Source: an optimization exercise on an open RTL-to-GDS flow (aim: small area, a short achievable clock period and few clock cycles per item). Production flows keep margins and buffers that such runs may drop.
RTL that was checked went through simulation tests only; none was proved equivalent to the original.
Some runs may be left out. An edit can pass the tests and still lose a function that they never use.
For runs 2 to 5, only the layout was checked, not whether the RTL still works.

`flow/constraint.sdc`:
```
create_clock -name core_clock -period 7.0 [get_ports {clk}]
set_input_delay 1.4000 -clock core_clock [delete_from_list [all_inputs] [get_ports {clk}]]
set_output_delay 1.4000 -clock core_clock [all_outputs]
set_load 0.01 [all_outputs]
```
`flow/design.v`:
```
`timescale 1ns / 1ps
module cnn_top (
    clk,
    rst_n,
    start,
    done,
    data_bram_wen, data_bram_addr, data_bram_din,
    weight_bram_wen, weight_bram_addr, weight_bram_din,
    feature_bram_wen, feature_bram_addr, feature_bram_din,
    dense_w_bram_wen, dense_w_bram_addr, dense_w_bram_din,
    final_class_out
);
    input             clk;
    input             rst_n;
    input             start;
    output reg        done;
    input             data_bram_wen;
    input      [3:0]  data_bram_addr;
    input      [7:0]  data_bram_din;
    input             weight_bram_wen;
    input      [3:0]  weight_bram_addr;
    input      [7:0]  weight_bram_din;
    input             feature_bram_wen;
    input      [4:0]  feature_bram_addr;
    input      [23:0] feature_bram_din;
    input             dense_w_bram_wen;
    input      [4:0]  dense_w_bram_addr;
    input      [7:0]  dense_w_bram_din;
    output     [1:0]  final_class_out;
    reg [3:0] cnt;                  
    wire busy = (cnt != 4'd0);
    always @(posedge clk or negedge rst_n) begin
        if (!rst_n) begin
            cnt  <= 4'd0;
            done <= 1'b0;
        end else begin
            if (!busy)
                cnt <= start ? 4'd1 : 4'd0;
            else
                cnt <= (cnt == 4'd8) ? 4'd0 : cnt + 4'd1;
            done <= (cnt == 4'd7);
        end
    end
    wire rot_w = busy && (cnt <= 4'd6);
    reg signed [7:0] x [0:7];
    reg signed [7:0] k [0:2];
    reg signed [7:0] w0 [0:5];
    reg signed [7:0] w1 [0:5];
    reg signed [7:0] w2 [0:5];
    integer i;
    always @(posedge clk) begin
        for (i = 0; i < 8; i = i + 1)
            if (data_bram_wen && data_bram_addr == i)
                x[i] <= data_bram_din;
            else if (busy)
                x[i] <= x[(i + 1) % 8];
        for (i = 0; i < 3; i = i + 1)
            if (weight_bram_wen && weight_bram_addr == i)
                k[i] <= weight_bram_din;
        for (i = 0; i < 6; i = i + 1) begin
            if (dense_w_bram_wen && dense_w_bram_addr == i)
                w0[i] <= dense_w_bram_din;
            else if (rot_w)
                w0[i] <= w0[(i + 1) % 6];
            if (dense_w_bram_wen && dense_w_bram_addr == i + 6)
                w1[i] <= dense_w_bram_din;
            else if (rot_w)
                w1[i] <= w1[(i + 1) % 6];
            if (dense_w_bram_wen && dense_w_bram_addr == i + 12)
                w2[i] <= dense_w_bram_din;
            else if (rot_w)
                w2[i] <= w2[(i + 1) % 6];
        end
    end
    wire signed [17:0] conv = x[0] * k[0] + x[1] * k[1] + x[2] * k[2];
    reg        [15:0] feat;
    reg signed [8:0]  d1, d2;
    always @(posedge clk) begin
        feat <= conv[17] ? 16'd0 : conv[15:0];
        d1   <= w0[0] - w1[0];
        d2   <= w0[0] - w2[0];
    end
    reg signed [27:0] acc1, acc2;
    wire first = (cnt == 4'd2);
    wire signed [16:0] feat_s = {1'b0, feat};
    always @(posedge clk) begin
        acc1 <= (first ? 28'sd0 : acc1) + feat_s * d1;
        acc2 <= (first ? 28'sd0 : acc2) + feat_s * d2;
    end
    assign final_class_out = (!acc1[27] && !acc2[27]) ? 2'd0 :
                             (acc2 >= acc1)           ? 2'd1 : 2'd2;
endmodule
```
`flow/run.sh`:
```
#!/bin/bash
# synth_recipe.tcl (not shown) runs the flow's synth.tcl, then flattens the netlist and writes it again
# the make line also repeats each setting of config.mk as NAME=value (left out here)
make -C /OpenROAD-flow-scripts/flow DESIGN_CONFIG=/design/flow/config.mk WORK_HOME=/design/flow/orfs CLKGATE_MAP_FILE= SYNTH_SCRIPT=/design/flow/synth_recipe.tcl finish
```
`flow/config.mk`:
```
export PLATFORM = sky130hd
export DESIGN_NAME = cnn_top
export DESIGN_NICKNAME = cnn_top
export VERILOG_FILES = /design/flow/design.v
export SDC_FILE = /design/flow/constraint.sdc
export NUM_CORES = 4
export LEC_CHECK = 0
export CAP_MARGIN = 20
export CORE_MARGIN = 2
export CORE_UTILIZATION = 40
export PLACE_DENSITY = 0.6
export SLEW_MARGIN = 20
```
Fig. 1: run 1, cell placement
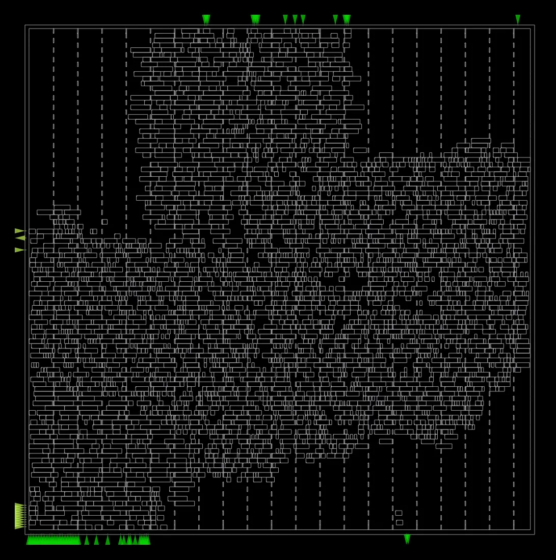
Layout Utilization: 0.4426
filler instances: 7772
core footprint: 81580 um^2
# Taps: 1070
non-filler cells, final: 4217

Fig. 2: run 1, supply network
Drawn at 1.5 px/um. Pins as bars on the die edge. Tap cells in gray.
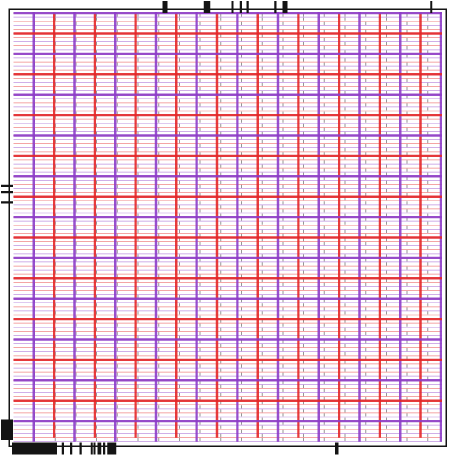
net	color
VDD	red
VSS	purple
met5 straps	21
tap cells	1070
rows	105
met4 straps	21

==> results by group, run 1 <==
Outcome
  – Outcome: no timing/DRC/antenna violations

Floorplan
  – # IOs: 76
  – Die height: ~290 um
  – Row cnt: around 110
  – Die W: ~290 um
  – Starting Density: 0.4021
  – Die area: approximately 84000 um^2

Clock tree
  – Worst-skew pair later-pin latency: 590 ps
  – Clock buffer depth: 3
  – Num CTS Buffers: 42
  – CTS tree: built
  – Clk pin slew, worst setup/hold paths: about 60 ps
  – H-tree depth: 2
  – Clock Sinks: roughly 330
  – Clk root buf: clkbuf_16

Route
  – First-pass iteration count of the detailed router: 5
  – Vias: about 21000
  – Wirelength, routed: 73.56 mm
  – Remaining antenna violation count: 0
  – Drt via density: 4.923
  – Drt drc: 0
  – WL per Instance: between 15 and 20 um
  – Initial DRC count: between 900 and 1000

Yosys
  – Synth area leaders: fa_1 29%, edfxtp_1 21%, ha_1 11%
  – Most frequent cell after synthesis: inv_1
  – Ys async rst share: 0.01529
  – Mean Syn Cell Area: 10.76 um^2
  – Number of flops mapped to enable cells by yosys: 232
  – Yosys top cell by area: fa_1
  – Syn. warnings: 6
  – Synth top cells by count: 600 x inv_1, 478 x fa_1, 304 x nand2_1
  – Syn nets: between 3000 and 4000
  – Post-synth cell types: 69
  – Area of the mapped netlist: 32800 um^2
  – Synthesized instance count: approximately 3000
  – Yosys reg bits: about 330
  – Main flop type after synthesis: edfxtp_1
  – Seq/Total Area, Yosys: 0.2711
  – Area fraction of the dominant cell type after synthesis: 0.2917

Worst hold path
  – HP Start: cnt[0]
  – Hold Path Stages: 1
  – Worst hold-check path type: register to register
  – Hold Crit Endpoint: cnt[0]

GRT
  – Gr usage total: 0.1828
  – Vias in the first global route: approximately 23000
  – First-pass GRT wire length: between 100 and 150 mm
  – Initial antenna violation count: 2
  – Largest net degree at the start of global routing: 26
  – Grt ovf: 0

STA
  – Maximum clock rate: roughly 0.15 GHz
  – Worst slew pin tran: just under 1000 ps
  – Fin. Hold Viols: 0
  – Fin Setup TNS: 0 ps
  – Unrepaired setup endpoints after global routing: no
  – Setup violators final: 0
  – Clock Skew: around 36 ps
  – Tcrit/Tclk final: 0.9506
  – Period minus WS final: approximately 6700 ps
  – Max Slew Vio Count: 0
  – Slew HR: 0.3403

Place
  – DP HPWL: between 50 and 60 mm
  – Placer Congestion: 0.8298
  – Port Buffers: 45

Setup path
  – Cell-by-cell trace of the critical path: nand2_1 -> inv_1 -> fa_1 -> inv_1 -> fa_1 -> fa_1 -> inv_1 -> fa_1 -> inv_1 -> fa_1 -> fa_1 -> fa_1 -> inv_1 -> ha_1 -> nand3_1 -> a211o_1 -> and3_1 -> o21a_1 -> a211oi_4 -> buf_12 -> nor2_1
  – Crit Reg-Reg Startpoint: x[0][7]
  – WP depth: 21
  – Crit path launch: x[0][7]
  – Top cell family by delay on the critical path: adder cells
  – Max Fanout on Critical Path: 16
  – Reg-to-Reg End: feat[15]
  – Crit path capture type: register
  – Crit path top cell by count: fa_1
  – Crit path required time: 7440 ps
  – Buf+Inv Stages, Crit Path: 6
  – Arr. time, crit path: between 7000 and 8000 ps
  – Crit start category: register
  – Reg2reg path depth: 21
  – Crit path kind: register to register
  – Worst stage delay on the critical path: 640 ps
  – Slowest cell on the critical path: fa_1

Finish
  – Fraction of layout cells with a size suffix above 1: 0.1058
  – Antenna cell count: 0
  – Nets: 3943
  – Layout area overhead: 10.07%

Job
  – Number of max-cap violations: 0
Testbench counts for the RTL of run 1, summed over its fixed seeds: cycles 5,120, inferences 320.
Fig. 3: run 1, cells colored by class
Drawn at 1.5 px/um. Fill, decap, tap and diode cells in gray.
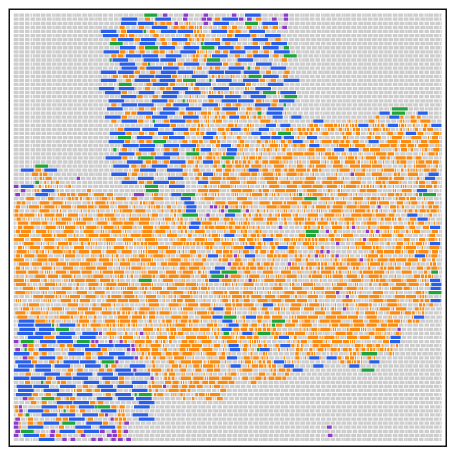
class	color	cells	share of their area
clock drivers and dummy loads	green	78	4.0%
flip-flops	blue	327	26%
all other logic	orange	2647	68%
other buffers and delay cells	purple	95	2.4%

[run 1: kinds of logic after synthesis]
kind of cell	Yosys count	synth area share
XOR/XNOR	76	0.02029
multiplexers	203	0.06961
AND/OR/NAND/NOR	805	0.1214
adder cells (fa/ha/maj)	757	0.3981
flip-flops	327	0.2711
AO/OA/AOI/OAI	205	0.04192
buffers and inverters	675	0.07758
[run 1: area by class of cell]
cell class	count	area [um^2]	area share
Multi-Input combinational cell	2046	21390	0.5923
Sequential cell	327	8894	0.2463
Inverter	601	2256	0.06248
Tap cell	1070	1339	0.03708
Clock buffer	57	1139	0.03153
Timing Repair Buffer	95	838.3	0.02322
Clock inverter	21	254.0	0.007034
[run 1: flip-flops by register name (all words and copies together), names as in the netlist]
register  cells
x            64
w0           48
done          1
feat         16
acc1         28
d1            9
k            24
w2           48
acc2         28
d2            9
w1           48
cnt           4
[run 1: layer usage]
| metal | GRT usage | vias to the layer above | wire length, um | part of all wire |
|---|---|---|---|---|
| met5 | 0 | - | 0 | 0 |
| met4 | 0.06148 | 0 | 2572 | 0.035 |
| met3 | 0.02180 | 114 | 2729 | 0.037 |
| met2 | 0.3213 | 343 | 36540 | 0.50 |
| met1 | 0.2336 | 10510 | 31720 | 0.43 |
| li1 | - | 9791 | - | - |
[run 1: placed cells by master (no fill, tap or decap), types with 10 or more instances in the layout]
cell type,n
inv_1,600
nand3_1,12
a21oi_1,46
and3_1,14
mux2_2,201
a211oi_1,14
nand2_1,304
nor2b_1,24
o21a_1,10
xor2_1,24
nand2b_1,55
dfxtp_1,90
clkbuf_1,13
o21bai_1,10
edfxtp_1,232
o21ai_0,48
buf_4,49
and2_1,219
clkbuf_16,43
ha_1,279
nand4_1,10
nor3_1,25
a21o_1,29
fa_1,478
nor2_1,113
xnor2_1,51
clkdlybuf4s50_1,45
[run 1: worst max-delay path by stage]
stage / to / slack (ps)
6_report: feat[15] / 350
3_3_place_gp: feat[5] / 270
5_1_grt: feat[7] / 9
3_5_place_dp: feat[15] / 230
4_1_cts: feat[15] / 180
2_1_floorplan: feat[10] / 620
[run 1: timing repair]
| item | CTS | global route |
|---|---|---|
| setup endpoints to repair | 0 | 16 |
| buffers inserted | 0 | 3 |
| hold buffers | 0 | 0 |
| resized for setup | 0 | 4 |
[run 1: metrics by stage]
step | utilization | cells | cell area (um^2) | hold slack, ps | setup slack [ps]
6_report | 0.4426 | 4217 | 36110 | 510.3 | 345.8
5_1_grt | 0.4426 | 4217 | 36110 | 537.0 | 9.357
4_1_cts | 0.4421 | 4214 | 36070 | 515.4 | 180.6
3_5_place_dp | 0.4250 | 4136 | 34670 | 500.8 | 225.9
3_3_place_gp | 0.4250 | 4136 | 34670 | 495.3 | 272.4
2_1_floorplan | - | 3048 | 32800 | 467.2 | 624.0
Fig. 4: run 1, where the registers sit
Drawn at 1.5 px/um. Other sequential cells in the stronger gray, the rest of the logic in the fainter gray.
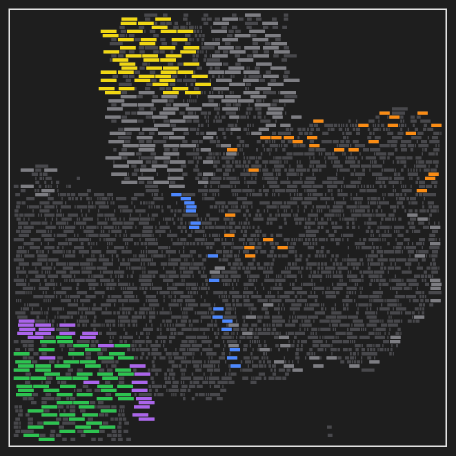

--- run 2: outline of the changes from run 1 ---
flow/design.v: 92 -> 983 lines; modules unchanged: 0
  conv_s1: new, 361 lines
  conv_s2: new, 51 lines
  conv_pipe: new, 20 lines
  final_cmp: new, 124 lines
  dense_mac: new, 309 lines
  cnn_top: edited, 91 -> 117 lines
==> module cnn_top as of run 2 <==
module cnn_top (
    clk,
    rst_n,
    start,
    done,
    data_bram_wen, data_bram_addr, data_bram_din,
    weight_bram_wen, weight_bram_addr, weight_bram_din,
    feature_bram_wen, feature_bram_addr, feature_bram_din,
    dense_w_bram_wen, dense_w_bram_addr, dense_w_bram_din,
    final_class_out
);
    input             clk;
    input             rst_n;
    input             start;
    output reg        done;
    input             data_bram_wen;
    input      [3:0]  data_bram_addr;
    input      [7:0]  data_bram_din;
    input             weight_bram_wen;
    input      [3:0]  weight_bram_addr;
    input      [7:0]  weight_bram_din;
    input             feature_bram_wen;
    input      [4:0]  feature_bram_addr;
    input      [23:0] feature_bram_din;
    input             dense_w_bram_wen;
    input      [4:0]  dense_w_bram_addr;
    input      [7:0]  dense_w_bram_din;
    output reg [1:0]  final_class_out;
    reg [3:0] cnt;                  
    wire busy = (cnt != 4'd0);
    always @(posedge clk or negedge rst_n) begin
        if (!rst_n) begin
            cnt  <= 4'd0;
            done <= 1'b0;
        end else begin
            if (!busy)
                cnt <= start ? 4'd1 : 4'd0;
            else
                cnt <= (cnt == 4'd10) ? 4'd0 : cnt + 4'd1;
            done <= (cnt == 4'd9);
        end
    end
    wire rot_x = busy && (cnt <= 4'd8);
    reg [7:0] x [0:7];
    reg [7:0] k [0:2];
    reg [7:0] w0 [0:5];
    reg [7:0] w1 [0:5];
    reg [7:0] w2 [0:5];
    integer i;
    always @(posedge clk) begin
        for (i = 0; i < 8; i = i + 1)
            if (data_bram_wen && data_bram_addr == i)
                x[i] <= data_bram_din;
            else if (rot_x)
                x[i] <= x[(i + 1) % 8];
        for (i = 0; i < 3; i = i + 1)
            if (weight_bram_wen && weight_bram_addr == i)
                k[i] <= weight_bram_din;
        for (i = 0; i < 6; i = i + 1) begin
            if (dense_w_bram_wen && dense_w_bram_addr == i)
                w0[i] <= dense_w_bram_din;
            if (dense_w_bram_wen && dense_w_bram_addr == i + 6)
                w1[i] <= dense_w_bram_din;
            if (dense_w_bram_wen && dense_w_bram_addr == i + 12)
                w2[i] <= dense_w_bram_din;
        end
    end
    wire [15:0] feat;
    conv_pipe u_conv (.clk(clk), .x0(x[0]), .x1(x[1]), .x2(x[2]),
                      .k0(k[0]), .k1(k[1]), .k2(k[2]), .feat(feat));
    reg [7:0] a0, a1, a2;
    always @(*) begin
        case (cnt)
            4'd3:    begin a0 = w0[1]; a1 = w1[1]; a2 = w2[1]; end
            4'd4:    begin a0 = w0[2]; a1 = w1[2]; a2 = w2[2]; end
            4'd5:    begin a0 = w0[3]; a1 = w1[3]; a2 = w2[3]; end
            4'd6:    begin a0 = w0[4]; a1 = w1[4]; a2 = w2[4]; end
            4'd7:    begin a0 = w0[5]; a1 = w1[5]; a2 = w2[5]; end
            default: begin a0 = w0[0]; a1 = w1[0]; a2 = w2[0]; end
        endcase
    end
    wire [8:0] da = {a0[7], a0} - {a1[7], a1};
    wire [8:0] db = {a0[7], a0} - {a2[7], a2};
    function [14:0] benc;           
        input [8:0] v;
        reg [10:0] b;
        integer j;
        begin
            b = {v[8], v, 1'b0};
            for (j = 0; j < 5; j = j + 1) begin
                benc[3*j]   = b[2*j+1] ^ b[2*j];
                benc[3*j+1] = (b[2*j+2] & ~b[2*j+1] & ~b[2*j]) |
                              (~b[2*j+2] & b[2*j+1] & b[2*j]);
                benc[3*j+2] = b[2*j+2];
            end
        end
    endfunction
    reg [14:0] ea, eb;
    always @(posedge clk) begin
        ea <= benc(da);
        eb <= benc(db);
    end
    reg  [27:0] s1, c1a, s2, c2a;
    wire [27:0] ns1, nc1, ns2, nc2;
    wire first = (cnt == 4'd3);
    dense_mac u_d1 (.f(feat), .de(ea), .first(first), .as(s1), .ac(c1a), .ns(ns1), .nc(nc1));
    dense_mac u_d2 (.f(feat), .de(eb), .first(first), .as(s2), .ac(c2a), .ns(ns2), .nc(nc2));
    always @(posedge clk) begin
        s1 <= ns1; c1a <= nc1;
        s2 <= ns2; c2a <= nc2;
    end
    wire [1:0] cls;
    final_cmp u_f (.s1(s1), .c1(c1a), .s2(s2), .c2(c2a), .cls(cls));
    always @(posedge clk)
        if (cnt == 4'd9)
            final_class_out <= cls;
endmodule
==> module conv_s2 as of run 2 <==
module conv_s2 (
    input [44:0] r,
    output [15:0] feat
);
  wire s307 = r[4] ^ r[5] ^ r[6];
  wire c308 = (r[4] & r[5]) | (r[4] & r[6]) | (r[5] & r[6]);
  wire s309 = r[7] ^ r[8] ^ c308;
  wire c310 = (r[7] & r[8]) | (r[7] & c308) | (r[8] & c308);
  wire s311 = r[9] ^ r[10] ^ r[11];
  wire c312 = (r[9] & r[10]) | (r[9] & r[11]) | (r[10] & r[11]);
  wire s313 = r[12] ^ s311 ^ c310;
  wire c314 = (r[12] & s311) | (r[12] & c310) | (s311 & c310);
  wire s315 = r[13] ^ r[14] ^ r[15];
  wire c316 = (r[13] & r[14]) | (r[13] & r[15]) | (r[14] & r[15]);
  wire s317 = c312 ^ s315 ^ c314;
  wire c318 = (c312 & s315) | (c312 & c314) | (s315 & c314);
  wire s319 = r[16] ^ r[17] ^ r[18];
  wire c320 = (r[16] & r[17]) | (r[16] & r[18]) | (r[17] & r[18]);
  wire s321 = r[19] ^ r[20] ^ c316;
  wire c322 = (r[19] & r[20]) | (r[19] & c316) | (r[20] & c316);
  wire s323 = s319 ^ s321 ^ c318;
  wire c324 = (s319 & s321) | (s319 & c318) | (s321 & c318);
  wire s325 = r[21] ^ r[22] ^ r[23];
  wire c326 = (r[21] & r[22]) | (r[21] & r[23]) | (r[22] & r[23]);
  wire s327 = r[24] ^ 1'b1 ^ c320;
  wire c328 = (r[24] & 1'b1) | (r[24] & c320) | (1'b1 & c320);
  wire s329 = s325 ^ c322 ^ s327;
  wire c330 = (s325 & c322) | (s325 & s327) | (c322 & s327);
  wire s331 = r[25] ^ r[26] ^ r[27];
  wire c332 = (r[25] & r[26]) | (r[25] & r[27]) | (r[26] & r[27]);
  wire s333 = r[28] ^ r[29] ^ c326;
  wire c334 = (r[28] & r[29]) | (r[28] & c326) | (r[29] & c326);
  wire s335 = s331 ^ c328 ^ s333;
  wire c336 = (s331 & c328) | (s331 & s333) | (c328 & s333);
  wire s337 = r[30] ^ r[31] ^ r[32];
  wire c338 = (r[30] & r[31]) | (r[30] & r[32]) | (r[31] & r[32]);
  wire s339 = c332 ^ s337 ^ c334;
  wire c340 = (c332 & s337) | (c332 & c334) | (s337 & c334);
  wire s341 = r[33] ^ r[34] ^ r[35];
  wire c342 = (r[33] & r[34]) | (r[33] & r[35]) | (r[34] & r[35]);
  wire s343 = r[36] ^ c338 ^ s341;
  wire c344 = (r[36] & c338) | (r[36] & s341) | (c338 & s341);
  wire s345 = r[37] ^ r[38] ^ c342;
  wire c346 = (r[37] & r[38]) | (r[37] & c342) | (r[38] & c342);
  wire s347 = r[39] ^ r[40] ^ r[41];
  wire c348 = (r[39] & r[40]) | (r[39] & r[41]) | (r[40] & r[41]);
  wire [16:0] ra = {1'b1, r[43], r[42], c346, c344, c340, c336, c330, c324, s323, s317, s313, s309, s307, r[3], r[2], r[0]};
  wire [16:0] rb = {1'b0, r[44], c348, s347, s345, s343, s339, s335, s329, 1'b0, 1'b0, 1'b0, 1'b0, 1'b0, 1'b0, 1'b0, r[1]};
  wire [16:0] sum = ra + rb;
  assign feat = sum[16] ? 16'd0 : sum[15:0];
endmodule
==> module conv_pipe as of run 2 <==
module conv_pipe (
    input clk,
    input [7:0] x0,
    input [7:0] x1,
    input [7:0] x2,
    input [7:0] k0,
    input [7:0] k1,
    input [7:0] k2,
    output reg [15:0] feat
);
  wire [44:0] r;
  reg [44:0] r_q;
  wire [15:0] feat_d;
  conv_s1 u_s1 (.x0(x0), .x1(x1), .x2(x2), .k0(k0), .k1(k1), .k2(k2), .r(r));
  conv_s2 u_s2 (.r(r_q), .feat(feat_d));
  always @(posedge clk) begin
    r_q <= r;
    feat <= feat_d;
  end
endmodule
==> module final_cmp as of run 2 <==
module final_cmp (
    input [27:0] s1,
    input [27:0] c1,
    input [27:0] s2,
    input [27:0] c2,
    output [1:0] cls
);
  wire s349 = s2[0] ^ c2[0] ^ ~s1[0];
  wire c350 = (s2[0] & c2[0]) | (s2[0] & ~s1[0]) | (c2[0] & ~s1[0]);
  wire s351 = s2[1] ^ c2[1] ^ 1'b1;
  wire c352 = (s2[1] & c2[1]) | (s2[1] & 1'b1) | (c2[1] & 1'b1);
  wire s353 = ~s1[1] ^ ~c1[1] ^ c350;
  wire c354 = (~s1[1] & ~c1[1]) | (~s1[1] & c350) | (~c1[1] & c350);
  wire s355 = s2[2] ^ c2[2] ^ ~s1[2];
  wire c356 = (s2[2] & c2[2]) | (s2[2] & ~s1[2]) | (c2[2] & ~s1[2]);
  wire s357 = ~c1[2] ^ c352 ^ s355;
  wire c358 = (~c1[2] & c352) | (~c1[2] & s355) | (c352 & s355);
  wire s359 = s2[3] ^ c2[3] ^ ~s1[3];
  wire c360 = (s2[3] & c2[3]) | (s2[3] & ~s1[3]) | (c2[3] & ~s1[3]);
  wire s361 = ~c1[3] ^ c356 ^ s359;
  wire c362 = (~c1[3] & c356) | (~c1[3] & s359) | (c356 & s359);
  wire s363 = s2[4] ^ c2[4] ^ ~s1[4];
  wire c364 = (s2[4] & c2[4]) | (s2[4] & ~s1[4]) | (c2[4] & ~s1[4]);
  wire s365 = ~c1[4] ^ c360 ^ s363;
  wire c366 = (~c1[4] & c360) | (~c1[4] & s363) | (c360 & s363);
  wire s367 = s2[5] ^ c2[5] ^ ~s1[5];
  wire c368 = (s2[5] & c2[5]) | (s2[5] & ~s1[5]) | (c2[5] & ~s1[5]);
  wire s369 = ~c1[5] ^ c364 ^ s367;
  wire c370 = (~c1[5] & c364) | (~c1[5] & s367) | (c364 & s367);
  wire s371 = s2[6] ^ c2[6] ^ ~s1[6];
  wire c372 = (s2[6] & c2[6]) | (s2[6] & ~s1[6]) | (c2[6] & ~s1[6]);
  wire s373 = ~c1[6] ^ c368 ^ s371;
  wire c374 = (~c1[6] & c368) | (~c1[6] & s371) | (c368 & s371);
  wire s375 = s2[7] ^ c2[7] ^ ~s1[7];
  wire c376 = (s2[7] & c2[7]) | (s2[7] & ~s1[7]) | (c2[7] & ~s1[7]);
  wire s377 = ~c1[7] ^ c372 ^ s375;
  wire c378 = (~c1[7] & c372) | (~c1[7] & s375) | (c372 & s375);
  wire s379 = s2[8] ^ c2[8] ^ ~s1[8];
  wire c380 = (s2[8] & c2[8]) | (s2[8] & ~s1[8]) | (c2[8] & ~s1[8]);
  wire s381 = ~c1[8] ^ c376 ^ s379;
  wire c382 = (~c1[8] & c376) | (~c1[8] & s379) | (c376 & s379);
  wire s383 = s2[9] ^ c2[9] ^ ~s1[9];
  wire c384 = (s2[9] & c2[9]) | (s2[9] & ~s1[9]) | (c2[9] & ~s1[9]);
  wire s385 = ~c1[9] ^ c380 ^ s383;
  wire c386 = (~c1[9] & c380) | (~c1[9] & s383) | (c380 & s383);
  wire s387 = s2[10] ^ c2[10] ^ ~s1[10];
  wire c388 = (s2[10] & c2[10]) | (s2[10] & ~s1[10]) | (c2[10] & ~s1[10]);
  wire s389 = ~c1[10] ^ c384 ^ s387;
  wire c390 = (~c1[10] & c384) | (~c1[10] & s387) | (c384 & s387);
  wire s391 = s2[11] ^ c2[11] ^ ~s1[11];
  wire c392 = (s2[11] & c2[11]) | (s2[11] & ~s1[11]) | (c2[11] & ~s1[11]);
  wire s393 = ~c1[11] ^ c388 ^ s391;
  wire c394 = (~c1[11] & c388) | (~c1[11] & s391) | (c388 & s391);
  wire s395 = s2[12] ^ c2[12] ^ ~s1[12];
  wire c396 = (s2[12] & c2[12]) | (s2[12] & ~s1[12]) | (c2[12] & ~s1[12]);
  wire s397 = ~c1[12] ^ c392 ^ s395;
  wire c398 = (~c1[12] & c392) | (~c1[12] & s395) | (c392 & s395);
  wire s399 = s2[13] ^ c2[13] ^ ~s1[13];
  wire c400 = (s2[13] & c2[13]) | (s2[13] & ~s1[13]) | (c2[13] & ~s1[13]);
  wire s401 = ~c1[13] ^ c396 ^ s399;
  wire c402 = (~c1[13] & c396) | (~c1[13] & s399) | (c396 & s399);
  wire s403 = s2[14] ^ c2[14] ^ ~s1[14];
  wire c404 = (s2[14] & c2[14]) | (s2[14] & ~s1[14]) | (c2[14] & ~s1[14]);
  wire s405 = ~c1[14] ^ c400 ^ s403;
  wire c406 = (~c1[14] & c400) | (~c1[14] & s403) | (c400 & s403);
  wire s407 = s2[15] ^ c2[15] ^ ~s1[15];
  wire c408 = (s2[15] & c2[15]) | (s2[15] & ~s1[15]) | (c2[15] & ~s1[15]);
  wire s409 = ~c1[15] ^ c404 ^ s407;
  wire c410 = (~c1[15] & c404) | (~c1[15] & s407) | (c404 & s407);
  wire s411 = s2[16] ^ c2[16] ^ ~s1[16];
  wire c412 = (s2[16] & c2[16]) | (s2[16] & ~s1[16]) | (c2[16] & ~s1[16]);
  wire s413 = ~c1[16] ^ c408 ^ s411;
  wire c414 = (~c1[16] & c408) | (~c1[16] & s411) | (c408 & s411);
  wire s415 = s2[17] ^ c2[17] ^ ~s1[17];
  wire c416 = (s2[17] & c2[17]) | (s2[17] & ~s1[17]) | (c2[17] & ~s1[17]);
  wire s417 = ~c1[17] ^ c412 ^ s415;
  wire c418 = (~c1[17] & c412) | (~c1[17] & s415) | (c412 & s415);
  wire s419 = s2[18] ^ c2[18] ^ ~s1[18];
  wire c420 = (s2[18] & c2[18]) | (s2[18] & ~s1[18]) | (c2[18] & ~s1[18]);
  wire s421 = ~c1[18] ^ c416 ^ s419;
  wire c422 = (~c1[18] & c416) | (~c1[18] & s419) | (c416 & s419);
  wire s423 = s2[19] ^ c2[19] ^ ~s1[19];
  wire c424 = (s2[19] & c2[19]) | (s2[19] & ~s1[19]) | (c2[19] & ~s1[19]);
  wire s425 = ~c1[19] ^ c420 ^ s423;
  wire c426 = (~c1[19] & c420) | (~c1[19] & s423) | (c420 & s423);
  wire s427 = s2[20] ^ c2[20] ^ ~s1[20];
  wire c428 = (s2[20] & c2[20]) | (s2[20] & ~s1[20]) | (c2[20] & ~s1[20]);
  wire s429 = ~c1[20] ^ c424 ^ s427;
  wire c430 = (~c1[20] & c424) | (~c1[20] & s427) | (c424 & s427);
  wire s431 = s2[21] ^ c2[21] ^ ~s1[21];
  wire c432 = (s2[21] & c2[21]) | (s2[21] & ~s1[21]) | (c2[21] & ~s1[21]);
  wire s433 = ~c1[21] ^ c428 ^ s431;
  wire c434 = (~c1[21] & c428) | (~c1[21] & s431) | (c428 & s431);
  wire s435 = s2[22] ^ c2[22] ^ ~s1[22];
  wire c436 = (s2[22] & c2[22]) | (s2[22] & ~s1[22]) | (c2[22] & ~s1[22]);
  wire s437 = ~c1[22] ^ c432 ^ s435;
  wire c438 = (~c1[22] & c432) | (~c1[22] & s435) | (c432 & s435);
  wire s439 = s2[23] ^ c2[23] ^ ~s1[23];
  wire c440 = (s2[23] & c2[23]) | (s2[23] & ~s1[23]) | (c2[23] & ~s1[23]);
  wire s441 = ~c1[23] ^ c436 ^ s439;
  wire c442 = (~c1[23] & c436) | (~c1[23] & s439) | (c436 & s439);
  wire s443 = s2[24] ^ c2[24] ^ ~s1[24];
  wire c444 = (s2[24] & c2[24]) | (s2[24] & ~s1[24]) | (c2[24] & ~s1[24]);
  wire s445 = ~c1[24] ^ c440 ^ s443;
  wire c446 = (~c1[24] & c440) | (~c1[24] & s443) | (c440 & s443);
  wire s447 = s2[25] ^ c2[25] ^ ~s1[25];
  wire c448 = (s2[25] & c2[25]) | (s2[25] & ~s1[25]) | (c2[25] & ~s1[25]);
  wire s449 = ~c1[25] ^ c444 ^ s447;
  wire c450 = (~c1[25] & c444) | (~c1[25] & s447) | (c444 & s447);
  wire s451 = s2[26] ^ c2[26] ^ ~s1[26];
  wire c452 = (s2[26] & c2[26]) | (s2[26] & ~s1[26]) | (c2[26] & ~s1[26]);
  wire s453 = ~c1[26] ^ c448 ^ s451;
  wire c454 = (~c1[26] & c448) | (~c1[26] & s451) | (c448 & s451);
  wire s455 = s2[27] ^ c2[27] ^ ~s1[27];
  wire c456 = (s2[27] & c2[27]) | (s2[27] & ~s1[27]) | (c2[27] & ~s1[27]);
  wire s457 = ~c1[27] ^ c452 ^ s455;
  wire c458 = (~c1[27] & c452) | (~c1[27] & s455) | (c452 & s455);
  wire [27:0] ra = {c454, c450, c446, c442, c438, c434, c430, c426, c422, c418, c414, c410, c406, c402, c398, c394, c390, c386, c382, c378, c374, c370, c366, c362, c358, c354, s351, ~c1[0]};
  wire [27:0] rb = {s457, s453, s449, s445, s441, s437, s433, s429, s425, s421, s417, s413, s409, s405, s401, s397, s393, s389, s385, s381, s377, s373, s369, s365, s361, s357, s353, s349};
  wire [27:0] t1 = s1 + c1;
  wire [27:0] t2 = s2 + c2;
  wire [27:0] t3 = ra + rb;
  assign cls = (!t1[27] && !t2[27]) ? 2'd0 : !t3[27] ? 2'd1 : 2'd2;
endmodule
--- a/flow/config.mk
+++ b/flow/config.mk
@@ -6,7 +6,9 @@
 export NUM_CORES = 4
 export LEC_CHECK = 0
+export ABC_CLOCK_PERIOD_IN_PS = 2800
 export CAP_MARGIN = 20
 export CORE_MARGIN = 2
 export CORE_UTILIZATION = 40
 export PLACE_DENSITY = 0.6
+export SETUP_SLACK_MARGIN = 4.0
 export SLEW_MARGIN = 20
Fig. 5: run 2, where the registers sit
Drawn at 1.5 px/um. Other sequential cells in the stronger gray, the rest of the logic in the fainter gray.
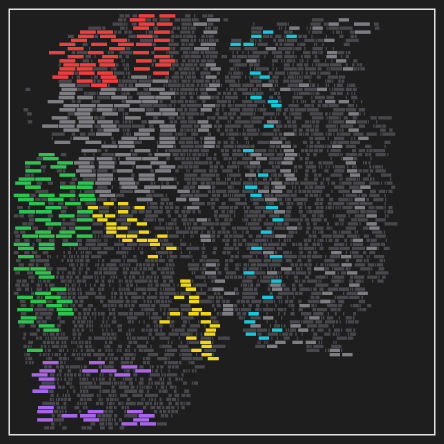
signal	color	flops
`x`	green	64
`u_conv.r_q`	yellow	45
`s2`	cyan	28
`k`	purple	24
`w2`	red	48

Fig. 6: run 2, clock network drawn from the DEF
Drawn at 1.5 px/um.
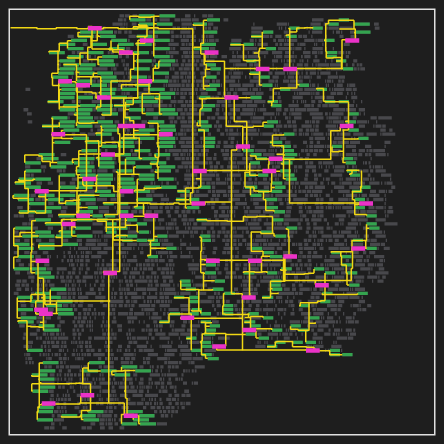
[cells driving clock nets] magenta | count: 48
[flip-flops] green | count: 428
[clock wires] yellow | length: 5890 um
flops lie	widely spread
routed clock nets	49

Fig. 7: run 2, supply network
Drawn at 1.5 px/um. Pins as bars on the die edge. Tap cells in gray.
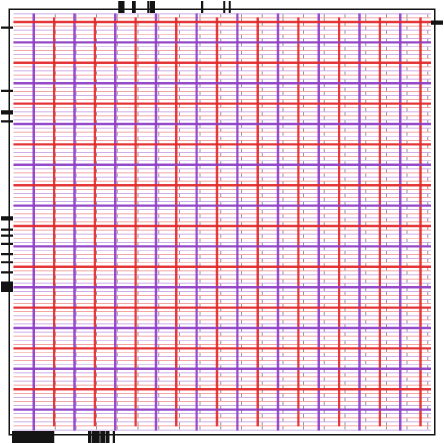
net	color
VSS	purple
VDD	red
met4 straps	20
rows	102
signal pins	76
met5 straps	20

==> run 2 against run 1 <==
  * Still clean
  * Sequential cell count is 101 higher
  * Global-route usage grew 2.4 points
  * Cell area is 5.9% higher
  * Highest routed layer unchanged
==> results by group, run 2 <==
Place
  – DP HPWL: 55.09 mm (-7.1%)
  – Placed insts: 3923 (-5.1%)
  – Post-DP Area: 32430 um^2 (-6.5%)
  – Placer Congestion: 0.8489 (+2.3%)
  – Port Buffers: 45 (unchanged)

GRT
  – Largest net degree at the start of global routing: 44 (+69%)
  – Vias in the first global route: 22540 (-0.90%)
  – Grt ovf: 0 (unchanged)
  – First-pass GRT wire length: 128.0 mm (+5.0%)
  – Gr usage total: 0.2065 (+0.02365)
  – Initial antenna violation count: 0 (-2)

Worst hold path
  – Worst hold-check path type: register to register
  – Hold Path Stages: 2 (+1)
  – Hold Crit Endpoint: s2[27]
  – HP Start: s2[27]

Finish
  – Fraction of layout cells with a size suffix above 1: 0.2617 (+0.1559)
  – Layout area overhead: 23.09%
  – Layout Utilization: 0.4954 (+0.05286)
  – Commonest non-fill, non-tap cell in the layout: inv_1
  – Nets: 3694 (-6.3%)
  – Filler instances: 6798 (-13%)
  – Finished Cell Area: 38250 um^2 (+5.9%)
  – Most flop-heavy register: x
  – Most frequent cells in the layout: 342 x inv_1, 248 x fa_1, 234 x edfxtp_1
  – Largest register FFs: 64 (unchanged)
  – Non-filler cells, final: 4255 (+0.90%)

Yosys
  – Yosys top cell by area: edfxtp_1
  – Syn nets: 3527 (-9.1%)
  – Area fraction of the dominant cell type after synthesis: 0.2261 (-0.06560)
  – Main flop type after synthesis: edfxtp_1
  – Largest family of logic cells by synthesized area: adder cells
  – Yosys reg bits: 428 (+31%)
  – Synth Area in XOR/XNOR: 0.06792 (+0.04763)
  – Adder-cell share of the synthesized area: 0.2681 (-0.1300)
  – Area of the mapped netlist: 31080 um^2 (-5.3%)
  – Number of flops mapped to enable cells by yosys: 234 (+0.86%)
  – Multiplexer share of the synthesized area: 0.02581 (-0.04380)
  – Mean Syn Cell Area: 10.33 um^2 (-4.0%)
  – Most frequent cell after synthesis: inv_1
  – Synth Area in Compound Gates: 0.1204 (+0.07850)
  – Ys async rst share: 0.01168 (-0.003608)
  – Post-Synth Simple-Gate Area: 0.08974 (-0.03163)
  – Seq/Total Area, Yosys: 0.3519 (+0.08077)
  – Syn. warnings: 12 (+6)
  – Synthesized instance count: 3009 (-1.3%)
  – Post-synth cell types: 69 (unchanged)
  – Synth area leaders: edfxtp_1 23%, fa_1 21%, dfxtp_1 12%
  – Synth top cells by count: 417 x inv_1, 327 x fa_1, 270 x nand2_1

Setup path
  – Worst stage delay on the critical path: 490 ps (-150 ps)
  – Crit path kind: register to register
  – Cell-by-cell trace of the critical path: or3_4 -> and2_4 -> fa_2 -> fa_2 -> fa_1 -> fa_2 -> fa_2 -> fa_1
  – Reg2reg path depth: 8 (-62%)
  – Reg-to-Reg End: s1[19]
  – Top cell family by delay on the critical path: adder cells
  – Crit path top cell by count: fa_2
  – Crit path required time: 7500 ps (+60 ps)
  – Max Fanout on Critical Path: 7 (-9)
  – Slowest cell on the critical path: dfrtp_4
  – Arr. time, crit path: 4130 ps (-2960 ps)
  – Crit Reg-Reg Startpoint: cnt[2]
  – Crit path capture type: register
  – Buf+Inv Stages, Crit Path: 0 (-6)
  – Crit start category: register

STA
  – Worst slew pin tran: 873.2 ps (-111.1 ps)
  – Fin Setup TNS: 0 ps (unchanged)
  – Tcrit/Tclk final: 0.5175 (-0.4331)
  – Slew HR: 0.4157 (+0.07547)
  – Clock Skew: 39.10 ps (+3.303 ps)
  – Unrepaired setup endpoints after global routing: yes
  – Setup violators final: 0 (unchanged)
  – Fin. Hold Viols: 0 (unchanged)
  – Max Slew Vio Count: 0 (unchanged)
  – Period minus WS final: 3622 ps (-3032 ps)
  – Maximum clock rate: 0.2761 GHz (+84%)

Clock tree
  – Worst-skew pair later-pin latency: 620 ps (+30 ps)
  – Clock buffer depth: 3 (unchanged)
  – CTS tree: built
  – Num CTS Buffers: 48 (+14%)
  – H-tree depth: 2 (unchanged)
  – Clk pin slew, worst setup/hold paths: 60 ps (about the same)
  – Clock Sinks: 428 (+31%)
  – Clk root buf: clkbuf_16
  – Post-CTS Hold Buffers: 0 (unchanged)

Route
  – Drt via density: 5.256 (+6.8%)
  – Drt drc: 0 (unchanged)
  – WL per Instance: 19.53 um (+12%)
  – Initial DRC count: 1925 (+95%)
  – Wirelength, routed: 83.10 mm (+13%)
  – First-pass iteration count of the detailed router: 6 (+1)
  – Vias: 22360 (+7.7%)
  – Remaining antenna violation count: 0 (unchanged)

Floorplan
  – Row cnt: 102 (-2.9%)
  – # IOs: 76 (unchanged)
  – Die area: 79940 um^2 (-5.2%)
  – Starting Density: 0.4025 (+0.0004098)
  – Die height: 282.7 um (-2.6%)
  – Die W: 282.7 um (-2.6%)
  – Core footprint: 77210 um^2 (-5.4%)

Job
  – Number of max-cap violations: 0 (unchanged)

Outcome
  – Outcome: no timing/DRC/antenna violations
-- run 2: cell types whose count changed after synthesis, sizes merged, moves of 34 or more --
cell    previous run  this run
and2             221        24
inv              600       419
a22oi              0       172
ha               279       118
xnor2             52       204
fa               478       327
mux2             201        65
clkbuf            73       173
dfxtp             90       189
a21oi             48       113
o21ai             49       103
nand2            304       270
nand2b            55        21
-- run 2: layer usage --
metal	routed length, um	share of wire	global-route usage	up-vias
met3	4205	0.051	0.02198	155
met5	0	0	0	-
met4	3185	0.038	0.07597	0
li1	-	-	-	10420
met2	40430	0.49	0.3497	710
met1	35280	0.42	0.2741	11080
-- run 2: cells by family after synthesis --
logic type               count (synthesis)
buffers and inverters                  627
XOR/XNOR                               241
flip-flops                             428
AND/OR/NAND/NOR                        608
adder cells (fa/ha/maj)                476
AO/OA/AOI/OAI                          557
multiplexers                            72
-- run 2: layout make-up --
cell class,instances,area (um^2),share of cell area
clock buffer,66,1406,0.03676
antenna,1,2.502,0.00006542
timing repair buffer,319,3356,0.08772
multi-input combinational,1956,19200,0.5019
clock inverter,22,317.8,0.008308
tap,1040,1301,0.03402
sequential,428,11040,0.2887
inverter,423,1629,0.04259
-- run 2: worst reg2reg max path, stage by stage, from the launching register on --
cell	delay [ps]
dfrtp_4	490
or3_4	490
and2_4	190
fa_2	380
fa_2	350
fa_1	480
fa_2	370
fa_2	340
fa_1	420
-- run 2: how the worst max path moves through the flow --
stage	start	endpoint	slack (ps)	cells past startpoint
after floorplan	cnt[3]	s1[19]	3300	11
after global placement	cnt[0]	s2[19]	2670	13
after detailed placement	cnt[0]	s2[19]	2610	10
after CTS	cnt[2]	s1[19]	3330	8
after global routing	cnt[2]	s1[19]	3280	8
final	cnt[2]	s1[19]	3380	8
-- run 2: per-stage QoR --
step                setup slack (ps)  hold WS, ps
CTS                             3329        516.0
detailed placement              2609        507.5
floorplan                       3303        488.0
global route                    3277        532.7
global placement                2671        501.2
finish                          3378        512.2
-- run 2: repair_timing --
item / 4_1_cts / 5_1_grt
setup endpoints to repair: 166 / 154
pin swaps: 95 / 113
gates cloned: 10 / 7
resized for setup: 374 / 193
hold endpoints to repair: 0 / 0
setup buffers: 154 / 72
Fig. 8: run 2, cells colored by class
Drawn at 1.5 px/um. Fill, decap, tap and diode cells in gray.
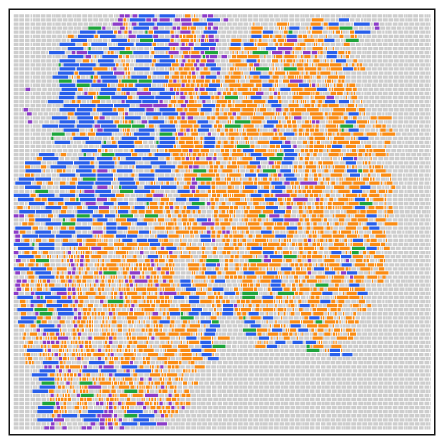

==> inputs of run 3 (changes only) <==
--- a/flow/config.mk
+++ b/flow/config.mk
@@ -7,3 +7,2 @@
 export LEC_CHECK = 0
-export ABC_CLOCK_PERIOD_IN_PS = 2800
 export CAP_MARGIN = 20
@@ -12,3 +11,2 @@
 export PLACE_DENSITY = 0.6
-export SETUP_SLACK_MARGIN = 4.0
 export SLEW_MARGIN = 20
Fig. 9: run 3, cells colored by class
Drawn at 1.5 px/um. Fill, decap, tap and diode cells in gray.
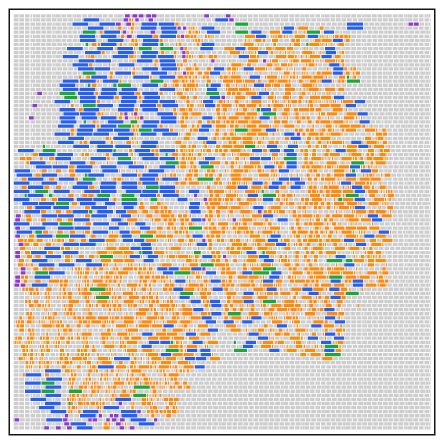
class	color	cells	share of their area
flip-flops	blue	428	33%
clock drivers and dummy loads	green	91	5.5%
other buffers and delay cells	purple	78	2.1%
all other logic	orange	2377	59%

Fig. 10: run 3, cell placement
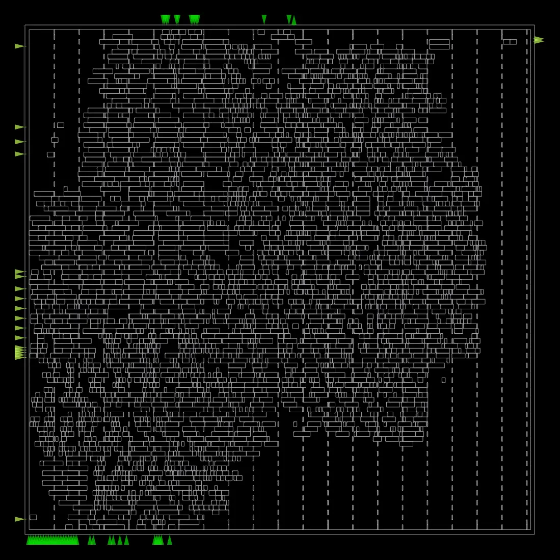
non-filler cells, final: 4014
Layout Utilization: 0.4417
core footprint: 77210 um^2
fraction of area in registers: 0.3206

==> run 3 against run 2 <==
  * Routed wire length shrank 11%
  * Cell count fell by 5.7%
  * Sequential cell count unchanged
  * Clock-buffer cell count fell by 5
  * Worst hold slack improved by 4.2 ps
  * Register-to-register slack lost 810 ps
  * First-iteration DRC count shrank 11%
  * Critical endpoint unchanged
  * Largest cell class unchanged
==> results by group, run 3 <==
Outcome
  – Outcome: no timing/DRC/antenna violations

Yosys
  – Post-synth cell types: 69 (unchanged)
  – Synth area leaders: edfxtp_1 23%, fa_1 21%, dfxtp_1 12%
  – Synth Area in Compound Gates: 0.1204 (unchanged)
  – Ys async rst share: 0.01168 (unchanged)
  – Seq/Total Area, Yosys: 0.3519 (unchanged)
  – Area of the mapped netlist: 31080 um^2 (unchanged)
  – Adder-cell share of the synthesized area: 0.2681 (unchanged)
  – Multiplexer share of the synthesized area: 0.02581 (unchanged)
  – Yosys reg bits: 428 (unchanged)
  – Number of flops mapped to enable cells by yosys: 234 (unchanged)
  – Synth Area in XOR/XNOR: 0.06792 (unchanged)
  – Mean Syn Cell Area: 10.33 um^2 (unchanged)
  – Main flop type after synthesis: edfxtp_1
  – Area fraction of the dominant cell type after synthesis: 0.2261 (unchanged)
  – Synthesized instance count: 3009 (unchanged)
  – Syn. warnings: 12 (unchanged)
  – Synth top cells by count: 417 x inv_1, 327 x fa_1, 270 x nand2_1
  – Largest family of logic cells by synthesized area: adder cells
  – Post-Synth Simple-Gate Area: 0.08974 (unchanged)
  – Syn nets: 3527 (unchanged)

Clock tree
  – Clock Sinks: 428 (unchanged)
  – CTS tree: built
  – Clock buffer depth: 3 (unchanged)
  – Post-CTS setup buffers: 0 (-100%)
  – Clk pin slew, worst setup/hold paths: 70 ps (about the same)
  – Clk root buf: clkbuf_16
  – Worst-skew pair later-pin latency: 630 ps (about the same)
  – PostCTS Resize Cnt: 0 (-100%)
  – Post-CTS Hold Buffers: 0 (unchanged)
  – Num CTS Buffers: 49 (+2.1%)

STA
  – Period minus WS final: 4432 ps (+809.5 ps)
  – Hold slack: 516.4 ps (+4.189 ps)
  – Setup violators final: 0 (unchanged)
  – Slew HR: 0.2997 (-0.1160)
  – Maximum clock rate: 0.2256 GHz (-18%)
  – Worst slew pin tran: 1050 ps (+177.3 ps)
  – Unrepaired setup endpoints after global routing: no
  – Fin Setup TNS: 0 ps (unchanged)
  – Tcrit/Tclk final: 0.6331 (+0.1156)
  – Setup ws final: 2568 ps (-809.5 ps)

Place
  – DP HPWL: 54.72 mm (-0.67%)
  – Port Buffers: 45 (unchanged)
  – Placer Congestion: 0.8656 (+2.0%)

Finish
  – Fraction of layout cells with a size suffix above 1: 0.06691 (-0.1948)
  – Most frequent cells in the layout: 417 x inv_1, 327 x fa_1, 270 x nand2_1
  – Antenna cell count: 0 (-1)
  – Most flop-heavy register: x
  – Nets: 3452 (-6.6%)
  – Commonest non-fill, non-tap cell in the layout: inv_1

Setup path
  – Crit path required time: 7510 ps (about the same)
  – Arr. time, crit path: 4940 ps (+810 ps)
  – Crit path kind: register to register
  – Max Fanout on Critical Path: 29 (+22)
  – Crit start category: register

Route
  – Remaining antenna violation count: 0 (unchanged)
  – Drt via density: 5.227 (-0.56%)
  – Vias: 20980 (-6.2%)
  – First-pass iteration count of the detailed router: 6 (unchanged)
  – Drt drc: 0 (unchanged)
  – WL per Instance: 18.47 um (-5.4%)

Floorplan
  – Die area: 79940 um^2 (unchanged)
  – # IOs: 76 (unchanged)
  – Die height: 282.7 um (unchanged)
  – Starting Density: 0.4025 (unchanged)

GRT
  – First-pass GRT wire length: 117.5 mm (-8.1%)
  – Initial antenna violation count: 0 (unchanged)

Job
  – Number of max-cap violations: 0 (unchanged)

Worst hold path
  – Worst hold-check path type: register to register
Fig. 11: run 3, where the registers sit
Drawn at 1.5 px/um. Other sequential cells in the stronger gray, the rest of the logic in the fainter gray.
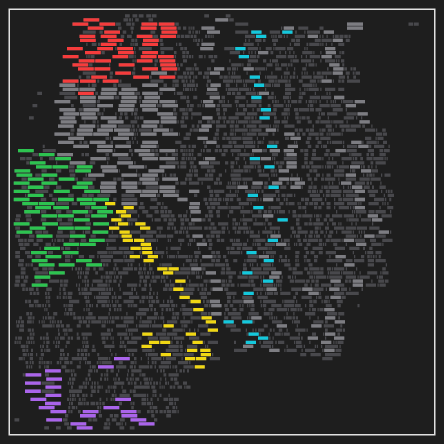
signal	color	flops
`w2`	red	48
`u_conv.r_q`	yellow	45
`k`	purple	24
`s2`	cyan	28
`x`	green	64

[run 3: cell types whose count changed in the layout (fill, tap and decap cells not counted), moves of 23 or more]
| cell | before | now |
|---|---|---|
| inv_1 | 342 | 417 |
| dfxtp_1 | 132 | 189 |
| buf_6 | 35 | 0 |
| nand2_4 | 24 | 0 |
| fa_2 | 79 | 0 |
| o21ai_0 | 80 | 103 |
| buf_12 | 30 | 0 |
| inv_2 | 69 | 2 |
| buf_4 | 184 | 33 |
| fa_1 | 248 | 327 |
| dfxtp_2 | 47 | 0 |
| nand2_1 | 224 | 270 |
| nor2_1 | 101 | 130 |
[run 3: worst max-delay path, cell delays in order, from the launching register on]
cell     delay, ps
dfrtp_1        530
nand2_1        190
or3_2          730
and2_1         300
fa_1           440
fa_1           430
fa_1           460
fa_1           390
fa_1           390
fa_1           430
[run 3: logic make-up after synthesis]
logic type | after synthesis
buffers and inverters | 627
and+or+nand+nor | 608
AOI/OAI and AO/OA | 557
adders and majority gates | 476
DFF | 428
xor gates and xnor gates | 241
muxes | 72
[run 3: final timing paths]
kind | depth (start not counted) | endpoint | slack, ps | startpoint
max in group asynchronous | 1 | cnt[2] | 5820 | rst_n
min in group asynchronous | 1 | done | 990 | rst_n
worst min-delay path | 2 | s2[27] | 520 | s2[27]
worst max register to register | 9 | s1[19] | 2570 | cnt[0]
worst min register to register | 2 | s2[27] | 520 | s2[27]
worst max-delay path | 9 | s1[19] | 2570 | cnt[0]
[run 3: final cells by class]
| cell class | count | area, um^2 |
|---|---|---|
| clock inverter | 30 | 402.9 |
| timing repair buffer | 78 | 698.2 |
| fill | 7231 | 43110 |
| multi-input combinational | 1954 | 17800 |
| sequential | 428 | 10940 |
| clock buffer | 61 | 1385 |
| inverter | 423 | 1588 |
| tap | 1040 | 1301 |
[run 3: through the flow]
stage / std cells / util / area [um^2]
3_3_place_gp: 3923 / 0.4186 / 32320
6_report: 4014 / 0.4417 / 34110
3_5_place_dp: 3923 / 0.4186 / 32320
4_1_cts: 4014 / 0.4417 / 34110
5_1_grt: 4014 / 0.4417 / 34110
2_1_floorplan: 3009 / - / 31080
[run 3: per-layer routing]
metal	part of all wire	vias to the layer above	wire [um]	GRT usage
met5	0	-	0	0
met4	0.031	0	2280	0.06539
met3	0.057	114	4255	0.03129
met2	0.47	609	34840	0.3118
met1	0.44	10340	32760	0.2531
li1	-	9917	-	-
Fig. 12: run 3, supply network
Drawn at 1.5 px/um. Pins as bars on the die edge. Tap cells in gray.
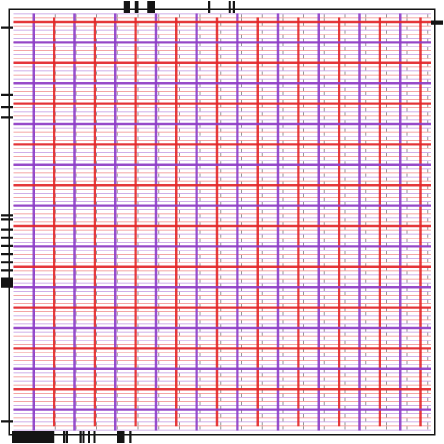

--- run 4: outline of the changes from run 3 ---
flow/design.v: 983 -> 1075 lines; modules unchanged: 0
  conv_s1: edited, 361 -> 325 lines
  conv_s2: edited, 51 -> 69 lines
  conv_pipe: edited, 20 -> 20 lines
  final_cmp: edited, 124 -> 180 lines
  dense_mac: edited, 309 -> 345 lines
  cnn_top: edited, 117 -> 135 lines
==> module final_cmp as of run 4 <==
module final_cmp (
    input [27:0] s1,
    input [27:0] c1,
    input [27:0] s2,
    input [27:0] c2,
    output [1:0] cls
);
  wire s315 = s2[1] ^ c2[1];
  wire c316 = s2[1] & c2[1];
  wire s317 = s2[2] ^ c2[2];
  wire c318 = s2[2] & c2[2];
  wire s319 = s2[3] ^ c2[3];
  wire c320 = s2[3] & c2[3];
  wire s321 = s2[4] ^ c2[4];
  wire c322 = s2[4] & c2[4];
  wire s323 = s2[5] ^ c2[5];
  wire c324 = s2[5] & c2[5];
  wire s325 = s2[6] ^ c2[6];
  wire c326 = s2[6] & c2[6];
  wire s327 = s2[7] ^ c2[7];
  wire c328 = s2[7] & c2[7];
  wire s329 = s2[8] ^ c2[8];
  wire c330 = s2[8] & c2[8];
  wire s331 = s2[9] ^ c2[9];
  wire c332 = s2[9] & c2[9];
  wire s333 = s2[10] ^ c2[10];
  wire c334 = s2[10] & c2[10];
  wire s335 = s2[11] ^ c2[11];
  wire c336 = s2[11] & c2[11];
  wire s337 = s2[12] ^ c2[12];
  wire c338 = s2[12] & c2[12];
  wire s339 = s2[13] ^ c2[13];
  wire c340 = s2[13] & c2[13];
  wire s341 = s2[14] ^ c2[14];
  wire c342 = s2[14] & c2[14];
  wire s343 = s2[15] ^ c2[15];
  wire c344 = s2[15] & c2[15];
  wire s345 = s2[16] ^ c2[16];
  wire c346 = s2[16] & c2[16];
  wire s347 = s2[17] ^ c2[17];
  wire c348 = s2[17] & c2[17];
  wire s349 = s2[18] ^ c2[18];
  wire c350 = s2[18] & c2[18];
  wire s351 = s2[19] ^ c2[19];
  wire c352 = s2[19] & c2[19];
  wire s353 = s2[20] ^ c2[20];
  wire c354 = s2[20] & c2[20];
  wire s355 = s2[21] ^ c2[21];
  wire c356 = s2[21] & c2[21];
  wire s357 = s2[22] ^ c2[22];
  wire c358 = s2[22] & c2[22];
  wire s359 = s2[23] ^ c2[23];
  wire c360 = s2[23] & c2[23];
  wire s361 = s2[24] ^ c2[24];
  wire c362 = s2[24] & c2[24];
  wire s363 = s2[25] ^ c2[25];
  wire c364 = s2[25] & c2[25];
  wire s365 = s2[26] ^ c2[26];
  wire c366 = s2[26] & c2[26];
  wire s367 = s2[27] ^ c2[27];
  wire c368 = s2[27] & c2[27];
  wire s369 = s2[0] ^ c2[0];
  wire c370 = s2[0] & c2[0];
  wire s371 = 1'b1 ^ ~s1[1] ^ ~c1[1];
  wire c372 = (1'b1 & ~s1[1]) | (1'b1 & ~c1[1]) | (~s1[1] & ~c1[1]);
  wire s373 = ~s1[2] ^ ~c1[2] ^ c316;
  wire c374 = (~s1[2] & ~c1[2]) | (~s1[2] & c316) | (~c1[2] & c316);
  wire s375 = ~s1[3] ^ ~c1[3] ^ c318;
  wire c376 = (~s1[3] & ~c1[3]) | (~s1[3] & c318) | (~c1[3] & c318);
  wire s377 = ~s1[4] ^ ~c1[4] ^ c320;
  wire c378 = (~s1[4] & ~c1[4]) | (~s1[4] & c320) | (~c1[4] & c320);
  wire s379 = ~s1[5] ^ ~c1[5] ^ c322;
  wire c380 = (~s1[5] & ~c1[5]) | (~s1[5] & c322) | (~c1[5] & c322);
  wire s381 = ~s1[6] ^ ~c1[6] ^ c324;
  wire c382 = (~s1[6] & ~c1[6]) | (~s1[6] & c324) | (~c1[6] & c324);
  wire s383 = ~s1[7] ^ ~c1[7] ^ c326;
  wire c384 = (~s1[7] & ~c1[7]) | (~s1[7] & c326) | (~c1[7] & c326);
  wire s385 = ~s1[8] ^ ~c1[8] ^ c328;
  wire c386 = (~s1[8] & ~c1[8]) | (~s1[8] & c328) | (~c1[8] & c328);
  wire s387 = ~s1[9] ^ ~c1[9] ^ c330;
  wire c388 = (~s1[9] & ~c1[9]) | (~s1[9] & c330) | (~c1[9] & c330);
  wire s389 = ~s1[10] ^ ~c1[10] ^ c332;
  wire c390 = (~s1[10] & ~c1[10]) | (~s1[10] & c332) | (~c1[10] & c332);
  wire s391 = ~s1[11] ^ ~c1[11] ^ c334;
  wire c392 = (~s1[11] & ~c1[11]) | (~s1[11] & c334) | (~c1[11] & c334);
  wire s393 = ~s1[12] ^ ~c1[12] ^ c336;
  wire c394 = (~s1[12] & ~c1[12]) | (~s1[12] & c336) | (~c1[12] & c336);
  wire s395 = ~s1[13] ^ ~c1[13] ^ c338;
  wire c396 = (~s1[13] & ~c1[13]) | (~s1[13] & c338) | (~c1[13] & c338);
  wire s397 = ~s1[14] ^ ~c1[14] ^ c340;
  wire c398 = (~s1[14] & ~c1[14]) | (~s1[14] & c340) | (~c1[14] & c340);
  wire s399 = ~s1[15] ^ ~c1[15] ^ c342;
  wire c400 = (~s1[15] & ~c1[15]) | (~s1[15] & c342) | (~c1[15] & c342);
  wire s401 = ~s1[16] ^ ~c1[16] ^ c344;
  wire c402 = (~s1[16] & ~c1[16]) | (~s1[16] & c344) | (~c1[16] & c344);
  wire s403 = ~s1[17] ^ ~c1[17] ^ c346;
  wire c404 = (~s1[17] & ~c1[17]) | (~s1[17] & c346) | (~c1[17] & c346);
  wire s405 = ~s1[18] ^ ~c1[18] ^ c348;
  wire c406 = (~s1[18] & ~c1[18]) | (~s1[18] & c348) | (~c1[18] & c348);
  wire s407 = ~s1[19] ^ ~c1[19] ^ c350;
  wire c408 = (~s1[19] & ~c1[19]) | (~s1[19] & c350) | (~c1[19] & c350);
  wire s409 = ~s1[20] ^ ~c1[20] ^ c352;
  wire c410 = (~s1[20] & ~c1[20]) | (~s1[20] & c352) | (~c1[20] & c352);
  wire s411 = ~s1[21] ^ ~c1[21] ^ c354;
  wire c412 = (~s1[21] & ~c1[21]) | (~s1[21] & c354) | (~c1[21] & c354);
  wire s413 = ~s1[22] ^ ~c1[22] ^ c356;
  wire c414 = (~s1[22] & ~c1[22]) | (~s1[22] & c356) | (~c1[22] & c356);
  wire s415 = ~s1[23] ^ ~c1[23] ^ c358;
  wire c416 = (~s1[23] & ~c1[23]) | (~s1[23] & c358) | (~c1[23] & c358);
  wire s417 = ~s1[24] ^ ~c1[24] ^ c360;
  wire c418 = (~s1[24] & ~c1[24]) | (~s1[24] & c360) | (~c1[24] & c360);
  wire s419 = ~s1[25] ^ ~c1[25] ^ c362;
  wire c420 = (~s1[25] & ~c1[25]) | (~s1[25] & c362) | (~c1[25] & c362);
  wire s421 = ~s1[26] ^ ~c1[26] ^ c364;
  wire c422 = (~s1[26] & ~c1[26]) | (~s1[26] & c364) | (~c1[26] & c364);
  wire s423 = ~s1[27] ^ ~c1[27] ^ c366;
  wire c424 = (~s1[27] & ~c1[27]) | (~s1[27] & c366) | (~c1[27] & c366);
  wire s425 = ~s1[0] ^ ~c1[0];
  wire c426 = ~s1[0] & ~c1[0];
  wire s427 = c370 ^ s315 ^ s371;
  wire c428 = (c370 & s315) | (c370 & s371) | (s315 & s371);
  wire s429 = s317 ^ c372 ^ s373;
  wire c430 = (s317 & c372) | (s317 & s373) | (c372 & s373);
  wire s431 = s319 ^ c374 ^ s375;
  wire c432 = (s319 & c374) | (s319 & s375) | (c374 & s375);
  wire s433 = s321 ^ c376 ^ s377;
  wire c434 = (s321 & c376) | (s321 & s377) | (c376 & s377);
  wire s435 = s323 ^ c378 ^ s379;
  wire c436 = (s323 & c378) | (s323 & s379) | (c378 & s379);
  wire s437 = s325 ^ c380 ^ s381;
  wire c438 = (s325 & c380) | (s325 & s381) | (c380 & s381);
  wire s439 = s327 ^ c382 ^ s383;
  wire c440 = (s327 & c382) | (s327 & s383) | (c382 & s383);
  wire s441 = s329 ^ c384 ^ s385;
  wire c442 = (s329 & c384) | (s329 & s385) | (c384 & s385);
  wire s443 = s331 ^ c386 ^ s387;
  wire c444 = (s331 & c386) | (s331 & s387) | (c386 & s387);
  wire s445 = s333 ^ c388 ^ s389;
  wire c446 = (s333 & c388) | (s333 & s389) | (c388 & s389);
  wire s447 = s335 ^ c390 ^ s391;
  wire c448 = (s335 & c390) | (s335 & s391) | (c390 & s391);
  wire s449 = s337 ^ c392 ^ s393;
  wire c450 = (s337 & c392) | (s337 & s393) | (c392 & s393);
  wire s451 = s339 ^ c394 ^ s395;
  wire c452 = (s339 & c394) | (s339 & s395) | (c394 & s395);
  wire s453 = s341 ^ c396 ^ s397;
  wire c454 = (s341 & c396) | (s341 & s397) | (c396 & s397);
  wire s455 = s343 ^ c398 ^ s399;
  wire c456 = (s343 & c398) | (s343 & s399) | (c398 & s399);
  wire s457 = s345 ^ c400 ^ s401;
  wire c458 = (s345 & c400) | (s345 & s401) | (c400 & s401);
  wire s459 = s347 ^ c402 ^ s403;
  wire c460 = (s347 & c402) | (s347 & s403) | (c402 & s403);
  wire s461 = s349 ^ c404 ^ s405;
  wire c462 = (s349 & c404) | (s349 & s405) | (c404 & s405);
  wire s463 = s351 ^ c406 ^ s407;
  wire c464 = (s351 & c406) | (s351 & s407) | (c406 & s407);
  wire s465 = s353 ^ c408 ^ s409;
  wire c466 = (s353 & c408) | (s353 & s409) | (c408 & s409);
  wire s467 = s355 ^ c410 ^ s411;
  wire c468 = (s355 & c410) | (s355 & s411) | (c410 & s411);
  wire s469 = s357 ^ c412 ^ s413;
  wire c470 = (s357 & c412) | (s357 & s413) | (c412 & s413);
  wire s471 = s359 ^ c414 ^ s415;
  wire c472 = (s359 & c414) | (s359 & s415) | (c414 & s415);
  wire s473 = s361 ^ c416 ^ s417;
  wire c474 = (s361 & c416) | (s361 & s417) | (c416 & s417);
  wire s475 = s363 ^ c418 ^ s419;
  wire c476 = (s363 & c418) | (s363 & s419) | (c418 & s419);
  wire s477 = s365 ^ c420 ^ s421;
  wire c478 = (s365 & c420) | (s365 & s421) | (c420 & s421);
  wire s479 = s367 ^ c422 ^ s423;
  wire c480 = (s367 & c422) | (s367 & s423) | (c422 & s423);
  wire [27:0] ra = {c478, c476, c474, c472, c470, c468, c466, c464, c462, c460, c458, c456, c454, c452, c450, c448, c446, c444, c442, c440, c438, c436, c434, c432, c430, c428, c426, s425};
  wire [27:0] rb = {s479, s477, s475, s473, s471, s469, s467, s465, s463, s461, s459, s457, s455, s453, s451, s449, s447, s445, s443, s441, s439, s437, s435, s433, s431, s429, s427, s369};
  wire [27:0] t1 = s1 + c1;
  wire [27:0] t2 = s2 + c2;
  wire [27:0] t3 = ra + rb;
  assign cls = (!t1[27] && !t2[27]) ? 2'd0 : !t3[27] ? 2'd1 : 2'd2;
endmodule
==> module conv_pipe as of run 4 <==
module conv_pipe (
    input clk,
    input [7:0] x0,
    input [7:0] x1,
    input [7:0] x2,
    input [11:0] k0,
    input [11:0] k1,
    input [11:0] k2,
    output reg [15:0] feat
);
  wire [60:0] r;
  reg [60:0] r_q;
  wire [15:0] feat_d;
  conv_s1 u_s1 (.x0(x0), .x1(x1), .x2(x2), .k0(k0), .k1(k1), .k2(k2), .r(r));
  conv_s2 u_s2 (.r(r_q), .feat(feat_d));
  always @(posedge clk) begin
    r_q <= r;
    feat <= feat_d;
  end
endmodule
==> module cnn_top as of run 4 <==
module cnn_top (
    clk,
    rst_n,
    start,
    done,
    data_bram_wen, data_bram_addr, data_bram_din,
    weight_bram_wen, weight_bram_addr, weight_bram_din,
    feature_bram_wen, feature_bram_addr, feature_bram_din,
    dense_w_bram_wen, dense_w_bram_addr, dense_w_bram_din,
    final_class_out
);
    input             clk;
    input             rst_n;
    input             start;
    output reg        done;
    input             data_bram_wen;
    input      [3:0]  data_bram_addr;
    input      [7:0]  data_bram_din;
    input             weight_bram_wen;
    input      [3:0]  weight_bram_addr;
    input      [7:0]  weight_bram_din;
    input             feature_bram_wen;
    input      [4:0]  feature_bram_addr;
    input      [23:0] feature_bram_din;
    input             dense_w_bram_wen;
    input      [4:0]  dense_w_bram_addr;
    input      [7:0]  dense_w_bram_din;
    output reg [1:0]  final_class_out;
    reg [3:0] cnt;                  
    wire busy = (cnt != 4'd0);
    always @(posedge clk or negedge rst_n) begin
        if (!rst_n) begin
            cnt  <= 4'd0;
            done <= 1'b0;
        end else begin
            if (!busy)
                cnt <= start ? 4'd1 : 4'd0;
            else
                cnt <= (cnt == 4'd10) ? 4'd0 : cnt + 4'd1;
            done <= (cnt == 4'd9);
        end
    end
    wire rot_x = busy && (cnt <= 4'd8);
    function [11:0] benc8;
        input [7:0] v;
        reg [8:0] b;
        integer j;
        begin
            b = {v, 1'b0};
            for (j = 0; j < 4; j = j + 1) begin
                benc8[3*j]   = b[2*j+1] ^ b[2*j];
                benc8[3*j+1] = (b[2*j+2] & ~b[2*j+1] & ~b[2*j]) |
                               (~b[2*j+2] & b[2*j+1] & b[2*j]);
                benc8[3*j+2] = b[2*j+2];
            end
        end
    endfunction
    reg [7:0] x [0:7];
    reg [11:0] k [0:2];             
    reg [7:0] w0 [0:5];
    reg [7:0] w1 [0:5];
    reg [7:0] w2 [0:5];
    integer i;
    always @(posedge clk) begin
        for (i = 0; i < 8; i = i + 1)
            if (data_bram_wen && data_bram_addr == i)
                x[i] <= data_bram_din;
            else if (rot_x)
                x[i] <= x[(i + 1) % 8];
        for (i = 0; i < 3; i = i + 1)
            if (weight_bram_wen && weight_bram_addr == i)
                k[i] <= benc8(weight_bram_din);
        for (i = 0; i < 6; i = i + 1) begin
            if (dense_w_bram_wen && dense_w_bram_addr == i)
                w0[i] <= dense_w_bram_din;
            if (dense_w_bram_wen && dense_w_bram_addr == i + 6)
                w1[i] <= dense_w_bram_din;
            if (dense_w_bram_wen && dense_w_bram_addr == i + 12)
                w2[i] <= dense_w_bram_din;
        end
    end
    wire [15:0] feat;
    conv_pipe u_conv (.clk(clk), .x0(x[0]), .x1(x[1]), .x2(x[2]),
                      .k0(k[0]), .k1(k[1]), .k2(k[2]), .feat(feat));
    reg [5:0] wsel;                 
    always @(posedge clk)
        for (i = 0; i < 6; i = i + 1)
            wsel[i] <= (cnt == i + 1);
    reg [7:0] a0, a1, a2;
    always @(*) begin
        a0 = 8'd0; a1 = 8'd0; a2 = 8'd0;
        for (i = 0; i < 6; i = i + 1) begin
            a0 = a0 | ({8{wsel[i]}} & w0[i]);
            a1 = a1 | ({8{wsel[i]}} & w1[i]);
            a2 = a2 | ({8{wsel[i]}} & w2[i]);
        end
    end
    wire [8:0] da = {a0[7], a0} - {a1[7], a1};
    wire [8:0] db = {a0[7], a0} - {a2[7], a2};
    function [14:0] benc;           
        input [8:0] v;
        reg [10:0] b;
        integer j;
        begin
            b = {v[8], v, 1'b0};
            for (j = 0; j < 5; j = j + 1) begin
                benc[3*j]   = b[2*j+1] ^ b[2*j];
                benc[3*j+1] = (b[2*j+2] & ~b[2*j+1] & ~b[2*j]) |
                              (~b[2*j+2] & b[2*j+1] & b[2*j]);
                benc[3*j+2] = b[2*j+2];
            end
        end
    endfunction
    reg [14:0] ea, eb;
    always @(posedge clk) begin
        ea <= benc(da);
        eb <= benc(db);
    end
    reg  [27:0] s1, c1a, s2, c2a;
    wire [27:0] ns1, nc1, ns2, nc2;
    reg first;                      
    always @(posedge clk)
        first <= (cnt == 4'd2);
    dense_mac u_d1 (.f(feat), .de(ea), .first(first), .as(s1), .ac(c1a), .ns(ns1), .nc(nc1));
    dense_mac u_d2 (.f(feat), .de(eb), .first(first), .as(s2), .ac(c2a), .ns(ns2), .nc(nc2));
    always @(posedge clk) begin
        s1 <= ns1; c1a <= nc1;
        s2 <= ns2; c2a <= nc2;
    end
    wire [1:0] cls;
    final_cmp u_f (.s1(s1), .c1(c1a), .s2(s2), .c2(c2a), .cls(cls));
    always @(posedge clk)
        if (cnt == 4'd9)
            final_class_out <= cls;
endmodule
--- a/flow/config.mk
+++ b/flow/config.mk
@@ -10,3 +10,4 @@
 export CORE_UTILIZATION = 40
 export PLACE_DENSITY = 0.6
+export SETUP_SLACK_MARGIN = 3.5
 export SLEW_MARGIN = 20
Fig. 13: run 4, supply network
Drawn at 1.5 px/um. Pins as bars on the die edge. Tap cells in gray.
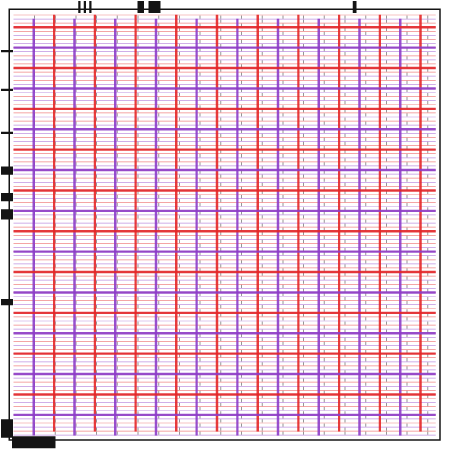
net	color
VDD	red
VSS	purple
met1 rails	104
tap cells	1050
rows	103
met5 straps	20
met4 straps	20

Fig. 14: run 4, cell placement
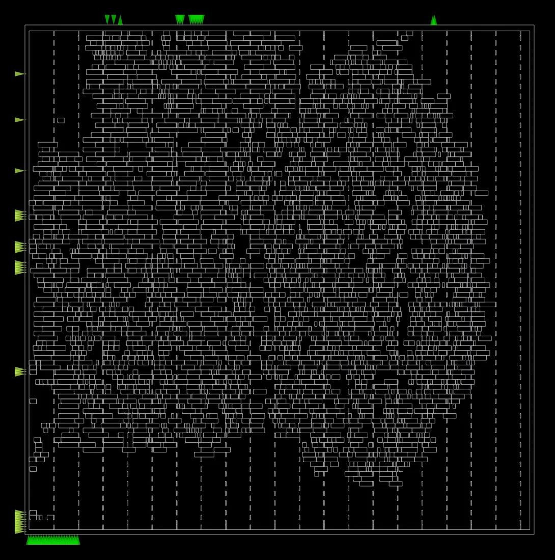
number of flip-flops and latches: 473
row cnt: 103
Layout Utilization: 0.4457

Fig. 15: run 4, cells colored by class
Drawn at 1.5 px/um. Fill, decap, tap and diode cells in gray.
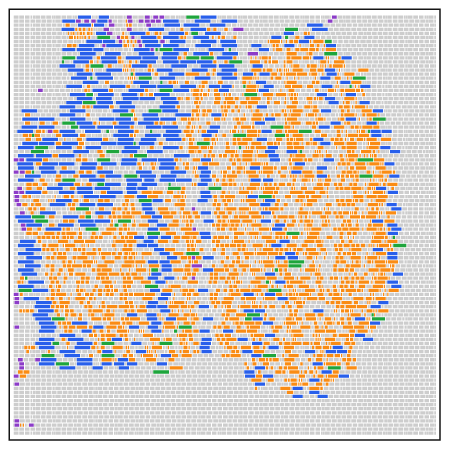
class	color	cells	share of their area
other buffers and delay cells	purple	63	1.9%
flip-flops	blue	473	35%
all other logic	orange	2127	57%
clock drivers and dummy loads	green	97	5.4%

==> run 4 against run 3 <==
  * Cell count is 5.1% lower
  * Routed wire length is 6.8% lower
  * Fmax is 31% higher
  * Worst hold slack better by 20 ps
  * Clock skew is 27 ps lower
  * Non-clock buffer count is 15 lower
  * Global-route usage is 1.7 points lower
  * Still clean
  * Sequential cell count is 45 higher
==> results by group, run 4 <==
Clock tree
  – Clock buffer depth: 3 (unchanged)
  – Clock Sinks: 473 (+11%)
  – H-tree depth: 2
  – Num CTS Buffers: 53 (+8.2%)
  – Clk pin slew, worst setup/hold paths: 60 ps (about the same)
  – Worst-skew pair later-pin latency: 610 ps (-20 ps)
  – Post-CTS Hold Buffers: 0 (unchanged)
  – CTS tree: built
  – Clk root buf: clkbuf_16

GRT
  – First-pass GRT wire length: 113.3 mm (-3.6%)
  – Largest net degree at the start of global routing: 64
  – Gr usage total: 0.1721
  – Grt ovf: 0
  – Vias in the first global route: roughly 21000
  – Initial antenna violation count: 0 (unchanged)

Setup path
  – Reg2reg path depth: 9 (unchanged)
  – Crit path capture: c1a[12]
  – Crit path launch: u_conv.feat[10]
  – Reg-to-Reg End: c1a[12]
  – Crit path kind: register to register
  – Max Fanout on Critical Path: 18 (-38%)
  – Crit path capture type: register
  – Arr. time, crit path: 3860 ps (-1080 ps)
  – Crit path required time: 7470 ps (-40 ps)
  – Crit start category: register
  – Crit Reg-Reg Startpoint: u_conv.feat[10]

STA
  – Worst slew pin tran: 1060 ps (+9.347 ps)
  – Maximum clock rate: 0.2952 GHz (+31%)
  – Hold slack: 536.3 ps (+19.93 ps)
  – Period minus WS final: 3388 ps (-1044 ps)
  – Tcrit/Tclk final: 0.4840 (-0.1492)
  – Slew HR: 0.2904 (-0.009327)
  – Fin Setup TNS: 0 ps (unchanged)
  – Unrepaired setup endpoints after global routing: yes
  – Clock Skew: between 20 and 25 ps
  – Max Slew Vio Count: 0
  – Fin. Hold Viols: 0
  – Setup violators final: 0 (unchanged)

Route
  – First-pass iteration count of the detailed router: 5 (-1)
  – WL per Instance: 18.15 um (-1.8%)
  – Remaining antenna violation count: 0 (unchanged)
  – Drt via density: 5.053 (-3.3%)
  – Vias: 19250 (-8.2%)
  – Initial DRC count: between 1000 and 1500
  – Wirelength, routed: 69.13 mm
  – Drt drc: 0 (unchanged)

Yosys
  – Yosys reg bits: 473 (+11%)
  – Synthesized instance count: 2776 (-7.7%)
  – Area fraction of the dominant cell type after synthesis: 0.2319 (+0.005788)
  – Most frequent cell after synthesis: inv_1
  – Mean Syn Cell Area: 11.48 um^2 (+11%)
  – Synth Area in XOR/XNOR: 0.08688 (+0.01896)
  – Ys async rst share: 0.01057 (-0.001111)
  – Synth Area in Compound Gates: 0.09733 (-0.02309)
  – Synth top cells by count: 416 x inv_1, 328 x fa_1, 261 x a22oi_1
  – Multiplexer share of the synthesized area: 0.02522 (-0.0005912)
  – Main flop type after synthesis: edfxtp_1
  – Number of flops mapped to enable cells by yosys: 246 (+5.1%)
  – Syn. warnings: 12 (unchanged)
  – Seq/Total Area, Yosys: 0.3753 (+0.02345)
  – Post-Synth Simple-Gate Area: 0.06359 (-0.02615)
  – Syn nets: 3368 (-4.5%)
  – Largest family of logic cells by synthesized area: adder cells
  – Post-synth cell types: 74 (+7.2%)
  – Area of the mapped netlist: 31860 um^2 (+2.5%)
  – Adder-cell share of the synthesized area: 0.2811 (+0.01301)
  – Yosys top cell by area: edfxtp_1
  – Synth area leaders: edfxtp_1 23%, fa_1 21%, dfxtp_1 14%

Finish
  – Antenna cell count: 0 (unchanged)
  – Most frequent cells in the layout: 416 x inv_1, 328 x fa_1, 261 x a22oi_1
  – Nets: 3310 (-4.1%)
  – Filler instances: 7194 (-0.51%)
  – Non-filler cells, final: 3810 (-5.1%)
  – Most flop-heavy register: x
  – Top Registers: x (64), u_conv.r_q (60)
  – Largest register FFs: 64
  – Fraction of layout cells with a size suffix above 1: 0.08732 (+0.02041)
  – Commonest non-fill, non-tap cell in the layout: inv_1
  – Layout area overhead: 10.36%

Place
  – Placer Congestion: 0.8526 (-1.5%)
  – DP HPWL: 51.94 mm (-5.1%)
  – Port Buffers: 45 (unchanged)
  – Placed insts: 3708 (-5.5%)

Outcome
  – Outcome: no timing/DRC/antenna violations

Floorplan
  – Core footprint: 78870 um^2 (+2.1%)
  – Die height: 286.2 um (+1.2%)
  – Die W: ~290 um
  – Die area: 81910 um^2 (+2.5%)
  – # IOs: 76 (unchanged)
  – Starting Density: 0.4039 (+0.001401)

Worst hold path
  – Worst hold-check path type: register to register

Job
  – Number of max-cap violations: 0 (unchanged)
run 4: critical path, stage by stage, from the launching register on:
cell     delay (ps)
dfxtp_1         930
a22oi_1         230
xor2_1          200
fa_1            510
inv_1            50
fa_1            350
inv_1            80
fa_1            420
inv_1            80
fa_1            400
run 4: final cells by class:
cell class	instances	area [um^2]	area share
Multi-Input combinational cell	1709	17830	0.5072
Sequential cell	473	11970	0.3406
Clock buffer	78	1628	0.04630
Inverter	418	1569	0.04463
Tap cell	1050	1314	0.03737
Timing Repair Buffer	63	634.4	0.01804
Clock inverter	19	205.2	0.005837
run 4: repair_timing:
| item | 4_1_cts | 5_1_grt |
|---|---|---|
| gates cloned | 0 | 0 |
| buffers inserted | 0 | 5 |
| pin swaps | 6 | 5 |
| setup endpoints to repair | 30 | 25 |
| gates resized for setup | 14 | 27 |
run 4: how the worst min path moves through the flow:
stage,from,to,slack [ps],cells after the start
5_1_grt,x[3][3],x[2][3],550,1
2_1_floorplan,cnt[0],cnt[0],500,1
3_5_place_dp,x[5][0],x[4][0],530,1
6_report,x[3][3],x[2][3],540,1
3_3_place_gp,x[6][0],x[5][0],530,1
4_1_cts,x[3][3],x[2][3],540,1
run 4: cell families after synthesis:
logic type,Yosys count
AOI/OAI and AO/OA,422
DFF,473
adders and majority gates,519
xor gates and xnor gates,316
and+or+nand+nor,380
muxes,72
buffers and inverters,594
run 4: metrics by stage:
stage,worst slack [ps],instance area [um^2]
2_1_floorplan,3789,31860
3_3_place_gp,3148,33060
3_5_place_dp,3141,33060
4_1_cts,3501,34970
5_1_grt,3449,35160
6_report,3612,35160
run 4: layer usage:
metal / GRT usage / wire length (um) / vias to the layer above
met5: 0 / 0 / -
met4: 0.05000 / 1755 / 0
met3: 0.02146 / 2903 / 115
met2: 0.2932 / 33390 / 421
met1: 0.2304 / 31090 / 9689
li1: - / - / 9027
Fig. 16: run 4, where the registers sit
Drawn at 1.5 px/um. Other sequential cells in the stronger gray, the rest of the logic in the fainter gray.
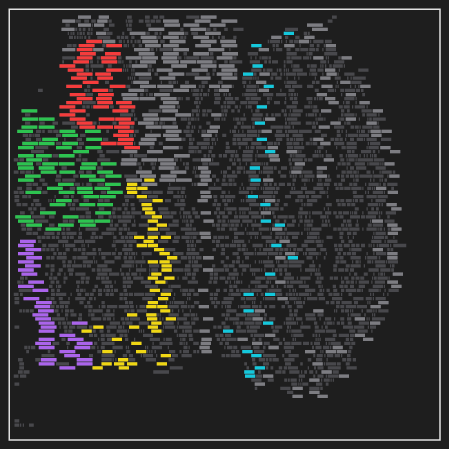

==> inputs of run 5 (changes only) <==
--- a/flow/config.mk
+++ b/flow/config.mk
@@ -7,2 +7,3 @@
 export LEC_CHECK = 0
+export ABC_CLOCK_PERIOD_IN_PS = 2800
 export CAP_MARGIN = 20
@@ -11,3 +12,3 @@
 export PLACE_DENSITY = 0.6
-export SETUP_SLACK_MARGIN = 3.5
+export SETUP_SLACK_MARGIN = 4.2
 export SLEW_MARGIN = 20
Fig. 17: run 5, where the registers sit
Drawn at 1.5 px/um. Other sequential cells in the stronger gray, the rest of the logic in the fainter gray.
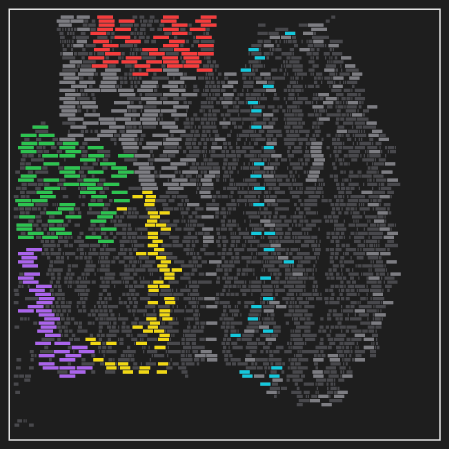
signal	color	flops
`k`	purple	36
`w2`	red	48
`x`	green	64
`s2`	cyan	28
`u_conv.r_q`	yellow	60

Fig. 18: run 5, cells colored by class
Drawn at 1.5 px/um. Fill, decap, tap and diode cells in gray.
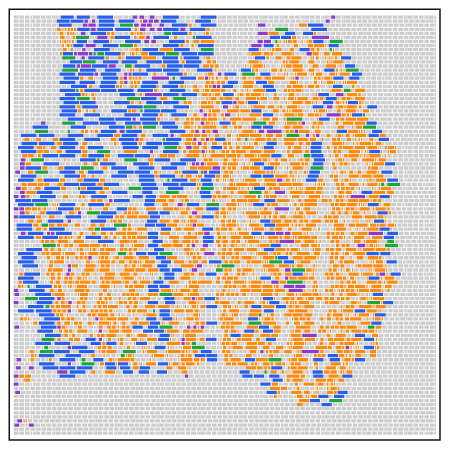
class	color	cells	share of their area
all other logic	orange	2127	57%
other buffers and delay cells	purple	169	5.3%
clock drivers and dummy loads	green	98	4.9%
flip-flops	blue	473	33%

==> run 5 against run 4 <==
  * Sequential cell count stayed put
  * Synthesized cell count stayed put
  * Setup slack better by 170 ps
  * Largest cell class unchanged
  * Sequential share of layout area is 2.1 points lower
  * Still clean on timing, DRC and antenna
  * Non-clock buffer count is 106 higher
  * Fmax is 5.1% higher
==> results by group, run 5 <==
Floorplan
  – Die height: 286.2 um (unchanged)
  – Die area: 81910 um^2 (unchanged)
  – # IOs: 76 (unchanged)
  – Die W: 286.2 um (unchanged)
  – Starting Density: 0.4039 (unchanged)

Route
  – First-pass iteration count of the detailed router: 6 (+1)
  – Vias: 19970 (+3.7%)
  – WL per Instance: 18.88 um (+4.0%)
  – Initial DRC count: 1110 (-0.63%)
  – Drt via density: 5.099 (+0.91%)
  – Drt drc: 0 (unchanged)

Finish
  – Filler instances: 6955 (-3.3%)
  – Non-filler cells, final: 3917 (+2.8%)
  – Fraction of layout cells with a size suffix above 1: 0.2354 (+0.1481)
  – Finished Cell Area: 37720 um^2 (+7.3%)
  – Reg area: 12070 um^2 (+0.79%)
  – Top Registers: x (64), u_conv.r_q (60)
  – Most flop-heavy register: x
  – Commonest non-fill, non-tap cell in the layout: inv_1
  – Largest register FFs: 64 (unchanged)
  – Nets: 3415 (+3.2%)
  – Layout area overhead: 18.42%

Yosys
  – Synth area leaders: edfxtp_1 23%, fa_1 21%, dfxtp_1 14%
  – Ys async rst share: 0.01057 (unchanged)
  – Synth top cells by count: 416 x inv_1, 328 x fa_1, 261 x a22oi_1
  – Most frequent cell after synthesis: inv_1
  – Yosys reg bits: 473 (unchanged)
  – Yosys top cell by area: edfxtp_1
  – Area of the mapped netlist: 31860 um^2 (unchanged)
  – Mean Syn Cell Area: 11.48 um^2 (unchanged)
  – Number of flops mapped to enable cells by yosys: 246 (unchanged)
  – Area fraction of the dominant cell type after synthesis: 0.2319 (unchanged)
  – Syn. warnings: 12 (unchanged)

Clock tree
  – Post-CTS Hold Buffers: 0 (unchanged)
  – CTS tree: built
  – H-tree depth: 2 (unchanged)
  – Clk root buf: clkbuf_16
  – Clock buffer depth: 3 (unchanged)
  – Worst-skew pair later-pin latency: 630 ps (+20 ps)

Outcome
  – Outcome: no timing/DRC/antenna violations

Place
  – DP HPWL: 52.44 mm (+0.97%)
  – Placed insts: 3709 (+0.027%)
  – Post-DP Area: 33340 um^2 (+0.84%)
  – Placer Congestion: 0.8930 (+4.7%)
  – Port Buffers: 45 (unchanged)

STA
  – Setup violators final: 0 (unchanged)
  – Max Slew Vio Count: 0 (unchanged)
  – Clock Skew: 50.93 ps (+27.62 ps)
  – Tcrit/Tclk final: 0.4603 (-0.02370)
  – Hold slack: 533.5 ps (-2.826 ps)
  – Unrepaired setup endpoints after global routing: yes
  – Worst slew pin tran: 1078 ps (+17.78 ps)
  – Maximum clock rate: 0.3104 GHz (+5.1%)
  – Fin Setup TNS: 0 ps (unchanged)
  – Period minus WS final: 3222 ps (-165.9 ps)

Setup path
  – Worst stage delay on the critical path: 510 ps (-420 ps)
  – Crit path required time: 7360 ps (-110 ps)
  – Crit start category: register
  – Slowest cell on the critical path: fa_1
  – Cell-by-cell trace of the critical path: ha_4 -> inv_2 -> fa_1 -> fa_1 -> inv_2 -> ha_4 -> and4_1 -> a221oi_2 -> o221ai_2 -> a31oi_4 -> xnor2_2 -> a21boi_2
  – Max Fanout on Critical Path: 3 (-15)
  – Crit path capture type: register
  – Arr. time, crit path: 3580 ps (-280 ps)

GRT
  – Initial antenna violation count: 0 (unchanged)
  – Gr usage total: 0.1809 (+0.008757)
  – Largest net degree at the start of global routing: 25 (-61%)
  – Vias in the first global route: 21540 (+2.9%)
  – First-pass GRT wire length: 117.3 mm (+3.5%)
  – GR Layer Usage met3: 0.02520 (+0.003736)
  – Busiest grt layer: met2
  – Met2 usage: 0.3148 (+0.02155)

Worst hold path
  – Worst hold-check path type: register to register
Fig. 19: run 5, clock network drawn from the DEF
Drawn at 1.5 px/um.
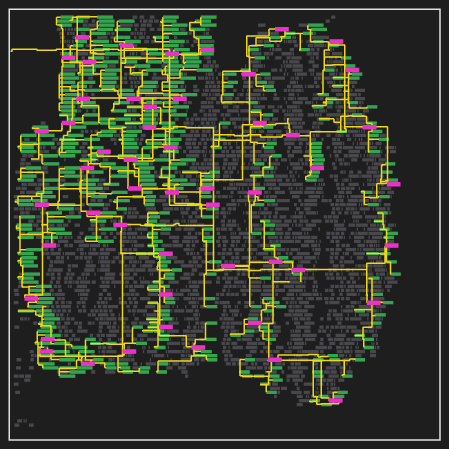
[cells driving clock nets] magenta | count: 52
[clock wires] yellow | length: 6110 um
[flip-flops] green | count: 473
flops lie	widely spread
routed clock nets	53

[run 5: per-layer routing]
metal | up-vias | wire length, um
met2 | 531 | 36980
met4 | 0 | 2187
met5 | - | 0
met1 | 10060 | 31280
met3 | 131 | 3480
li1 | 9253 | -
[run 5: final timing paths]
path                          from  depth (start not counted)  slack, ps                  to
max                        c2a[16]                         12       3780  final_class_out[0]
min                        x[5][2]                          1        530             x[4][2]
max reg2reg                c2a[16]                         12       3780  final_class_out[0]
min reg2reg                x[5][2]                          1        530             x[4][2]
max in group asynchronous    rst_n                          1       5830              cnt[3]
min in group asynchronous    rst_n                          1        990                done
[run 5: layout make-up]
cell class / count / area share
Timing Repair Buffer: 169 / 0.05115
Sequential cell: 473 / 0.3199
Inverter: 418 / 0.04163
Multi-Input combinational cell: 1709 / 0.5052
Tap cell: 1050 / 0.03483
Clock inverter: 24 / 0.006203
Clock buffer: 74 / 0.04103
[run 5: kinds of logic (layout without fill, tap and decap cells)]
group                      after synthesis  in the layout  share of synthesized area
buffers and inverters                  594            685                    0.07050
adders and majority gates              519            519                     0.2811
AOI/OAI and AO/OA                      422            422                    0.09733
and+or+nand+nor                        380            380                    0.06359
xor gates and xnor gates               316            316                    0.08688
DFF                                    473            473                     0.3753
muxes                                   72             72                    0.02522
[run 5: critical path, delay by kind of cell (launching register included)]
kind,cells,cell delay [ps]
AOI/OAI and AO/OA,4,870
xor gates and xnor gates,1,90
adders and majority gates,4,1360
buffers and inverters,2,80
DFF,1,380
and+or+nand+nor,1,210
[run 5: timing repair]
item                       in CTS  in global routing
resized for setup             244                188
gates cloned                   11                  0
setup endpoints to repair     204                175
setup buffers                  54                 45
pin swaps                      89                 94

==> notes/layouts.md <==
Pictures saved along the way, in no particular order.

Clock network drawn from the DEF.
Drawn at 1.5 px/um.
image #1
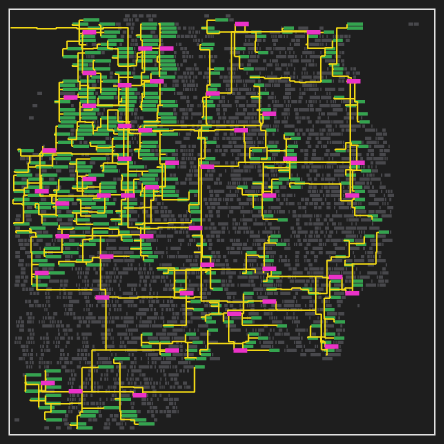
image #2
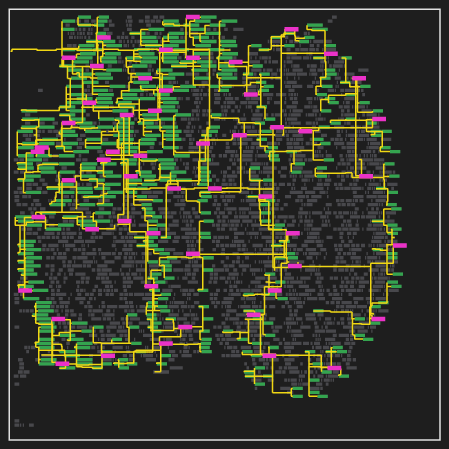
image #3
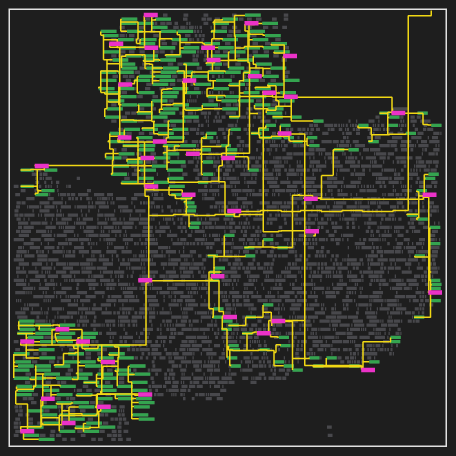
The one with the fewest sequential cells is image #3.
- image #2 = run 4
- image #3 = run 1
- image #1 = run 3

Key to image #2:
[flip-flops] green | count: 473
[clock wires] yellow | length: 6390 um
[cells driving clock nets] magenta | count: 53
routed clock nets	54
flops lie	widely spread

afterwards: timing with drivers on the ports:
How much do the figures lean on ideal ports? The routed layouts below were timed once more, with nothing changed but the port constraints. Step 1 assumes that a clkbuf_16 drives the clock port and a buf_2 every other input. Step 2 adds t to the input delays and takes it off the output delays; t is the mean of the earliest and latest rising clock arrival at the registers after step 1. Input paths then give back, and output paths get back, about the clock's delay inside the block. Three values: ideal ports, drivers, drivers and shift; two values: the first two.
| run | shift t [ns] | slack for setup (ns) | hold slack, ns | worst setup path at the end | clock arrival spread, ns |
|---|---|---|---|---|---|
| run 1 | 0.637 | 0.346 / 0.346 / 0.346 | 0.510 / 0.510 / 0.510 | register to register | 0.039 / 0.039 |
| run 2 | 0.663 | 3.378 / 3.378 / 3.378 | 0.512 / 0.512 / 0.512 | register to register | 0.043 / 0.043 |
| run 3 | 0.668 | 2.568 / 2.568 / 2.568 | 0.516 / 0.516 / 0.516 | register to register | 0.054 / 0.054 |
| run 4 | 0.663 | 3.612 / 3.612 / 3.376 | 0.536 / 0.536 / 0.536 | input to register | 0.027 / 0.027 |
| run 5 | 0.672 | 3.778 / 3.778 / 3.596 | 0.533 / 0.533 / 0.533 | input to register | 0.054 / 0.054 |
After both steps every run listed still meets setup and hold. For run 4, which loses most, drivers alone change the setup slack by 0.000 ns; drivers and shift together by -0.236 ns.
